Background: an optimization exercise with open tools, aiming at small area and a short achievable clock period. Do not read the settings as production practice.
RTL that was checked went through simulation tests only; none was proved equivalent to the original.
The series may have gaps, and a smaller design here may also do less where the tests do not look.
Only the layout flow was run in runs 1 and 3; the RTL was not checked for function there.

==> run_1/final_clocks.png <==
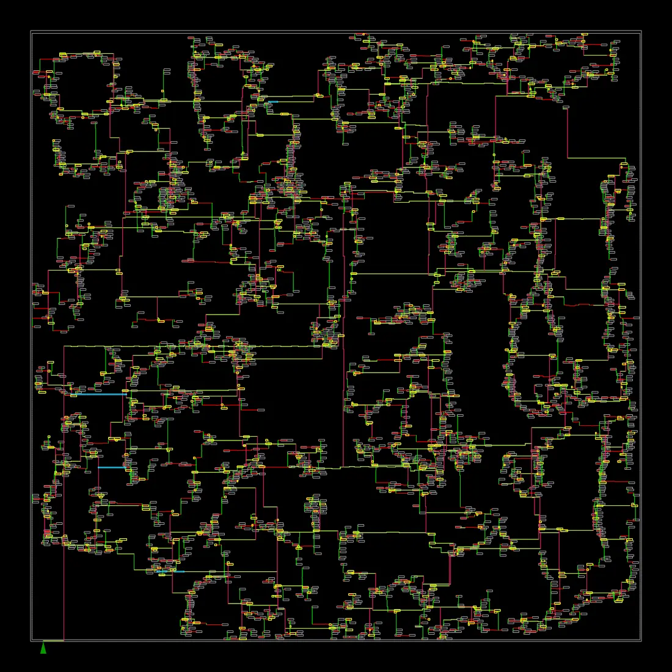
==> run_1/wire_density.png <==
23 x 23 tiles, from black (low) to pale yellow (high), scaled to the fullest tile. Values are wire area over tile area, all layers added.
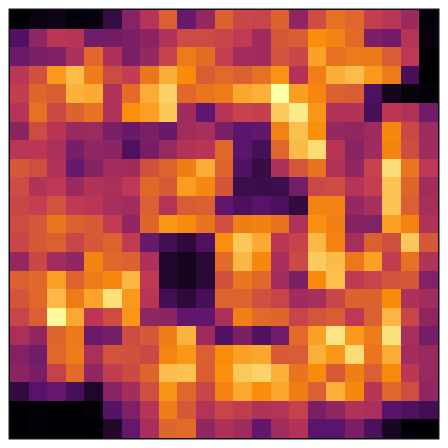
==> run_1/pdn.png <==
Pins as bars on the die edge. Tap cells in gray.
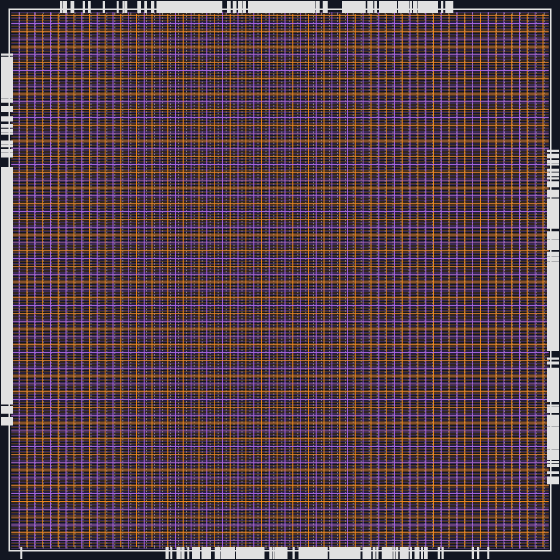
--- flow/design.v: outline only ---
// module FA: 4 lines
// module HA: 4 lines
// module FA1: 4 lines
// module AO: 3 lines
// module BS: 5 lines
// module KN: 3 lines
// module KR: 3 lines
// module KX: 3 lines
// module KXN: 3 lines
// module KIV: 3 lines
// module KGA: 3 lines
// module KGB: 3 lines
// module PE_cs_00: 3509 lines
// module PE_cs_01: 3509 lines
// module PE_cs_10: 3509 lines
// module PE_cs_11: 4204 lines
// module Systolic_Array: 48 lines
module Systolic_Array(IP_Left0, IP_Left4, IP_Left8, IP_Left12,
    IP_Up0, IP_Up1, IP_Up2, IP_Up3, Result0,
    Result1, Result2, Result3, Result4, Result5, Result6, Result7,
    Result8, Result9, Result10, Result11, Result12, Result13, Result14, Result15,
    Clk, Reset, Done);
  // ...
==> flow/flow/run.sh <==
#!/bin/bash
# Standard layout, with the port buffers that buffer_ports inserts made
# sky130_fd_sc_hd__buf_4 instead of its default choice.
set -o pipefail
export BUFFER_PORTS_ARGS="-buffer_cell sky130_fd_sc_hd__buf_4"
bash standard.sh 2>&1 | tee standard.log
==> flow/standard.sh <==
#!/bin/bash
# synth_recipe.tcl (not shown) runs the flow's synth.tcl, then flattens the netlist and writes it again
# the make line also repeats each setting of config.mk as NAME=value (left out here)
make -C /OpenROAD-flow-scripts/flow DESIGN_CONFIG=/design/flow/config.mk WORK_HOME=/design/flow/orfs CLKGATE_MAP_FILE= SYNTH_SCRIPT=/design/flow/synth_recipe.tcl "${@:-finish}"
==> flow/config.mk <==
export PLATFORM = sky130hd
export DESIGN_NAME = Systolic_Array
export DESIGN_NICKNAME = Systolic_Array
export VERILOG_FILES = /design/flow/design.v
export SDC_FILE = /design/flow/constraint.sdc
export NUM_CORES = 8
export LEC_CHECK = 0
export CAP_MARGIN = 20
export CORE_MARGIN = 2
export CORE_UTILIZATION = 55
export PLACE_DENSITY = 0.8
export SLEW_MARGIN = 20
export SYNTH_HIERARCHICAL = 1
==> flow/constraint.sdc <==
create_clock -name core_clock -period 14.0 [get_ports {Clk}]
set_input_delay 2.8000 -clock core_clock [delete_from_list [all_inputs] [get_ports {Clk}]]
set_output_delay 2.8000 -clock core_clock [all_outputs]
set_load 0.01 [all_outputs]
==> results_dict.tcl, run 1 <==
set metrics [dict create \
    max_freq_ghz 0.118 \
    path_clk_slew_ns 0.06 \
    drt_iter0_markers 56800 \
    reg2reg_slack_ns 7.05 \
    dpl_cell_area_mm2 0.509 \
    grt_max_degree 126 \
    cp_top_family "compound AO/OA/AOI/OAI gates" \
    ys_warn_count 11 \
    nNonClkInverters 1460 \
    cp_max_fo 5 \
    synth_cells 42500 \
    dp_worst_setup_slack_ns 6.07 \
    slew_viol_final 0 \
    cts_tree "built" \
    nonClockBufferCount 2280 \
    largest_cell_class "multi-input combinational cells" \
    relSlewSlack_pct 6.18 \
    holdPathStages 0 \
    busiest_layer "met2" \
    max_slew.worst_pin.slew_ns 1.40 \
    first_pass_iters 14 \
    cp.arrival_ns 5.71 \
    hold_viol 0 \
    highest-signal-layer "met5" \
    tns_ns 0 \
    die_area_mm2 0.878 \
    port_buffers 1282 \
    cts_made_buffers 368 \
    wl_met3_mm 368 \
    min_path_type "reg2reg" \
    fillCellCount 69100 \
    cp.required_ns 11.20 \
    regArea_mm2 0.0683 \
    met1_length_mm 641 \
    setup_viol 0 \
    dp.cells 55900 \
    fin_crit_ns 8.51 \
    crit_path_max_incr_delay_ns 0.84 \
    stdcell_count 56700 \
    slowest_stage "xor2_1" \
    use_met1_pct 52.1 \
    grt_pass1_vias 444000 \
    hold_buffers 0 \
    diodes 86 \
    drive_gt1_share_pct 11.1 \
    overflow 0 \
    worst-path-buf-inv 3 \
    met3_usage_pct 25.6 \
    r2r.worst_path.cells 16 \
    clk_path_buf_depth 4 \
    clkCellAreaFrac_pct 2.53 \
    buffer_area_share_pct 3.28 \
    hpwl_mm 1360 \
    postCtsSetupRepairBufs 0 \
    multi_input_area_share_pct 77.2 \
    crit_path_end_kind "output port" \
    period_share_pct 60.8 \
    drc 0 \
    post_cts_resized 0 \
    final_cell_mix "xor2_1 (9,602), fa_1 (8,931), a22o_1 (7,920)" \
    crit_top_cell "o21ai_1" \
    post-route-util_pct 60.2 \
    syn-cell-area_mm2 0.479 \
    multi_input_gates 37900 \
    taps 11500 \
    cts-root-buf "clkbuf_16" \
    rows 342 \
    grt_antenna_before_repair 130 \
    path_depth 10 \
    via_per_inst 7.17 \
    wl_met2_mm 843 \
    cap_violations 0 \
    critPathLaunchType "flop" \
    fin_nets 54800 \
    pin_count 1283 \
    grt_use_met2_pct 66.1 \
    hold-worst-slack_ns 0.408 \
    grt_pass1_wl_mm 3020 \
    critical_path.cell_chain "nand2_1 -> o21ai_1 -> inv_1 -> o21ai_1 -> inv_1 -> o21ai_1 -> a21oi_2 -> o21ai_1 -> xor2_1 -> buf_4" \
    rsz0062_at_grt "false" \
    multi_input_area_mm2 0.404 \
    cts_sinks 2710 \
    status "finished clean" \
    seq_area_share_pct 13.1 \
    htreeDepth 5 \
    place.gp.congestion 1.02 \
    syn-mean-instance-area_um2 11.3 \
    start_util_pct 55.2 \
    areaGrowthSynthToFinish_pct 9.08 \
    ant_nets 0 \
    design_area_mm2 0.523 \
    setup_ws_ns 5.49 \
    final_common_cell "xor2_1" \
    critical_path_class "reg2out" \
]
## Picture notes: final_clocks.png
Layout Skew: 0.105 ns
Clock buffer cells: 469
layout sequential cell count: 2,710
clock latency (worst-skew pair): 1.20 ns

## Picture notes: wire_density.png
fullest tile: 0.90
mean over tiles: 0.47
tiles over half the peak: 55%
nearly empty tiles: 3.6%
Routed wire per std cell: 37.0 um
GRT Util Overall: 47.2%
routed vias: 406,000
Routed WL: 2100 mm

## Picture notes: pdn.png
[VDD] orange
[VSS] purple
met4 straps: 68
signal pins: 1,283
tap cells: 11,524
met1 rails: 343
Die W: 937 um
Die Height: 937 um
Core ar.: 0.868 mm2

--- run 2: outline of the changes from run 1 ---
flow/design.v: 14820 -> 14704 lines; modules unchanged: 13
  PA: new, 3 lines
  PO: new, 3 lines
  PG: new, 3 lines
  SMX: new, 3 lines
  PE_cs_00: edited, 3509 -> 3477 lines
  PE_cs_01: edited, 3509 -> 3477 lines
  PE_cs_10: edited, 3509 -> 3477 lines
  PE_cs_11: edited, 4204 -> 4172 lines
==> module PG as of run 2 <==
module PG(input gh, input th, input gl, output g);
  assign g = gh | (th & gl);
endmodule
==> module PO as of run 2 <==
module PO(input a, input b, output y);
  assign y = a | b;
endmodule
==> module PA as of run 2 <==
module PA(input a, input b, output y);
  assign y = a & b;
endmodule
==> module SMX as of run 2 <==
module SMX(input x, input c, output s);
  assign s = c ? ~x : x;
endmodule
--- a/flow/config.mk
+++ b/flow/config.mk
@@ -8,6 +8,5 @@
 export CAP_MARGIN = 20
 export CORE_MARGIN = 2
-export CORE_UTILIZATION = 55
-export PLACE_DENSITY = 0.8
+export CORE_UTILIZATION = 40
 export SLEW_MARGIN = 20
 export SYNTH_HIERARCHICAL = 1
==> results_dict.tcl, run 2 <==
set metrics [dict create \
    seq_area_share_pct 12.6 \
    grt_antenna_before_repair 149 \
    post_cts_resized 0 \
    multi_input_area_share_pct 76.9 \
    first_pass_iters 7 \
    fin_crit_ns 7.62 \
    grt_pass1_vias 435000 \
    status "finished clean" \
    met1_length_mm 764 \
    crit_path_end_kind "output port" \
    busiest_layer "met2" \
    hold_buffers 0 \
    hpwl_mm 1450 \
    critical_path_class "reg2out" \
    stdcell_count 61300 \
    clkCellAreaFrac_pct 2.53 \
    design_area_mm2 0.543 \
    drt_iter0_markers 45100 \
    hold-worst-slack_ns 0.414 \
    fin_nets 54700 \
    final_common_cell "xor2_1" \
    regArea_mm2 0.0683 \
    post-route-util_pct 44.2 \
    areaGrowthSynthToFinish_pct 10.5 \
    nNonClkInverters 1204 \
    htreeDepth 5 \
    synth_cells 42300 \
    wl_met2_mm 945 \
    taps 16400 \
    critPathLaunchType "flop" \
    cp_max_fo 3 \
    ant_nets 0 \
    seq_cells 2710 \
    buffer_area_share_pct 3.30 \
    dp.cells 60600 \
    cp_top_family "compound AO/OA/AOI/OAI gates" \
    nonClockBufferCount 2371 \
    max_slew.worst_pin.slew_ns 1.34 \
    path_clk_slew_ns 0.06 \
    diodes 56 \
    clk_path_buf_depth 5 \
    rsz0062_at_grt "false" \
    max_freq_ghz 0.131 \
    setup_viol 0 \
    fillCellCount 114000 \
    slowest_stage "xor2_1" \
    via_per_inst 6.39 \
    hold_viol 0 \
    setup_ws_ns 6.38 \
    highest-signal-layer "met5" \
    cap_violations 0 \
    postCtsSetupRepairBufs 0 \
    tns_ns 0 \
    num_vias 392000 \
    largest_cell_class "multi-input combinational cells" \
    wl_met3_mm 311 \
    dp_worst_setup_slack_ns 6.07 \
    cts_made_buffers 389 \
    drc 0 \
    final_cell_mix "xor2_1 (9,934), fa_1 (8,931), a22o_1 (7,920)" \
    overflow 0 \
    port_buffers 1282 \
    start_util_pct 40.1 \
    cts_sinks 2710 \
    syn-cell-area_mm2 0.491 \
    cp.required_ns 11.20 \
    wirelength_mm 2230 \
    drive_gt1_share_pct 8.69 \
    multi_input_area_mm2 0.417 \
    critical_path.cell_chain "or2_1 -> and2_1 -> a21o_1 -> a21o_1 -> a21o_1 -> a21o_1 -> a21o_1 -> a21o_1 -> xor2_1 -> buf_4" \
    period_share_pct 54.5 \
    nClkBuffers 508 \
    path_depth 10 \
    slew_viol_final 0 \
    rows 407 \
    insertion_delay_ns 1.21 \
    worst-path-buf-inv 1 \
    grt_pass1_wl_mm 3180 \
    cts_tree "built" \
    cts-root-buf "clkbuf_16" \
    grt_max_degree 118 \
    multi_input_gates 37900 \
    holdPathStages 0 \
    syn-mean-instance-area_um2 11.6 \
    pin_count 1283 \
]
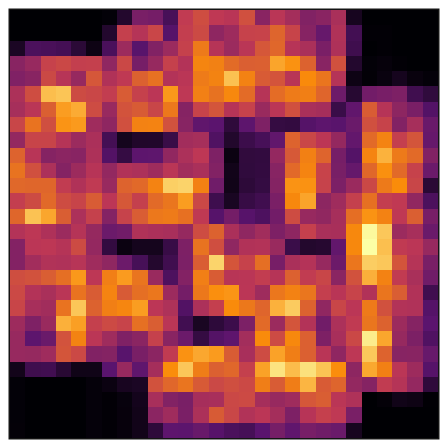
(run_2/wire_density.png)
28 x 28 tiles, from black (low) to pale yellow (high), scaled to the fullest tile. Values are wire area over tile area, all layers added.
fullest tile: 0.78
mean over tiles: 0.33
nearly empty tiles: 9.8%
tiles over half the peak: 39%
GRT Util Overall: 35.4%
Routed wire per std cell: 36.3 um

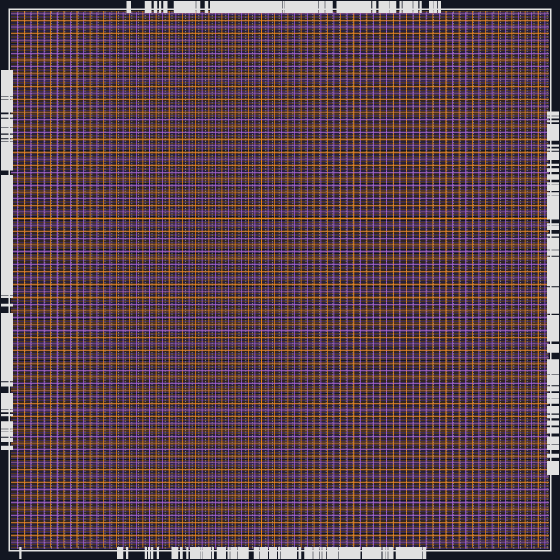
(run_2/pdn.png)
Pins as bars on the die edge. Tap cells in gray.
[VDD] orange
[VSS] purple
signal pins: 1,283
rows: 407
Core ar.: 1.23 mm2
Die W: 1.11 mm

==> run 3: too many edits to list; what changed since run 2 <==
flow/design.v: 14704 -> 16884 lines; modules unchanged: 13
  PE_cs_00: edited, 3477 -> 4025 lines
  PE_cs_01: edited, 3477 -> 4025 lines
  PE_cs_10: edited, 3477 -> 4025 lines
  PE_cs_11: edited, 4172 -> 4720 lines
  removed: PA, PO, PG, SMX
--- a/flow/config.mk
+++ b/flow/config.mk
@@ -8,5 +8,6 @@
 export CAP_MARGIN = 20
 export CORE_MARGIN = 2
-export CORE_UTILIZATION = 40
+export CORE_UTILIZATION = 55
+export PLACE_DENSITY = 0.8
 export SLEW_MARGIN = 20
 export SYNTH_HIERARCHICAL = 1
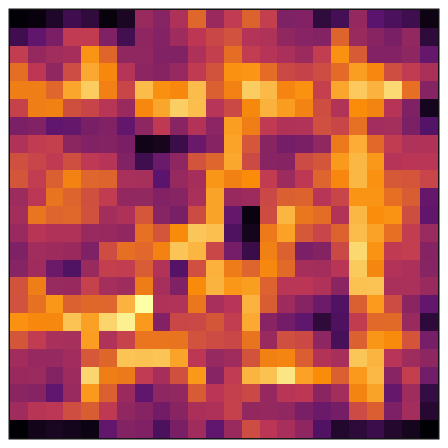
(run_3/wire_density.png)
24 x 24 tiles, from black (low) to pale yellow (high), scaled to the fullest tile. Values are wire area over tile area, all layers added.
mean over tiles: 0.47
nearly empty tiles: 0.50%
fullest tile: 0.91
tiles over half the peak: 50%
Routed WL: 2230 mm
GRT Util Overall: 47.9%
Routed wire per std cell: 36.4 um
routed vias: 437,000

==> results_dict.tcl, run 3 <==
set metrics [dict create \
    status "finished clean" \
    clkCellAreaFrac_pct 2.29 \
    seq_area_share_pct 12.5 \
    clk_path_buf_depth 4 \
    insertion_delay_ns 1.10 \
    final_cell_mix "xor2_1 (9,259), fa_1 (8,931), a22o_1 (7,920)" \
    ant_nets 0 \
    cp.arrival_ns 4.98 \
    hold_viol 0 \
    place.gp.congestion 1.08 \
    wl_met2_mm 895 \
    areaGrowthSynthToFinish_pct 8.81 \
    cp.required_ns 11.20 \
    stdcell_count 61400 \
    met3_usage_pct 24.2 \
    post_cts_resized 0 \
    htreeDepth 5 \
    cap_violations 0 \
    grt_pass1_vias 472000 \
    syn-mean-instance-area_um2 10.7 \
    first_pass_iters 12 \
    cp_top_family "compound AO/OA/AOI/OAI gates" \
    dp.cells 60700 \
    min_path_type "reg2reg" \
    seq_cells 2710 \
    grt_use_met2_pct 67.1 \
    port_buffers 1282 \
    setup_viol 0 \
    rows 350 \
    period_share_pct 55.5 \
    slowest_stage "xnor2_1" \
    busiest_layer "met2" \
    nClkBuffers 450 \
    skew_ns 0.0863 \
    overflow 0 \
    buffer_area_share_pct 3.23 \
    pin_count 1283 \
    multi_input_area_mm2 0.426 \
    drc 0 \
    die_area_mm2 0.920 \
    met1_length_mm 722 \
    start_util_pct 55.2 \
    grt_pass1_wl_mm 3220 \
    nonClockBufferCount 2341 \
    syn-cell-area_mm2 0.502 \
    relSlewSlack_pct 8.69 \
    via_per_inst 7.11 \
    hold_buffers 0 \
    cts_sinks 2710 \
    grt_max_degree 123 \
    rsz0062_at_grt "false" \
    cp_max_fo 5 \
    use_met1_pct 55.2 \
    hold-worst-slack_ns 0.369 \
    fin_nets 59000 \
    postCtsSetupRepairBufs 0 \
    post-route-util_pct 60.1 \
    tns_ns 0 \
    reg2reg_slack_ns 6.92 \
    drive_gt1_share_pct 12.6 \
    max_slew.worst_pin.slew_ns 1.36 \
    path_depth 9 \
    fillCellCount 74500 \
    holdPathStages 0 \
    dp_worst_setup_slack_ns 5.98 \
    cts-root-buf "clkbuf_16" \
    crit_top_cell "o21ai_1" \
    max_freq_ghz 0.129 \
    cts_tree "built" \
    setup_ws_ns 6.22 \
    r2r.worst_path.cells 15 \
    wl_met3_mm 372 \
    cts_made_buffers 359 \
    regArea_mm2 0.0682 \
    multi_input_area_share_pct 78.1 \
    crit_path_max_incr_delay_ns 0.82 \
    taps 12100 \
    final_common_cell "xor2_1" \
    diodes 96 \
    nNonClkInverters 1460 \
    hpwl_mm 1550 \
    highest-signal-layer "met5" \
    fin_crit_ns 7.78 \
    worst-path-buf-inv 2 \
    crit_path_end_kind "output port" \
    critical_path.cell_chain "nand2_1 -> o21ai_1 -> a21oi_2 -> o21ai_1 -> inv_1 -> o21ai_1 -> a21oi_2 -> xnor2_1 -> buf_4" \
    largest_cell_class "multi-input combinational cells" \
    drt_iter0_markers 62500 \
    grt_antenna_before_repair 169 \
    ys_warn_count 11 \
    synth_cells 46700 \
    design_area_mm2 0.546 \
    multi_input_gates 42000 \
    slew_viol_final 0 \
    critPathLaunchType "flop" \
    dpl_cell_area_mm2 0.533 \
    critical_path_class "reg2out" \
    path_clk_slew_ns 0.06 \
]
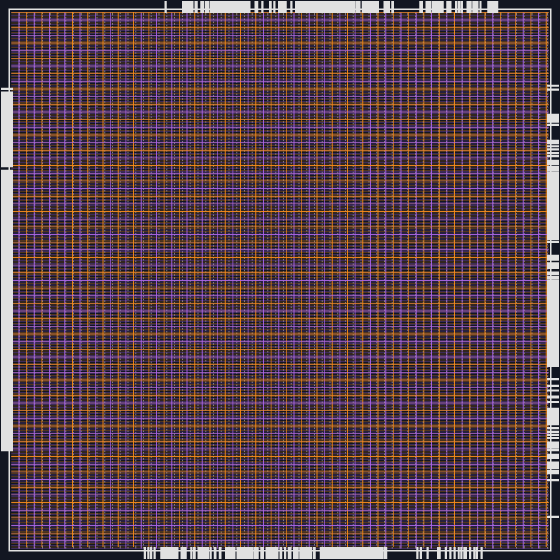
(run_3/pdn.png)
Pins as bars on the die edge. Tap cells in gray.
[VSS] purple
[VDD] orange
signal pins: 1,283
tap cells: 12,144
Core ar.: 0.909 mm2
Die W: 959 um
Die Height: 959 um

--- run 4: outline of the changes from run 3 ---
flow/design.v: 16884 -> 14115 lines; modules unchanged: 13
  PA: new, 3 lines
  PO: new, 3 lines
  PG: new, 3 lines
  SMX: new, 3 lines
  SMX2: new, 3 lines
  PE_cs_00: edited, 4025 -> 3327 lines
  PE_cs_01: edited, 4025 -> 3327 lines
  PE_cs_10: edited, 4025 -> 3327 lines
  PE_cs_11: edited, 4720 -> 4030 lines
==> module PG as of run 4 <==
module PG(input gh, input th, input gl, output g);
  assign g = gh | (th & gl);
endmodule
==> module SMX2 as of run 4 <==
module SMX2(input x, input xn, input c, output s);
  assign s = c ? xn : x;
endmodule
==> module PA as of run 4 <==
module PA(input a, input b, output y);
  assign y = a & b;
endmodule
==> module SMX as of run 4 <==
module SMX(input x, input c, output s);
  assign s = c ? ~x : x;
endmodule
==> module PO as of run 4 <==
module PO(input a, input b, output y);
  assign y = a | b;
endmodule
--- a/flow/config.mk
+++ b/flow/config.mk
@@ -8,6 +8,5 @@
 export CAP_MARGIN = 20
 export CORE_MARGIN = 2
-export CORE_UTILIZATION = 55
-export PLACE_DENSITY = 0.8
+export CORE_UTILIZATION = 40
 export SLEW_MARGIN = 20
 export SYNTH_HIERARCHICAL = 1
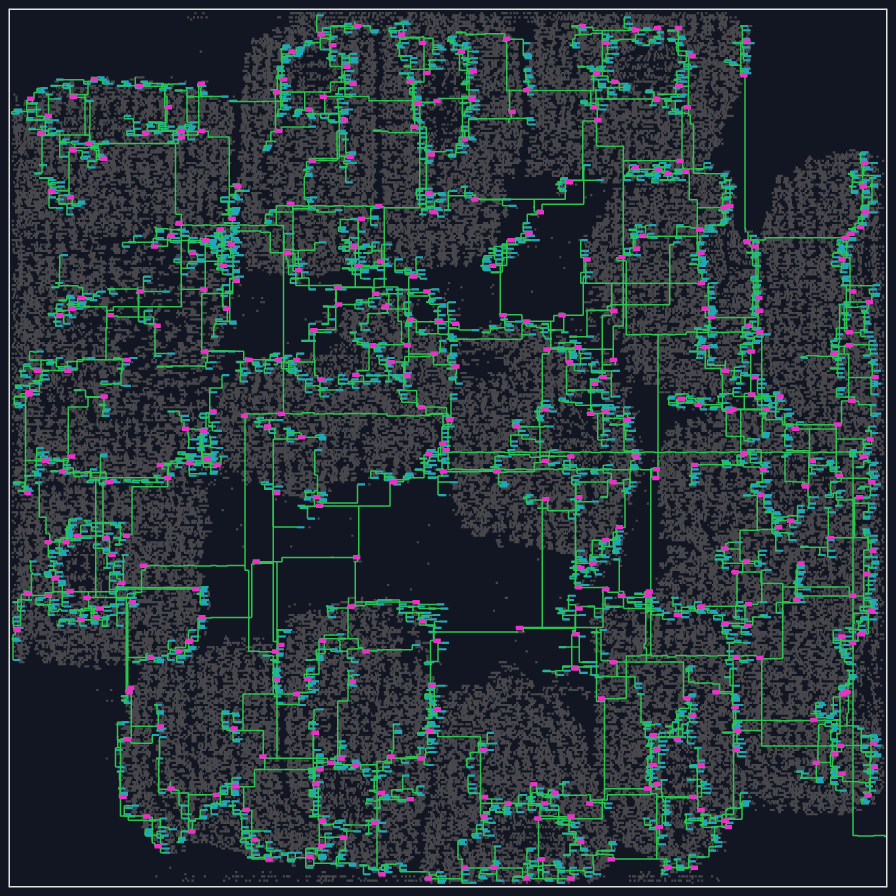
(run_4/clock_map.png)
[flip-flops] cyan | count: 2,739
[clock wires] green | length: 55.3 mm
[cells driving clock nets] magenta | count: 392
routed clock nets: 393
Layout Skew: 0.133 ns

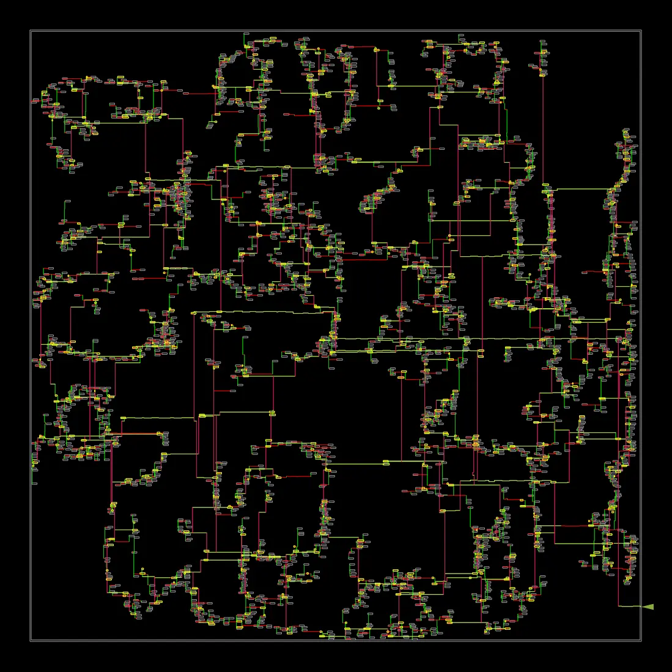
(run_4/final_clocks.png)
layout sequential cell count: 2,739
TritonCTS buffer count: 392
clock latency (worst-skew pair): 1.24 ns
TritonCTS Sinks: 2,739

==> results_dict.tcl, run 4 <==
set metrics [dict create \
    multi_input_area_mm2 0.412 \
    design_area_mm2 0.542 \
    multi_input_gates 35500 \
    max_slew.worst_pin.slew_ns 1.26 \
    drive_gt1_share_pct 11.2 \
    met3_usage_pct 13.9 \
    diodes 94 \
    drt_iter0_markers 43000 \
    cp_max_fo 24 \
    multi_input_area_share_pct 76.1 \
    largest_cell_class "multi-input combinational cells" \
    period_share_pct 51.0 \
    place.gp.congestion 0.968 \
    clkCellAreaFrac_pct 2.54 \
    hold-worst-slack_ns 0.415 \
    r2r.worst_path.cells 14 \
    post_cts_resized 0 \
    rsz0062_at_grt "false" \
    synth_cells 41200 \
    ys_warn_count 11 \
    syn-cell-area_mm2 0.491 \
    fillCellCount 113000 \
    fp.dieW_mm 1.11 \
    max_freq_ghz 0.140 \
    slowest_stage "dfrtp_2" \
    wl_met3_mm 295 \
    path_depth 14 \
    cts-root-buf "clkbuf_16" \
    fin_nets 54100 \
    buffer_area_share_pct 3.22 \
    min_path_type "reg2reg" \
    syn-mean-instance-area_um2 11.9 \
    grt_max_degree 137 \
    die_area_mm2 1.24 \
    first_pass_iters 7 \
    critical_path_class "reg2reg" \
    setup_ws_ns 6.86 \
    nonClockBufferCount 2314 \
    slew_viol_final 0 \
    use_met1_pct 40.9 \
    taps 16400 \
    stdcell_count 59900 \
    grt_use_met2_pct 52.3 \
    seq_area_share_pct 12.8 \
    crit_path_max_incr_delay_ns 0.89 \
    critical_path.cell_chain "buf_4 -> xor2_2 -> buf_4 -> a22o_1 -> xor2_1 -> fa_1 -> fa_1 -> fa_1 -> fa_1 -> fa_1 -> fa_1 -> fa_1 -> ha_1 -> a21o_1" \
    crit_top_cell "fa_1" \
    cts_tree "built" \
    wl_met2_mm 940 \
    status "finished clean" \
    cp.arrival_ns 8.25 \
    met1_length_mm 763 \
    setup_viol 0 \
    worst-path-buf-inv 2 \
    crit_path_end_kind "flop" \
    wirelength_mm 2210 \
    reg2reg_slack_ns 6.86 \
    grt_pass1_wl_mm 3150 \
    via_per_inst 6.42 \
    postCtsSetupRepairBufs 0 \
    nNonClkInverters 2212 \
    pin_count 1283 \
    critPathLaunchType "flop" \
    hold_viol 0 \
    cp_top_family "adder cells" \
    dpl_cell_area_mm2 0.528 \
    cp.required_ns 15.11 \
    dp.cells 59100 \
    tns_ns 0 \
    highest-signal-layer "met5" \
    grt_pass1_vias 427000 \
    grt_antenna_before_repair 166 \
    die_h_mm 1.11 \
    cap_violations 0 \
    core-area_mm2 1.23 \
    final_common_cell "fa_1" \
    wl_per_cell_um 36.9 \
    fin_crit_ns 7.14 \
    clk_path_buf_depth 5 \
    path_clk_slew_ns 0.06 \
    rows 407 \
    htreeDepth 5 \
    hpwl_mm 1470 \
    final_cell_mix "fa_1 (8,931), xor2_1 (7,920), a22o_1 (7,920)" \
    relSlewSlack_pct 15.9 \
    grt_usage_pct 35.1 \
]
## Run 5: large edit since run 4, in outline
flow/design.v: 14115 -> 13376 lines; modules unchanged: 18
  PG3: new, 3 lines
  A4: new, 3 lines
  PE_cs_00: edited, 3327 -> 3061 lines
  PE_cs_01: edited, 3327 -> 3061 lines
  PE_cs_10: edited, 3327 -> 3061 lines
  PE_cs_11: edited, 4030 -> 4083 lines
==> module A4 as of run 5 <==
module A4(input a, input b, input c, input d, output y);
  assign y = a & b & c & d;
endmodule
==> module PG3 as of run 5 <==
module PG3(input gh, input t1, input t2, input gl, output g);
  assign g = gh | (t1 & t2 & gl);
endmodule
==> flow/flow/run.sh (replaced) <==
#!/bin/bash
# Standard layout (standard.sh) with two changes to how it is made:
#  - buffer_ports inserts sky130_fd_sc_hd__buf_4 as the port buffers;
#  - timing repair aims for 7.8 ns of setup slack instead of 0, so that it
#    sizes and buffers the critical paths beyond the 14 ns constraint.
# The clock period and the SDC constraints are the design's, unchanged.
set -o pipefail
export BUFFER_PORTS_ARGS="-buffer_cell sky130_fd_sc_hd__buf_4"
export SETUP_SLACK_MARGIN=7.8
bash standard.sh 2>&1 | tee standard.log
==> results_dict.tcl, run 5 <==
set metrics [dict create \
    grt_use_met2_pct 53.3 \
    dp.cells 56400 \
    crit_path_end_kind "output port" \
    cts-root-buf "clkbuf_16" \
    tns_ns 0 \
    die_h_mm 1.10 \
    cap_violations 0 \
    critPathLaunchType "flop" \
    hold-worst-slack_ns 0.382 \
    r2r.worst_path.cells 14 \
    status "finished clean" \
    wl_met2_mm 938 \
    buffer_area_share_pct 5.75 \
    htreeDepth 5 \
    critical_path.cell_chain "a31o_4 -> buf_12 -> a21o_1 -> a21o_1 -> a21o_1 -> a21o_4 -> a31o_4 -> mux2_4 -> buf_6" \
    relSlewSlack_pct 16.8 \
    fp.dieW_mm 1.10 \
    slew_viol_final 0 \
    path_clk_slew_ns 0.07 \
    crit_path_max_incr_delay_ns 0.45 \
    rsz0062_at_grt "true" \
    diodes 68 \
    drt_iter0_markers 42600 \
    core-area_mm2 1.19 \
    fin_crit_ns 6.42 \
    drive_gt1_share_pct 20.4 \
    ys_warn_count 11 \
    slowest_stage "dfrtp_2" \
    grt_pass1_wl_mm 3110 \
    path_depth 9 \
    seq_cells 2325 \
    seq_area_share_pct 10.9 \
    clk_path_buf_depth 5 \
    largest_cell_class "multi-input combinational cells" \
    final_cell_mix "xor2_1 (8,865), fa_1 (8,535), a22o_1 (7,920)" \
    cp.arrival_ns 3.62 \
    fin_nets 53200 \
    critical_path_class "reg2out" \
    min_path_type "reg2reg" \
    setup_ws_ns 7.58 \
    cts_made_buffers 353 \
    highest-signal-layer "met5" \
    design_area_mm2 0.547 \
    stdcell_count 58400 \
    reg2reg_slack_ns 7.85 \
    max_freq_ghz 0.156 \
    setup_viol 0 \
    period_share_pct 45.9 \
    die_area_mm2 1.20 \
    met1_length_mm 759 \
    cts_tree "built" \
    fillCellCount 108000 \
    rows 401 \
    dpl_cell_area_mm2 0.516 \
    cp_top_family "compound AO/OA/AOI/OAI gates" \
    nNonClkInverters 1732 \
    clkCellAreaFrac_pct 2.30 \
    multi_input_area_share_pct 76.1 \
    nonClockBufferCount 3613 \
    syn-mean-instance-area_um2 12.2 \
    grt_max_degree 160 \
    hold_viol 0 \
    wl_met3_mm 286 \
    syn-cell-area_mm2 0.477 \
    final_common_cell "xor2_1" \
]
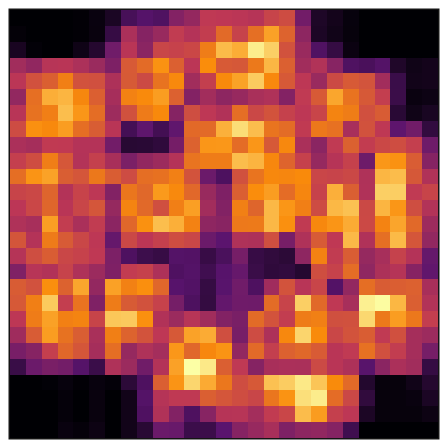
(run_5/wire_density.png)
27 x 27 tiles, from black (low) to pale yellow (high), scaled to the fullest tile. Values are wire area over tile area, all layers added.
tiles over half the peak: 51%
mean over tiles: 0.33
nearly empty tiles: 8.6%
fullest tile: 0.71
Routed WL: 2200 mm
Routed wire per std cell: 37.6 um
routed vias: 376,000
GRT Util Overall: 35.9%

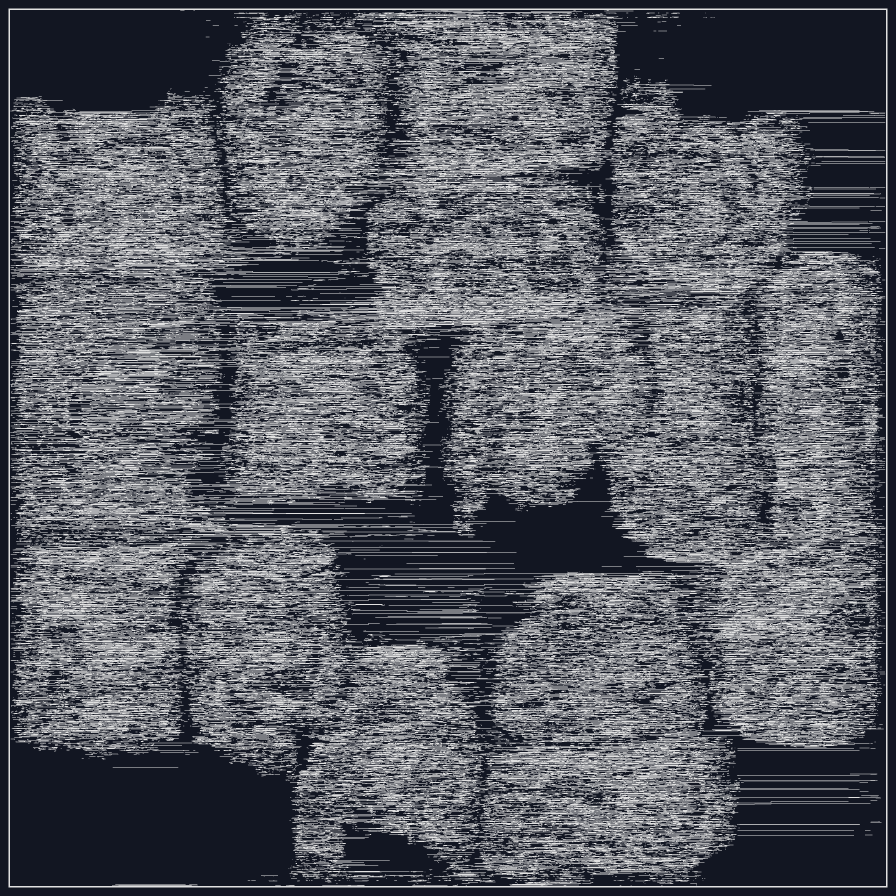
(run_5/met1.png)
main direction: horizontal
share of all routed wire: 35%
wire length on this layer: 759 mm
nets with wire on the layer: 47,614
longest straight run: 248 um
GRT met1 Usage: 42.5%

==> run_5/final_clocks.png <==
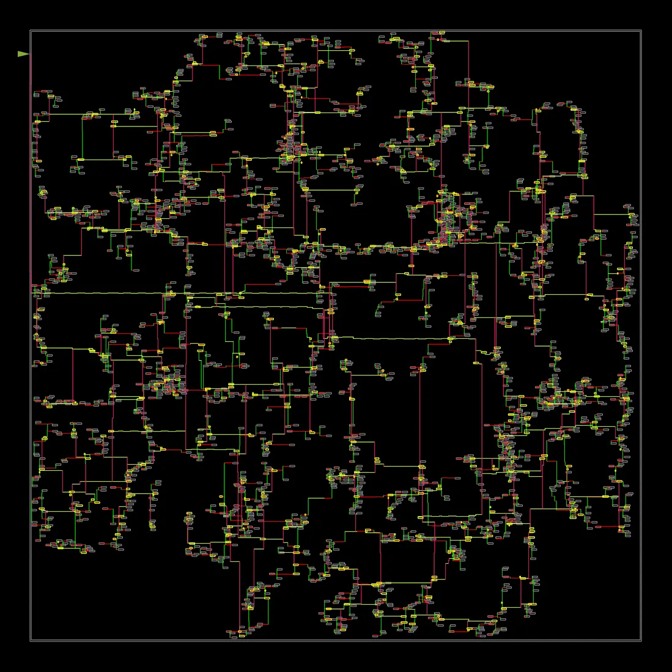

==> run 6: too many edits to list; what changed since run 5 <==
flow/design.v: 13376 -> 14480 lines; modules unchanged: 20
  PE_cs_00: edited, 3061 -> 3257 lines
  PE_cs_01: edited, 3061 -> 3257 lines
  PE_cs_10: edited, 3061 -> 3257 lines
  PE_cs_11: edited, 4083 -> 4599 lines
==> flow/flow/run.sh (replaced) <==
#!/bin/bash
# Standard layout, with the port buffers that buffer_ports inserts made
# sky130_fd_sc_hd__buf_4 instead of its default choice.
set -o pipefail
export BUFFER_PORTS_ARGS="-buffer_cell sky130_fd_sc_hd__buf_4"
bash standard.sh 2>&1 | tee standard.log
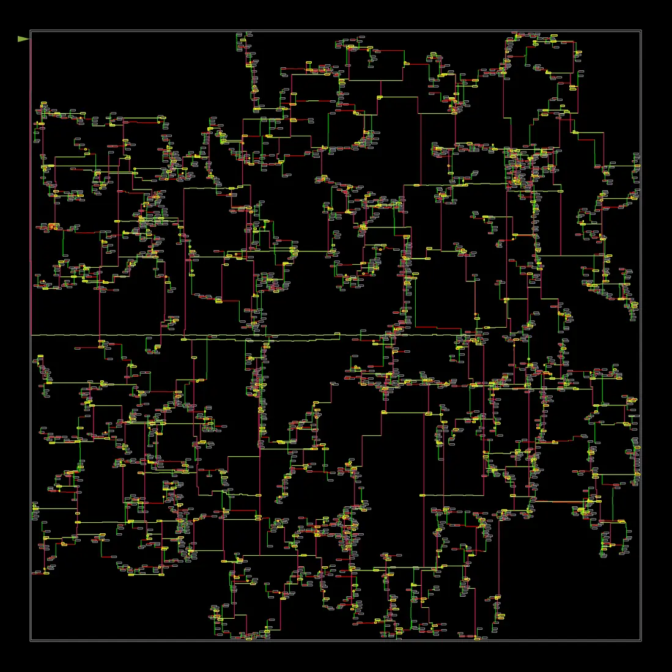
(run_6/final_clocks.png)
clock latency (worst-skew pair): 1.18 ns
Clock buffer cells: 438
TritonCTS buffer count: 350
Layout Skew: 0.0809 ns

==> results_dict.tcl, run 6 <==
set metrics [dict create \
    htreeDepth 5 \
    grt_max_degree 106 \
    period_share_pct 48.5 \
    path_clk_slew_ns 0.06 \
    syn-cell-area_mm2 0.489 \
    die_h_mm 1.11 \
    hold-worst-slack_ns 0.386 \
    final_cell_mix "fa_1 (9,436), xor2_1 (8,865), a22o_1 (7,920)" \
    cap_violations 0 \
    clk_path_buf_depth 5 \
    postCtsSetupRepairBufs 0 \
    cts-root-buf "clkbuf_16" \
    ant_nets 0 \
    first_pass_iters 10 \
    cp.arrival_ns 7.82 \
    post-route-util_pct 44.0 \
    critical_path_class "reg2reg" \
    clkCellAreaFrac_pct 2.25 \
    dp.cells 58600 \
    max_freq_ghz 0.147 \
    areaGrowthSynthToFinish_pct 9.81 \
    tns_ns 0 \
    syn-mean-instance-area_um2 12.0 \
    status "finished clean" \
    fp.dieW_mm 1.11 \
    relSlewSlack_pct 17.0 \
    core-area_mm2 1.22 \
    taps 16300 \
    stdcell_count 59300 \
    holdPathStages 0 \
    design_area_mm2 0.537 \
    setup_viol 0 \
    slew_viol_final 0 \
    dpl_cell_area_mm2 0.525 \
    crit_path_max_incr_delay_ns 1.12 \
    via_per_inst 6.50 \
    slowest_stage "dfrtp_2" \
    seq_cells 2325 \
    multi_input_gates 35800 \
    cp.required_ns 15.03 \
    place.gp.congestion 0.960 \
    hold_viol 0 \
    path_depth 15 \
    grt_antenna_before_repair 186 \
    reg2reg_slack_ns 7.21 \
    crit_path_end_kind "flop" \
    met1_length_mm 781 \
    seq_area_share_pct 10.9 \
    drc 0 \
    drive_gt1_share_pct 11.2 \
    overflow 0 \
    fin_nets 53600 \
    nonClockBufferCount 2365 \
    wl_met3_mm 296 \
    rsz0062_at_grt "false" \
    diodes 66 \
    ys_warn_count 11 \
    r2r.worst_path.cells 15 \
    cp_top_family "adder cells" \
    critPathLaunchType "flop" \
    largest_cell_class "multi-input combinational cells" \
    min_path_type "reg2reg" \
    wl_per_cell_um 37.1 \
    multi_input_area_share_pct 78.5 \
    fin_crit_ns 6.79 \
    cts_sinks 2325 \
    fillCellCount 113000 \
    grt_use_met2_pct 52.5 \
    setup_ws_ns 7.21 \
    synth_cells 40700 \
    buffer_area_share_pct 3.30 \
    wl_met2_mm 944 \
    final_common_cell "fa_1" \
    hpwl_mm 1450 \
    post_cts_resized 0 \
    grt_usage_pct 35.3 \
    die_area_mm2 1.23 \
    grt_pass1_wl_mm 3160 \
    nNonClkInverters 1732 \
    drt_iter0_markers 45300 \
    critical_path.cell_chain "buf_4 -> nand2b_1 -> o21ai_2 -> buf_4 -> a22o_1 -> xor2_1 -> fa_1 -> fa_1 -> fa_1 -> fa_1 -> fa_1 -> fa_1 -> fa_1 -> ha_1 -> a21o_1" \
    met3_usage_pct 13.5 \
    rows 406 \
    cts_tree "built" \
    highest-signal-layer "met5" \
]
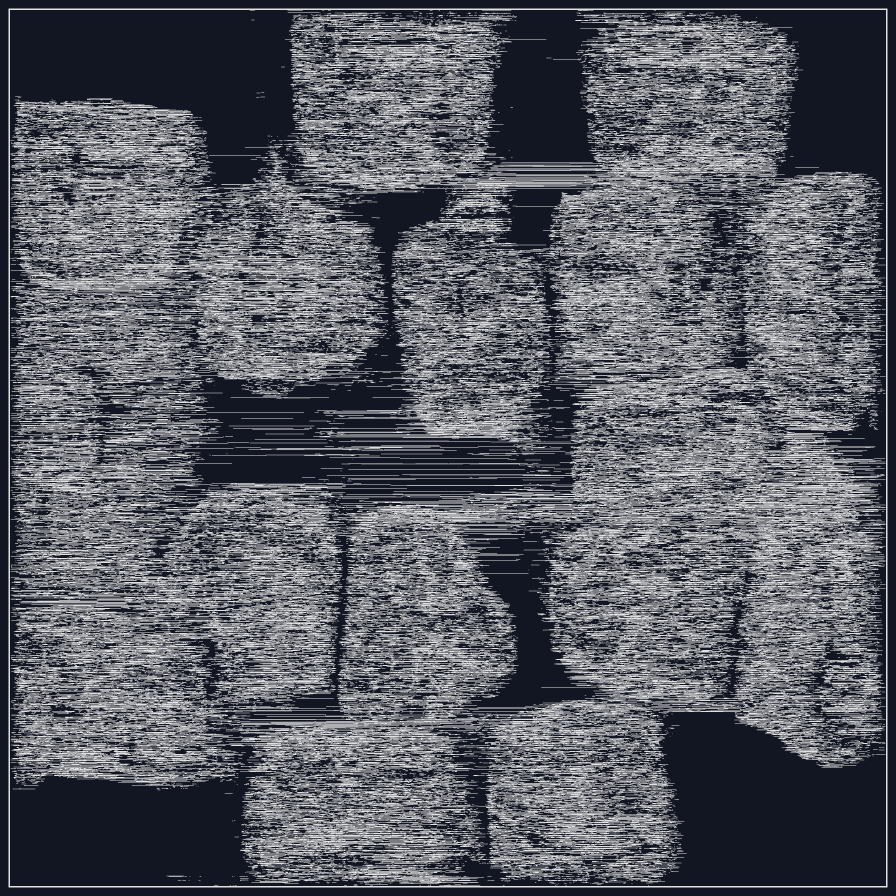
(run_6/met1.png)
share of all routed wire: 35%
longest straight run: 254 um
main direction: horizontal
wire length on this layer: 781 mm
nets with wire on the layer: 48,089
routed vias: 385,000
GRT met1 Usage: 42.7%
Routed WL: 2200 mm

==> run_6/pdn.png <==
Pins as bars on the die edge. Tap cells in gray.
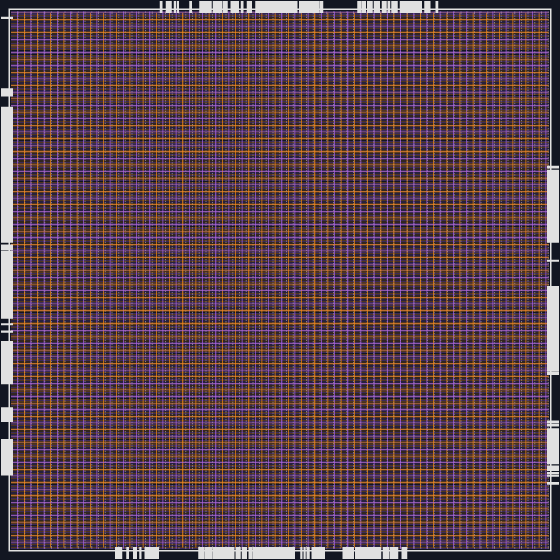

==> run 6 -> run 7 <==
==> flow/flow/run.sh (replaced) <==
#!/bin/bash
# Standard layout (standard.sh) with two changes to how it is made:
#  - buffer_ports inserts sky130_fd_sc_hd__buf_4 as the port buffers;
#  - timing repair aims for 8.0 ns of setup slack instead of 0, so that it
#    sizes and buffers the critical paths beyond the 14 ns constraint.
# The clock period and the SDC constraints are the design's, unchanged.
set -o pipefail
export BUFFER_PORTS_ARGS="-buffer_cell sky130_fd_sc_hd__buf_4"
export SETUP_SLACK_MARGIN=8.0
bash standard.sh 2>&1 | tee standard.log
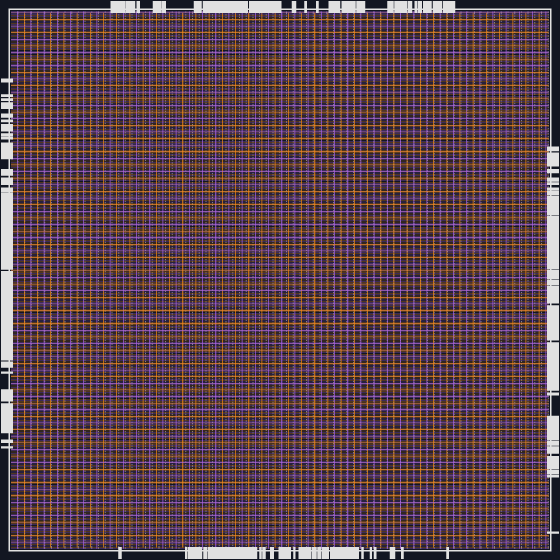
(run_7/pdn.png)
Pins as bars on the die edge. Tap cells in gray.
Die Height: 1.11 mm

==> results_dict.tcl, run 7 <==
set metrics [dict create \
    multi_input_gates 35800 \
    first_pass_iters 8 \
    areaGrowthSynthToFinish_pct 16.1 \
    clk_path_buf_depth 5 \
    grt_usage_pct 35.4 \
    hpwl_mm 1460 \
    critical_path.cell_chain "a21o_4 -> a21o_1 -> a21o_1 -> a21o_4 -> a21o_1 -> a21o_1 -> mux2_4 -> buf_6" \
    nNonClkInverters 1732 \
    cap_violations 0 \
    port_buffers 1282 \
    path_depth 8 \
    r2r.worst_path.cells 12 \
    cp.required_ns 11.20 \
    htreeDepth 5 \
    rows 406 \
    fin_nets 55400 \
    final_cell_mix "xor2_1 (8,855), fa_1 (8,311), a22o_1 (7,920)" \
    seq_cells 2325 \
    reg2reg_slack_ns 8.01 \
    syn-mean-instance-area_um2 12.0 \
    via_per_inst 6.46 \
    crit_path_max_incr_delay_ns 0.47 \
    rsz0062_at_grt "true" \
    use_met1_pct 43.1 \
    tns_ns 0 \
    drive_gt1_share_pct 21.9 \
    fin_crit_ns 6.22 \
    hold-worst-slack_ns 0.498 \
    clkCellAreaFrac_pct 2.17 \
    cp_max_fo 4 \
    min_path_type "reg2reg" \
    die_area_mm2 1.23 \
    cts_made_buffers 358 \
    overflow 0 \
    largest_cell_class "multi-input combinational cells" \
    fillCellCount 110000 \
    diodes 66 \
    drt_iter0_markers 46100 \
    post-route-util_pct 46.5 \
    fp.dieW_mm 1.11 \
    crit_top_cell "a21o_1" \
    met1_length_mm 794 \
    worst-path-buf-inv 1 \
    period_share_pct 44.4 \
    drc 0 \
    grt_pass1_wl_mm 3170 \
    multi_input_area_mm2 0.429 \
    hold_buffers 0 \
    cp.arrival_ns 3.42 \
    path_clk_slew_ns 0.06 \
    busiest_layer "met2" \
    grt_antenna_before_repair 125 \
    crit_path_end_kind "output port" \
    stdcell_count 61000 \
    post_cts_resized 2793 \
    status "finished clean" \
    critical_path_class "reg2out" \
    pin_count 1283 \
    multi_input_area_share_pct 75.5 \
    slowest_stage "dfrtp_2" \
    place.gp.congestion 0.962 \
    dp_worst_setup_slack_ns 6.23 \
    met3_usage_pct 13.6 \
    core-area_mm2 1.22 \
    hold_viol 0 \
    dpl_cell_area_mm2 0.529 \
    skew_ns 0.115 \
    wl_met2_mm 954 \
    grt_pass1_vias 435000 \
    synth_cells 40700 \
    seq_area_share_pct 10.6 \
    nonClockBufferCount 4131 \
    ant_nets 0 \
    relSlewSlack_pct 24.3 \
    nClkBuffers 470 \
    critPathLaunchType "flop" \
    setup_viol 0 \
    regArea_mm2 0.0601 \
    start_util_pct 40.1 \
    grt_max_degree 160 \
    cp_top_family "compound AO/OA/AOI/OAI gates" \
    grt_use_met2_pct 52.6 \
    final_common_cell "xor2_1" \
    syn-cell-area_mm2 0.489 \
    cts_sinks 2325 \
    taps 16300 \
    cts-root-buf "clkbuf_16" \
    slew_viol_final 0 \
    ys_warn_count 11 \
    max_slew.worst_pin.slew_ns 1.14 \
    insertion_delay_ns 1.18 \
    setup_ws_ns 7.78 \
    holdPathStages 1 \
    wl_met3_mm 310 \
    dp.cells 58600 \
    max_freq_ghz 0.161 \
    postCtsSetupRepairBufs 1239 \
    highest-signal-layer "met5" \
    cts_tree "built" \
    design_area_mm2 0.568 \
    buffer_area_share_pct 6.94 \
]
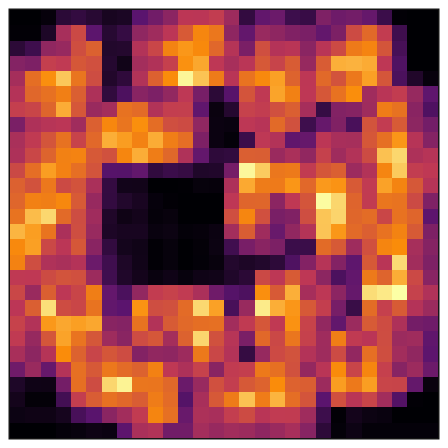
(run_7/wire_density.png)
28 x 28 tiles, from black (low) to pale yellow (high), scaled to the fullest tile. Values are wire area over tile area, all layers added.
nearly empty tiles: 7.4%
tiles over half the peak: 47%
emptiest ninth of the die: center
fullest tile: 0.74
mean over tiles: 0.33
routed vias: 394,000
Routed WL: 2230 mm
Routed wire per std cell: 36.6 um

==> run 7 -> run 8 <==
--- a/flow/config.mk
+++ b/flow/config.mk
@@ -10,3 +10,4 @@
 export CORE_UTILIZATION = 40
 export SLEW_MARGIN = 20
 export SYNTH_HIERARCHICAL = 1
+export TNS_END_PERCENT = 10
==> results_dict.tcl, run 8 <==
set metrics [dict create \
    dp.cells 58600 \
    grt_pass1_vias 433000 \
    hold_buffers 0 \
    busiest_layer "met2" \
    status "finished clean" \
    slew_viol_final 0 \
    clkCellAreaFrac_pct 2.23 \
    crit_path_max_incr_delay_ns 0.55 \
    hold-worst-slack_ns 0.458 \
    postCtsSetupRepairBufs 520 \
    fin_nets 54700 \
    nonClockBufferCount 3386 \
    syn-mean-instance-area_um2 12.0 \
    wirelength_mm 2230 \
    pin_count 1283 \
    clk_path_buf_depth 5 \
    grt_use_met2_pct 52.9 \
    critical_path.cell_chain "buf_6 -> buf_6 -> and2_1 -> fa_1 -> fa_1 -> fa_1 -> fa_1 -> fa_1 -> fa_1 -> fa_1 -> ha_1" \
    fin_crit_ns 6.27 \
    max_freq_ghz 0.160 \
    via_per_inst 6.51 \
    largest_cell_class "multi-input combinational cells" \
    post_cts_resized 1366 \
    critical_path_class "in2reg" \
    worst-path-buf-inv 2 \
    hold_viol 0 \
    nNonClkInverters 1732 \
    drt_iter0_markers 45200 \
    wl_per_cell_um 37.0 \
    cp_max_fo 26 \
    highest-signal-layer "met5" \
    rsz0062_at_grt "true" \
    met3_usage_pct 13.5 \
    crit_top_cell "fa_1" \
    areaGrowthSynthToFinish_pct 13.1 \
    design_area_mm2 0.554 \
    nClkBuffers 441 \
    reg2reg_slack_ns 7.87 \
    setup_ws_ns 7.73 \
    final_common_cell "fa_1" \
    taps 16300 \
    regArea_mm2 0.0598 \
    path_clk_slew_ns 0.07 \
    met1_length_mm 791 \
    tns_ns 0 \
    diodes 100 \
    skew_ns 0.124 \
    critPathLaunchType "input pin" \
    overflow 0 \
    use_met1_pct 43.1 \
    multi_input_gates 35800 \
    final_cell_mix "fa_1 (9,054), xor2_1 (8,864), a22o_1 (7,920)" \
    num_vias 393000 \
    period_share_pct 44.8 \
    slowest_stage "fa_1" \
    r2r.worst_path.cells 15 \
    grt_usage_pct 35.6 \
    multi_input_area_mm2 0.424 \
    path_depth 11 \
    cp.required_ns 15.00 \
    min_path_type "reg2reg" \
    drc 0 \
    dpl_cell_area_mm2 0.526 \
    first_pass_iters 12 \
    cts-root-buf "clkbuf_16" \
    post-route-util_pct 45.4 \
    buffer_area_share_pct 5.47 \
    ys_warn_count 11 \
    max_slew.worst_pin.slew_ns 1.16 \
    die_area_mm2 1.23 \
    dp_worst_setup_slack_ns 6.07 \
    wl_met3_mm 302 \
    htreeDepth 5 \
    cp.arrival_ns 7.27 \
    drive_gt1_share_pct 16.9 \
    multi_input_area_share_pct 76.6 \
    grt_pass1_wl_mm 3180 \
    place.gp.congestion 0.964 \
    crit_path_end_kind "flop" \
    rows 406 \
    hpwl_mm 1440 \
    insertion_delay_ns 1.19 \
    port_buffers 1282 \
    cap_violations 0 \
    synth_cells 40700 \
    wl_met2_mm 956 \
    cp_top_family "adder cells" \
    grt_antenna_before_repair 152 \
    cts_sinks 2325 \
    holdPathStages 0 \
    start_util_pct 40.1 \
    grt_max_degree 111 \
    seq_area_share_pct 10.8 \
    fillCellCount 111000 \
    setup_viol 0 \
    cts_tree "built" \
    relSlewSlack_pct 22.9 \
    syn-cell-area_mm2 0.489 \
    ant_nets 0 \
    stdcell_count 60300 \
]
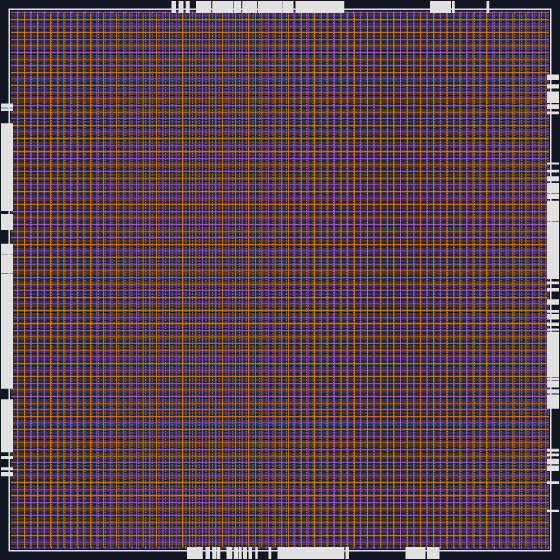
(run_8/pdn.png)
Pins as bars on the die edge. Tap cells in gray.
[VDD] orange
[VSS] purple
tap cells: 16,320
rows: 406
signal pins: 1,283
Die W: 1.11 mm
Core ar.: 1.22 mm2

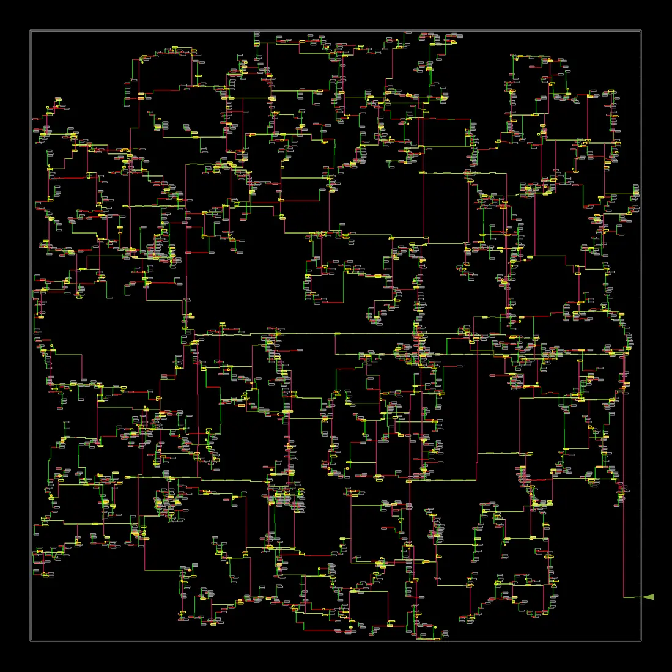
(run_8/final_clocks.png)
layout sequential cell count: 2,325
TritonCTS buffer count: 356

==> run 9: too many edits to list; what changed since run 8 <==
flow/design.v: 14480 -> 13985 lines; modules unchanged: 20
  XA: new, 3 lines
  PE_cs_00: edited, 3257 -> 3133 lines
  PE_cs_01: edited, 3257 -> 3133 lines
  PE_cs_10: edited, 3257 -> 3133 lines
  PE_cs_11: edited, 4599 -> 4473 lines
==> module XA as of run 9 <==
module XA(input s, input k, input q, output y);
  assign y = s ^ (k & q);
endmodule
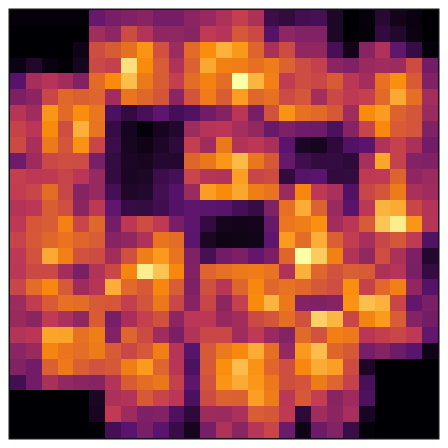
(run_9/wire_density.png)
27 x 27 tiles, from black (low) to pale yellow (high), scaled to the fullest tile. Values are wire area over tile area, all layers added.
nearly empty tiles: 8.2%
fullest tile: 0.75
mean over tiles: 0.33
tiles over half the peak: 47%
Routed WL: 2210 mm
routed vias: 387,000
Routed wire per std cell: 37.3 um

==> results_dict.tcl, run 9 <==
set metrics [dict create \
    largest_cell_class "multi-input combinational cells" \
    busiest_layer "met2" \
    slowest_stage "xor2_2" \
    postCtsSetupRepairBufs 372 \
    crit_path_max_incr_delay_ns 0.58 \
    nonClockBufferCount 3265 \
    clk_path_buf_depth 5 \
    crit_path_end_kind "output port" \
    regArea_mm2 0.0596 \
    critPathLaunchType "flop" \
    highest-signal-layer "met5" \
    min_path_type "reg2reg" \
    dp.cells 57800 \
    use_met1_pct 43.1 \
    critical_path.cell_chain "a31o_1 -> a21o_1 -> a21o_1 -> a21o_1 -> a21o_1 -> xor2_2 -> buf_4" \
    first_pass_iters 9 \
    hold_buffers 0 \
    relSlewSlack_pct 13.1 \
    rsz0062_at_grt "true" \
    cts_sinks 2325 \
    grt_max_degree 95 \
    critical_path_class "reg2out" \
    grt_use_met2_pct 53.8 \
    post_cts_resized 1121 \
    post-route-util_pct 45.7 \
    drt_iter0_markers 45800 \
    hpwl_mm 1420 \
    holdPathStages 0 \
    cts_tree "built" \
    place.gp.congestion 0.973 \
    status "finished clean" \
    met1_length_mm 770 \
    max_freq_ghz 0.157 \
    seq_cells 2325 \
    fin_nets 54000 \
    final_cell_mix "fa_1 (9,031), xor2_1 (8,792), a22o_1 (7,915)" \
    die_area_mm2 1.21 \
    path_clk_slew_ns 0.06 \
    nNonClkInverters 1204 \
    worst-path-buf-inv 1 \
    start_util_pct 40.0 \
    areaGrowthSynthToFinish_pct 14.1 \
    hold-worst-slack_ns 0.469 \
    cap_violations 0 \
    cp_max_fo 3 \
    dpl_cell_area_mm2 0.515 \
    slew_viol_final 0 \
    clkCellAreaFrac_pct 2.29 \
    diodes 67 \
    tns_ns 0 \
    cts_made_buffers 354 \
    insertion_delay_ns 1.20 \
    cp.required_ns 11.20 \
    r2r.worst_path.cells 13 \
    ant_nets 0 \
    ys_warn_count 11 \
    seq_area_share_pct 10.9 \
    period_share_pct 45.6 \
    multi_input_area_share_pct 76.6 \
    path_depth 7 \
    fin_crit_ns 6.39 \
    hold_viol 0 \
    dp_worst_setup_slack_ns 6.14 \
]
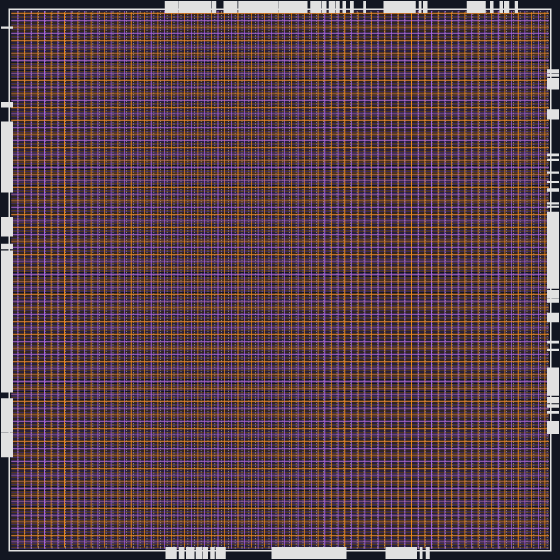
(run_9/pdn.png)
Pins as bars on the die edge. Tap cells in gray.
Core ar.: 1.20 mm2
Die W: 1.10 mm
Die Height: 1.10 mm

==> run 9 -> run 10 <==
--- a/flow/config.mk
+++ b/flow/config.mk
@@ -8,6 +8,8 @@
 export CAP_MARGIN = 20
 export CORE_MARGIN = 2
 export CORE_UTILIZATION = 40
+export CTS_CLUSTER_DIAMETER = 100
+export CTS_CLUSTER_SIZE = 25
 export SLEW_MARGIN = 20
 export SYNTH_HIERARCHICAL = 1
 export TNS_END_PERCENT = 10
==> results_dict.tcl, run 10 <==
set metrics [dict create \
    status "finished clean" \
    slowest_stage "xor2_1" \
    met3_usage_pct 12.4 \
    core-area_mm2 1.20 \
    htreeDepth 4 \
    seq_area_share_pct 11.0 \
    tns_ns 0 \
    clk_path_buf_depth 5 \
    via_per_inst 6.52 \
    die_area_mm2 1.21 \
    cap_violations 0 \
    taps 16000 \
    final_cell_mix "fa_1 (9,082), xor2_1 (8,799), a22o_1 (7,920)" \
    worst-path-buf-inv 1 \
    ys_warn_count 11 \
    holdPathStages 0 \
    setup_viol 0 \
    cp_max_fo 4 \
    cp.arrival_ns 3.54 \
    setup_ws_ns 7.66 \
    critical_path_class "reg2out" \
    drc 0 \
    wl_met2_mm 955 \
    buffer_area_share_pct 5.59 \
    port_buffers 1282 \
    critPathLaunchType "flop" \
    pin_count 1283 \
    cts-root-buf "clkbuf_16" \
    hold_viol 0 \
    grt_use_met2_pct 53.8 \
    dp.cells 57800 \
    nClkBuffers 262 \
    overflow 0 \
    seq_cells 2325 \
    post_cts_resized 1216 \
    post-route-util_pct 45.5 \
    cts_made_buffers 251 \
    grt_pass1_wl_mm 3140 \
    wl_met3_mm 284 \
    min_path_type "reg2reg" \
    synth_cells 40100 \
    busiest_layer "met2" \
    reg2reg_slack_ns 7.70 \
    drt_iter0_markers 44600 \
    multi_input_area_share_pct 77.1 \
    grt_pass1_vias 427000 \
    cp.required_ns 11.20 \
    stdcell_count 59400 \
    max_slew.worst_pin.slew_ns 1.33 \
    die_h_mm 1.10 \
    ant_nets 0 \
    fin_nets 54200 \
    cp_top_family "XOR/XNOR gates" \
    first_pass_iters 10 \
    period_share_pct 45.3 \
    nonClockBufferCount 3548 \
    postCtsSetupRepairBufs 385 \
    fillCellCount 109000 \
    nNonClkInverters 1204 \
    slew_viol_final 0 \
    hold-worst-slack_ns 0.450 \
    place.gp.congestion 0.973 \
    multi_input_area_mm2 0.419 \
    rows 402 \
    relSlewSlack_pct 10.8 \
    insertion_delay_ns 1.24 \
    crit_path_max_incr_delay_ns 0.94 \
    dp_worst_setup_slack_ns 6.14 \
    final_common_cell "fa_1" \
    r2r.worst_path.cells 15 \
    fin_crit_ns 6.34 \
    start_util_pct 40.0 \
    hpwl_mm 1420 \
    regArea_mm2 0.0599 \
    design_area_mm2 0.544 \
    critical_path.cell_chain "and4_1 -> a21o_1 -> a21o_4 -> xor2_1 -> buf_4" \
    fp.dieW_mm 1.10 \
    hold_buffers 0 \
    met1_length_mm 766 \
    areaGrowthSynthToFinish_pct 13.7 \
    highest-signal-layer "met5" \
    drive_gt1_share_pct 16.0 \
    path_clk_slew_ns 0.09 \
    dpl_cell_area_mm2 0.515 \
    syn-mean-instance-area_um2 11.9 \
    largest_cell_class "multi-input combinational cells" \
    max_freq_ghz 0.158 \
    clkCellAreaFrac_pct 1.79 \
    cts_sinks 2325 \
    rsz0062_at_grt "true" \
    grt_antenna_before_repair 177 \
    multi_input_gates 35800 \
    grt_max_degree 95 \
    cts_tree "built" \
    crit_path_end_kind "output port" \
    diodes 112 \
    path_depth 5 \
]
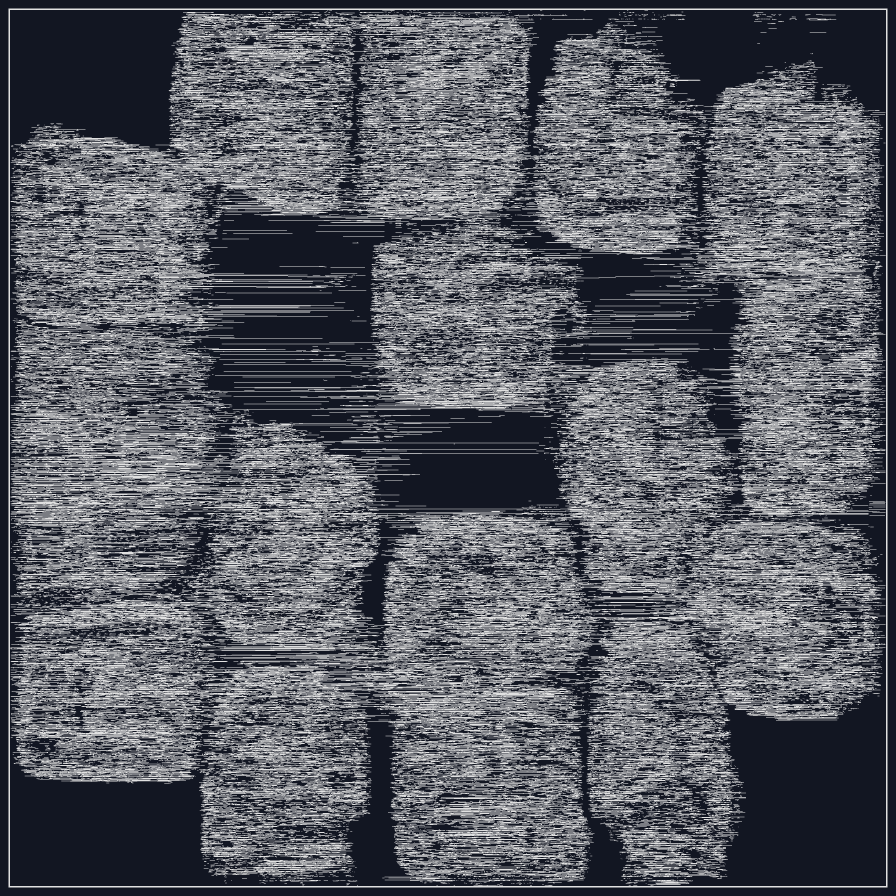
(run_10/met1.png)
routed vias: 387,000
GRT met1 Usage: 43.1%
Routed WL: 2200 mm

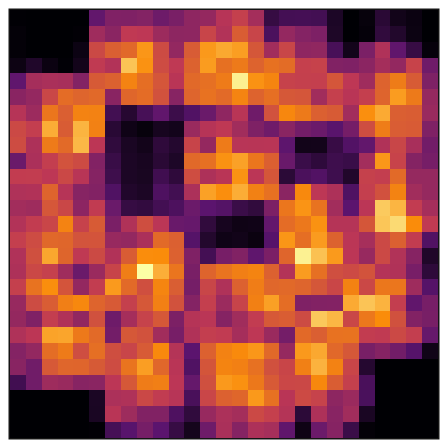
(run_10/wire_density.png)
27 x 27 tiles, from black (low) to pale yellow (high), scaled to the fullest tile. Values are wire area over tile area, all layers added.
tiles over half the peak: 45%
mean over tiles: 0.33
fullest tile: 0.75
GRT Util Overall: 35.8%
Routed wire per std cell: 37.0 um

==> run 11: too many edits to list; what changed since run 10 <==
flow/design.v: 13985 -> 13391 lines; modules unchanged: 24
  PE_cs_11: edited, 4473 -> 3879 lines
--- a/flow/config.mk
+++ b/flow/config.mk
@@ -9,6 +9,4 @@
 export CORE_MARGIN = 2
 export CORE_UTILIZATION = 40
-export CTS_CLUSTER_DIAMETER = 100
-export CTS_CLUSTER_SIZE = 25
 export SLEW_MARGIN = 20
 export SYNTH_HIERARCHICAL = 1
==> results_dict.tcl, run 11 <==
set metrics [dict create \
    nClkBuffers 436 \
    start_util_pct 40.1 \
    buffer_area_share_pct 5.97 \
    fillCellCount 107000 \
    reg2reg_slack_ns 7.90 \
    tns_ns 0 \
    grt_antenna_before_repair 155 \
    multi_input_area_mm2 0.418 \
    slowest_stage "fa_1" \
    cp_max_fo 33 \
    via_per_inst 6.55 \
    pin_count 1283 \
    path_depth 13 \
    grt_pass1_wl_mm 3140 \
    highest-signal-layer "met5" \
    place.gp.congestion 0.964 \
    slew_viol_final 0 \
    worst-path-buf-inv 1 \
    crit_path_end_kind "flop" \
    dpl_cell_area_mm2 0.513 \
    holdPathStages 0 \
    fin_nets 53700 \
    max_freq_ghz 0.155 \
    busiest_layer "met2" \
    met1_length_mm 776 \
    relSlewSlack_pct 19.0 \
    clk_path_buf_depth 5 \
    first_pass_iters 7 \
    syn-mean-instance-area_um2 12.0 \
    max_slew.worst_pin.slew_ns 1.21 \
    hpwl_mm 1410 \
    taps 15900 \
    cts_tree "built" \
    nonClockBufferCount 3292 \
    dp_worst_setup_slack_ns 5.85 \
    final_common_cell "fa_1" \
    rows 400 \
    rsz0062_at_grt "true" \
    wl_met2_mm 939 \
    areaGrowthSynthToFinish_pct 14.7 \
    design_area_mm2 0.546 \
    die_area_mm2 1.20 \
    hold-worst-slack_ns 0.378 \
    cp_top_family "adder cells" \
    clkCellAreaFrac_pct 2.28 \
    grt_max_degree 114 \
    cts_made_buffers 350 \
    wl_met3_mm 317 \
    cp.arrival_ns 7.43 \
    hold_buffers 0 \
    cts-root-buf "clkbuf_16" \
    seq_cells 2293 \
    overflow 0 \
    wl_per_cell_um 37.8 \
    setup_ws_ns 7.56 \
    htreeDepth 5 \
    drive_gt1_share_pct 15.5 \
    stdcell_count 58900 \
    met3_usage_pct 14.4 \
    critical_path.cell_chain "buf_16 -> and2_1 -> fa_1 -> fa_2 -> fa_2 -> fa_2 -> fa_2 -> fa_2 -> fa_1 -> fa_2 -> fa_2 -> ha_4 -> a21o_1" \
    cap_violations 0 \
    critical_path_class "in2reg" \
    grt_pass1_vias 425000 \
    cts_sinks 2293 \
    status "finished clean" \
    drt_iter0_markers 45900 \
    ys_warn_count 11 \
    grt_use_met2_pct 53.1 \
    diodes 77 \
    period_share_pct 46.0 \
    synth_cells 39800 \
    use_met1_pct 43.5 \
    post_cts_resized 1313 \
    postCtsSetupRepairBufs 436 \
    critPathLaunchType "input pin" \
    largest_cell_class "multi-input combinational cells" \
    multi_input_area_share_pct 76.5 \
]
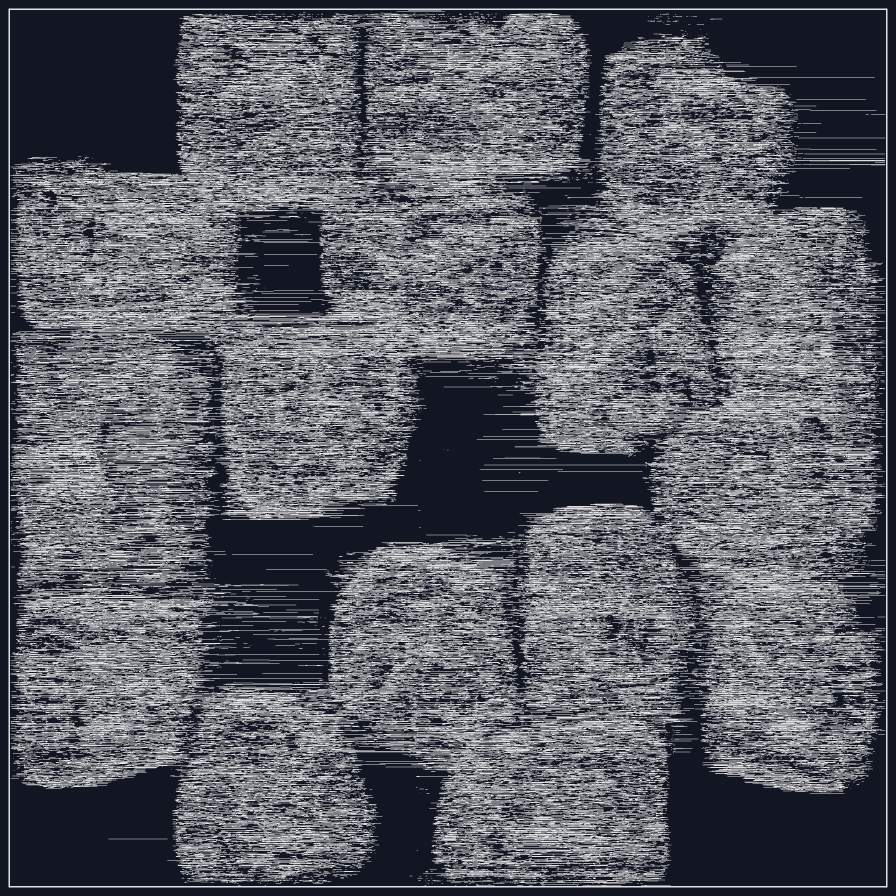
(run_11/met1.png)
Routed WL: 2230 mm
routed vias: 386,000

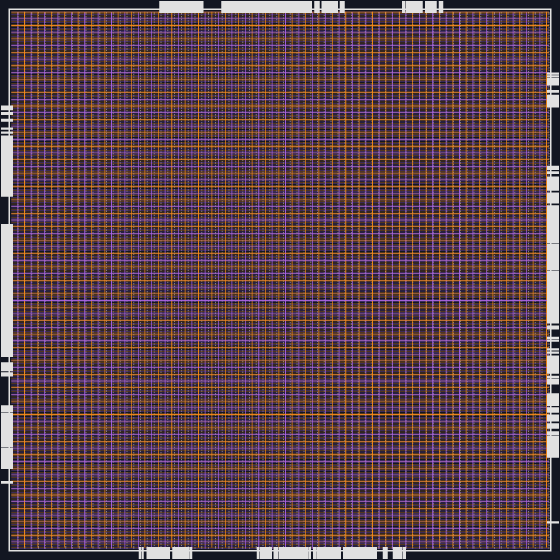
(run_11/pdn.png)
Pins as bars on the die edge. Tap cells in gray.
[VDD] orange
[VSS] purple
met1 rails: 401
signal pins: 1,283
tap cells: 15,879
Die Height: 1.09 mm
Core ar.: 1.19 mm2
Die W: 1.09 mm


## Gallery

Clock nets.
Plate I
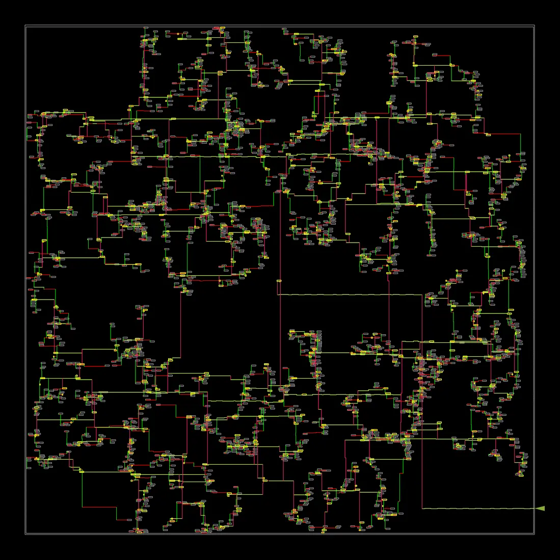
Plate II
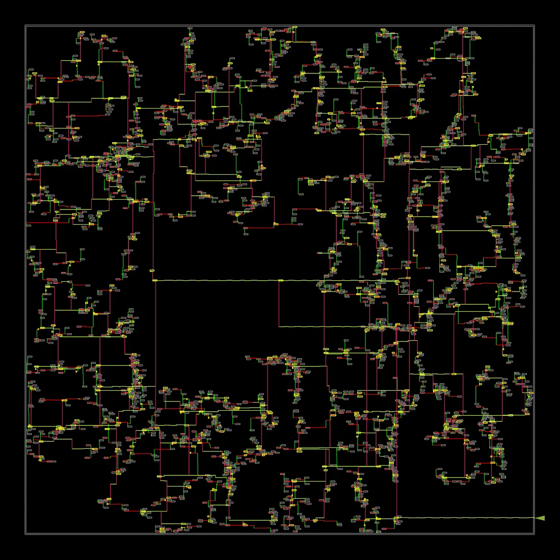
Plate III
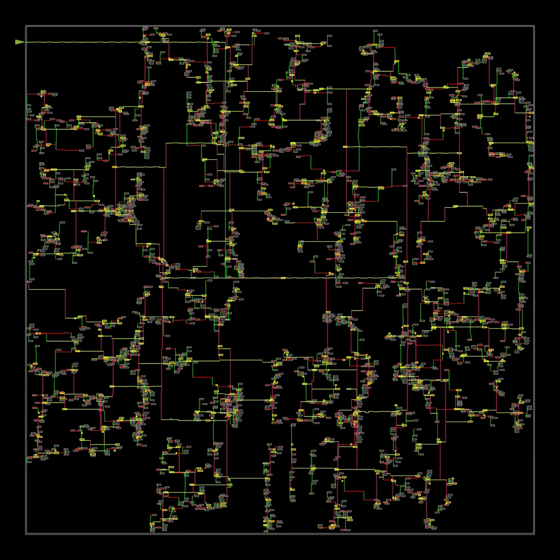
Plate IV
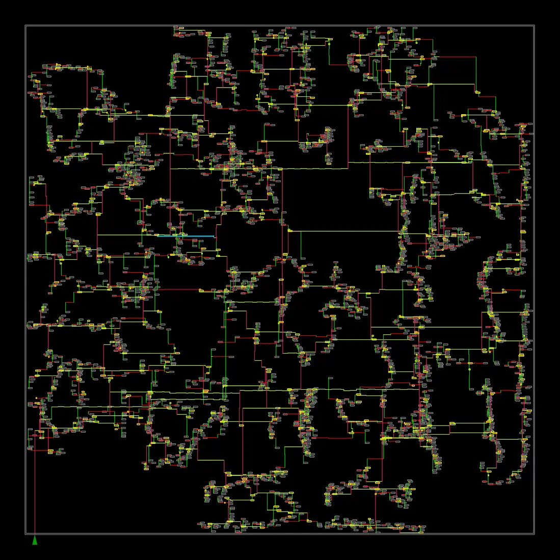
Plate V
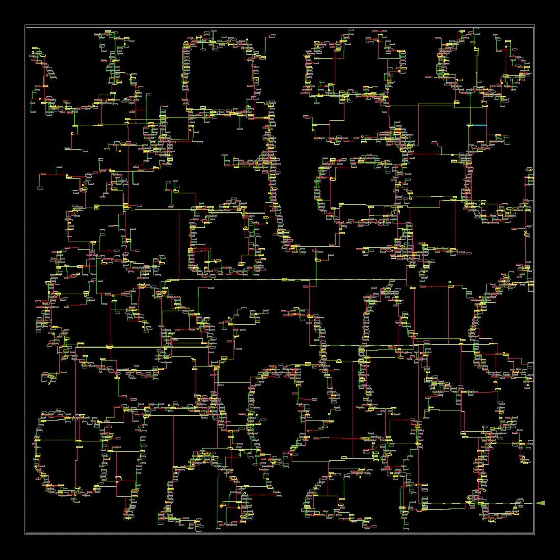
Plate III comes from run 9.
Plate V comes from run 3.
Plate II comes from run 7.
Plate I comes from run 11.
Plate IV comes from run 2.


## Gallery

Wire density map.
(a)
28 x 28 tiles, from black (low) to pale yellow (high), scaled to the fullest tile. Values are wire area over tile area, all layers added.
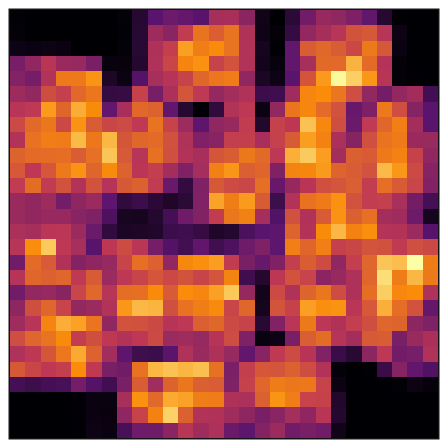
(b)
28 x 28 tiles, from black (low) to pale yellow (high), scaled to the fullest tile. Values are wire area over tile area, all layers added.
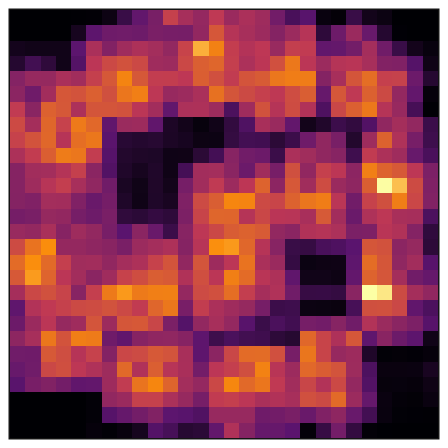
(c)
28 x 28 tiles, from black (low) to pale yellow (high), scaled to the fullest tile. Values are wire area over tile area, all layers added.
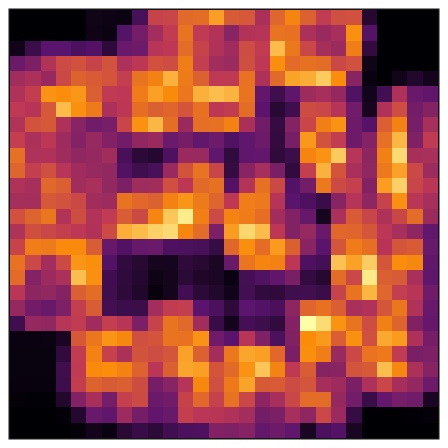
(d)
27 x 27 tiles, from black (low) to pale yellow (high), scaled to the fullest tile. Values are wire area over tile area, all layers added.
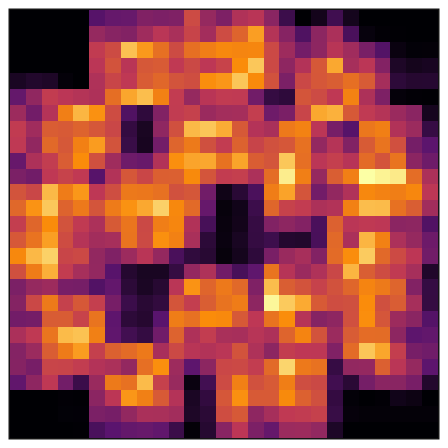
| picture | from |
|---|---|
| (c) | run 4 |
| (b) | run 8 |
| (d) | run 11 |
| (a) | run 6 |

Key to (d):
tiles over half the peak: 46%
nearly empty tiles: 9.7%
fullest tile: 0.78
mean over tiles: 0.34

[port drivers added, routing unchanged]
The results above use ideal ports. As a check the final layouts listed here were re-extracted and re-timed, cells and wires unchanged. Step 1 (the two cells are an assumption about what drives the block):
set clk [get_ports {Clk}]
set_driving_cell -lib_cell sky130_fd_sc_hd__clkbuf_16 $clk
set_driving_cell -lib_cell sky130_fd_sc_hd__buf_2 [delete_from_list [all_inputs] $clk]
Step 2, shift: input delay + t, output delay - t, t = (earliest + latest rising clock arrival at the registers) / 2. This alone moves slack from input paths to output paths. a / b / c = ideal ports / drivers / drivers and shift; a / b = the first two.
run | t, ns | setup WS [ns] | clock arrival spread, ns | worst slew at a driven data input, ns
run 1 | 1.314 | 5.493 / 5.319 / 6.011 | 0.120 / 0.120 | 0.32
run 2 | 1.333 | 6.376 / 6.201 / 6.067 | 0.124 / 0.123 | 0.39
run 3 | 1.232 | 6.224 / 6.046 / 5.896 | 0.088 / 0.087 | 0.27
run 4 | 1.367 | 6.860 / 6.860 / 5.796 | 0.148 / 0.149 | 0.40
run 5 | 1.338 | 7.576 / 7.390 / 6.301 | 0.104 / 0.103 | 0.38
run 6 | 1.308 | 7.211 / 7.090 / 5.946 | 0.088 / 0.089 | 0.37
run 7 | 1.290 | 7.785 / 7.619 / 6.477 | 0.136 / 0.137 | 0.54
run 8 | 1.325 | 7.732 / 7.608 / 6.447 | 0.135 / 0.135 | 0.41
run 9 | 1.303 | 7.615 / 7.469 / 6.433 | 0.111 / 0.111 | 0.52
run 10 | 1.341 | 7.665 / 7.502 / 6.401 | 0.130 / 0.130 | 0.39
run 11 | 1.294 | 7.564 / 7.423 / 6.211 | 0.109 / 0.109 | 0.60
After both steps setup and hold are still met in every run listed. For run 11, which loses most, drivers alone change the setup slack by -0.141 ns; drivers and shift together by -1.353 ns.
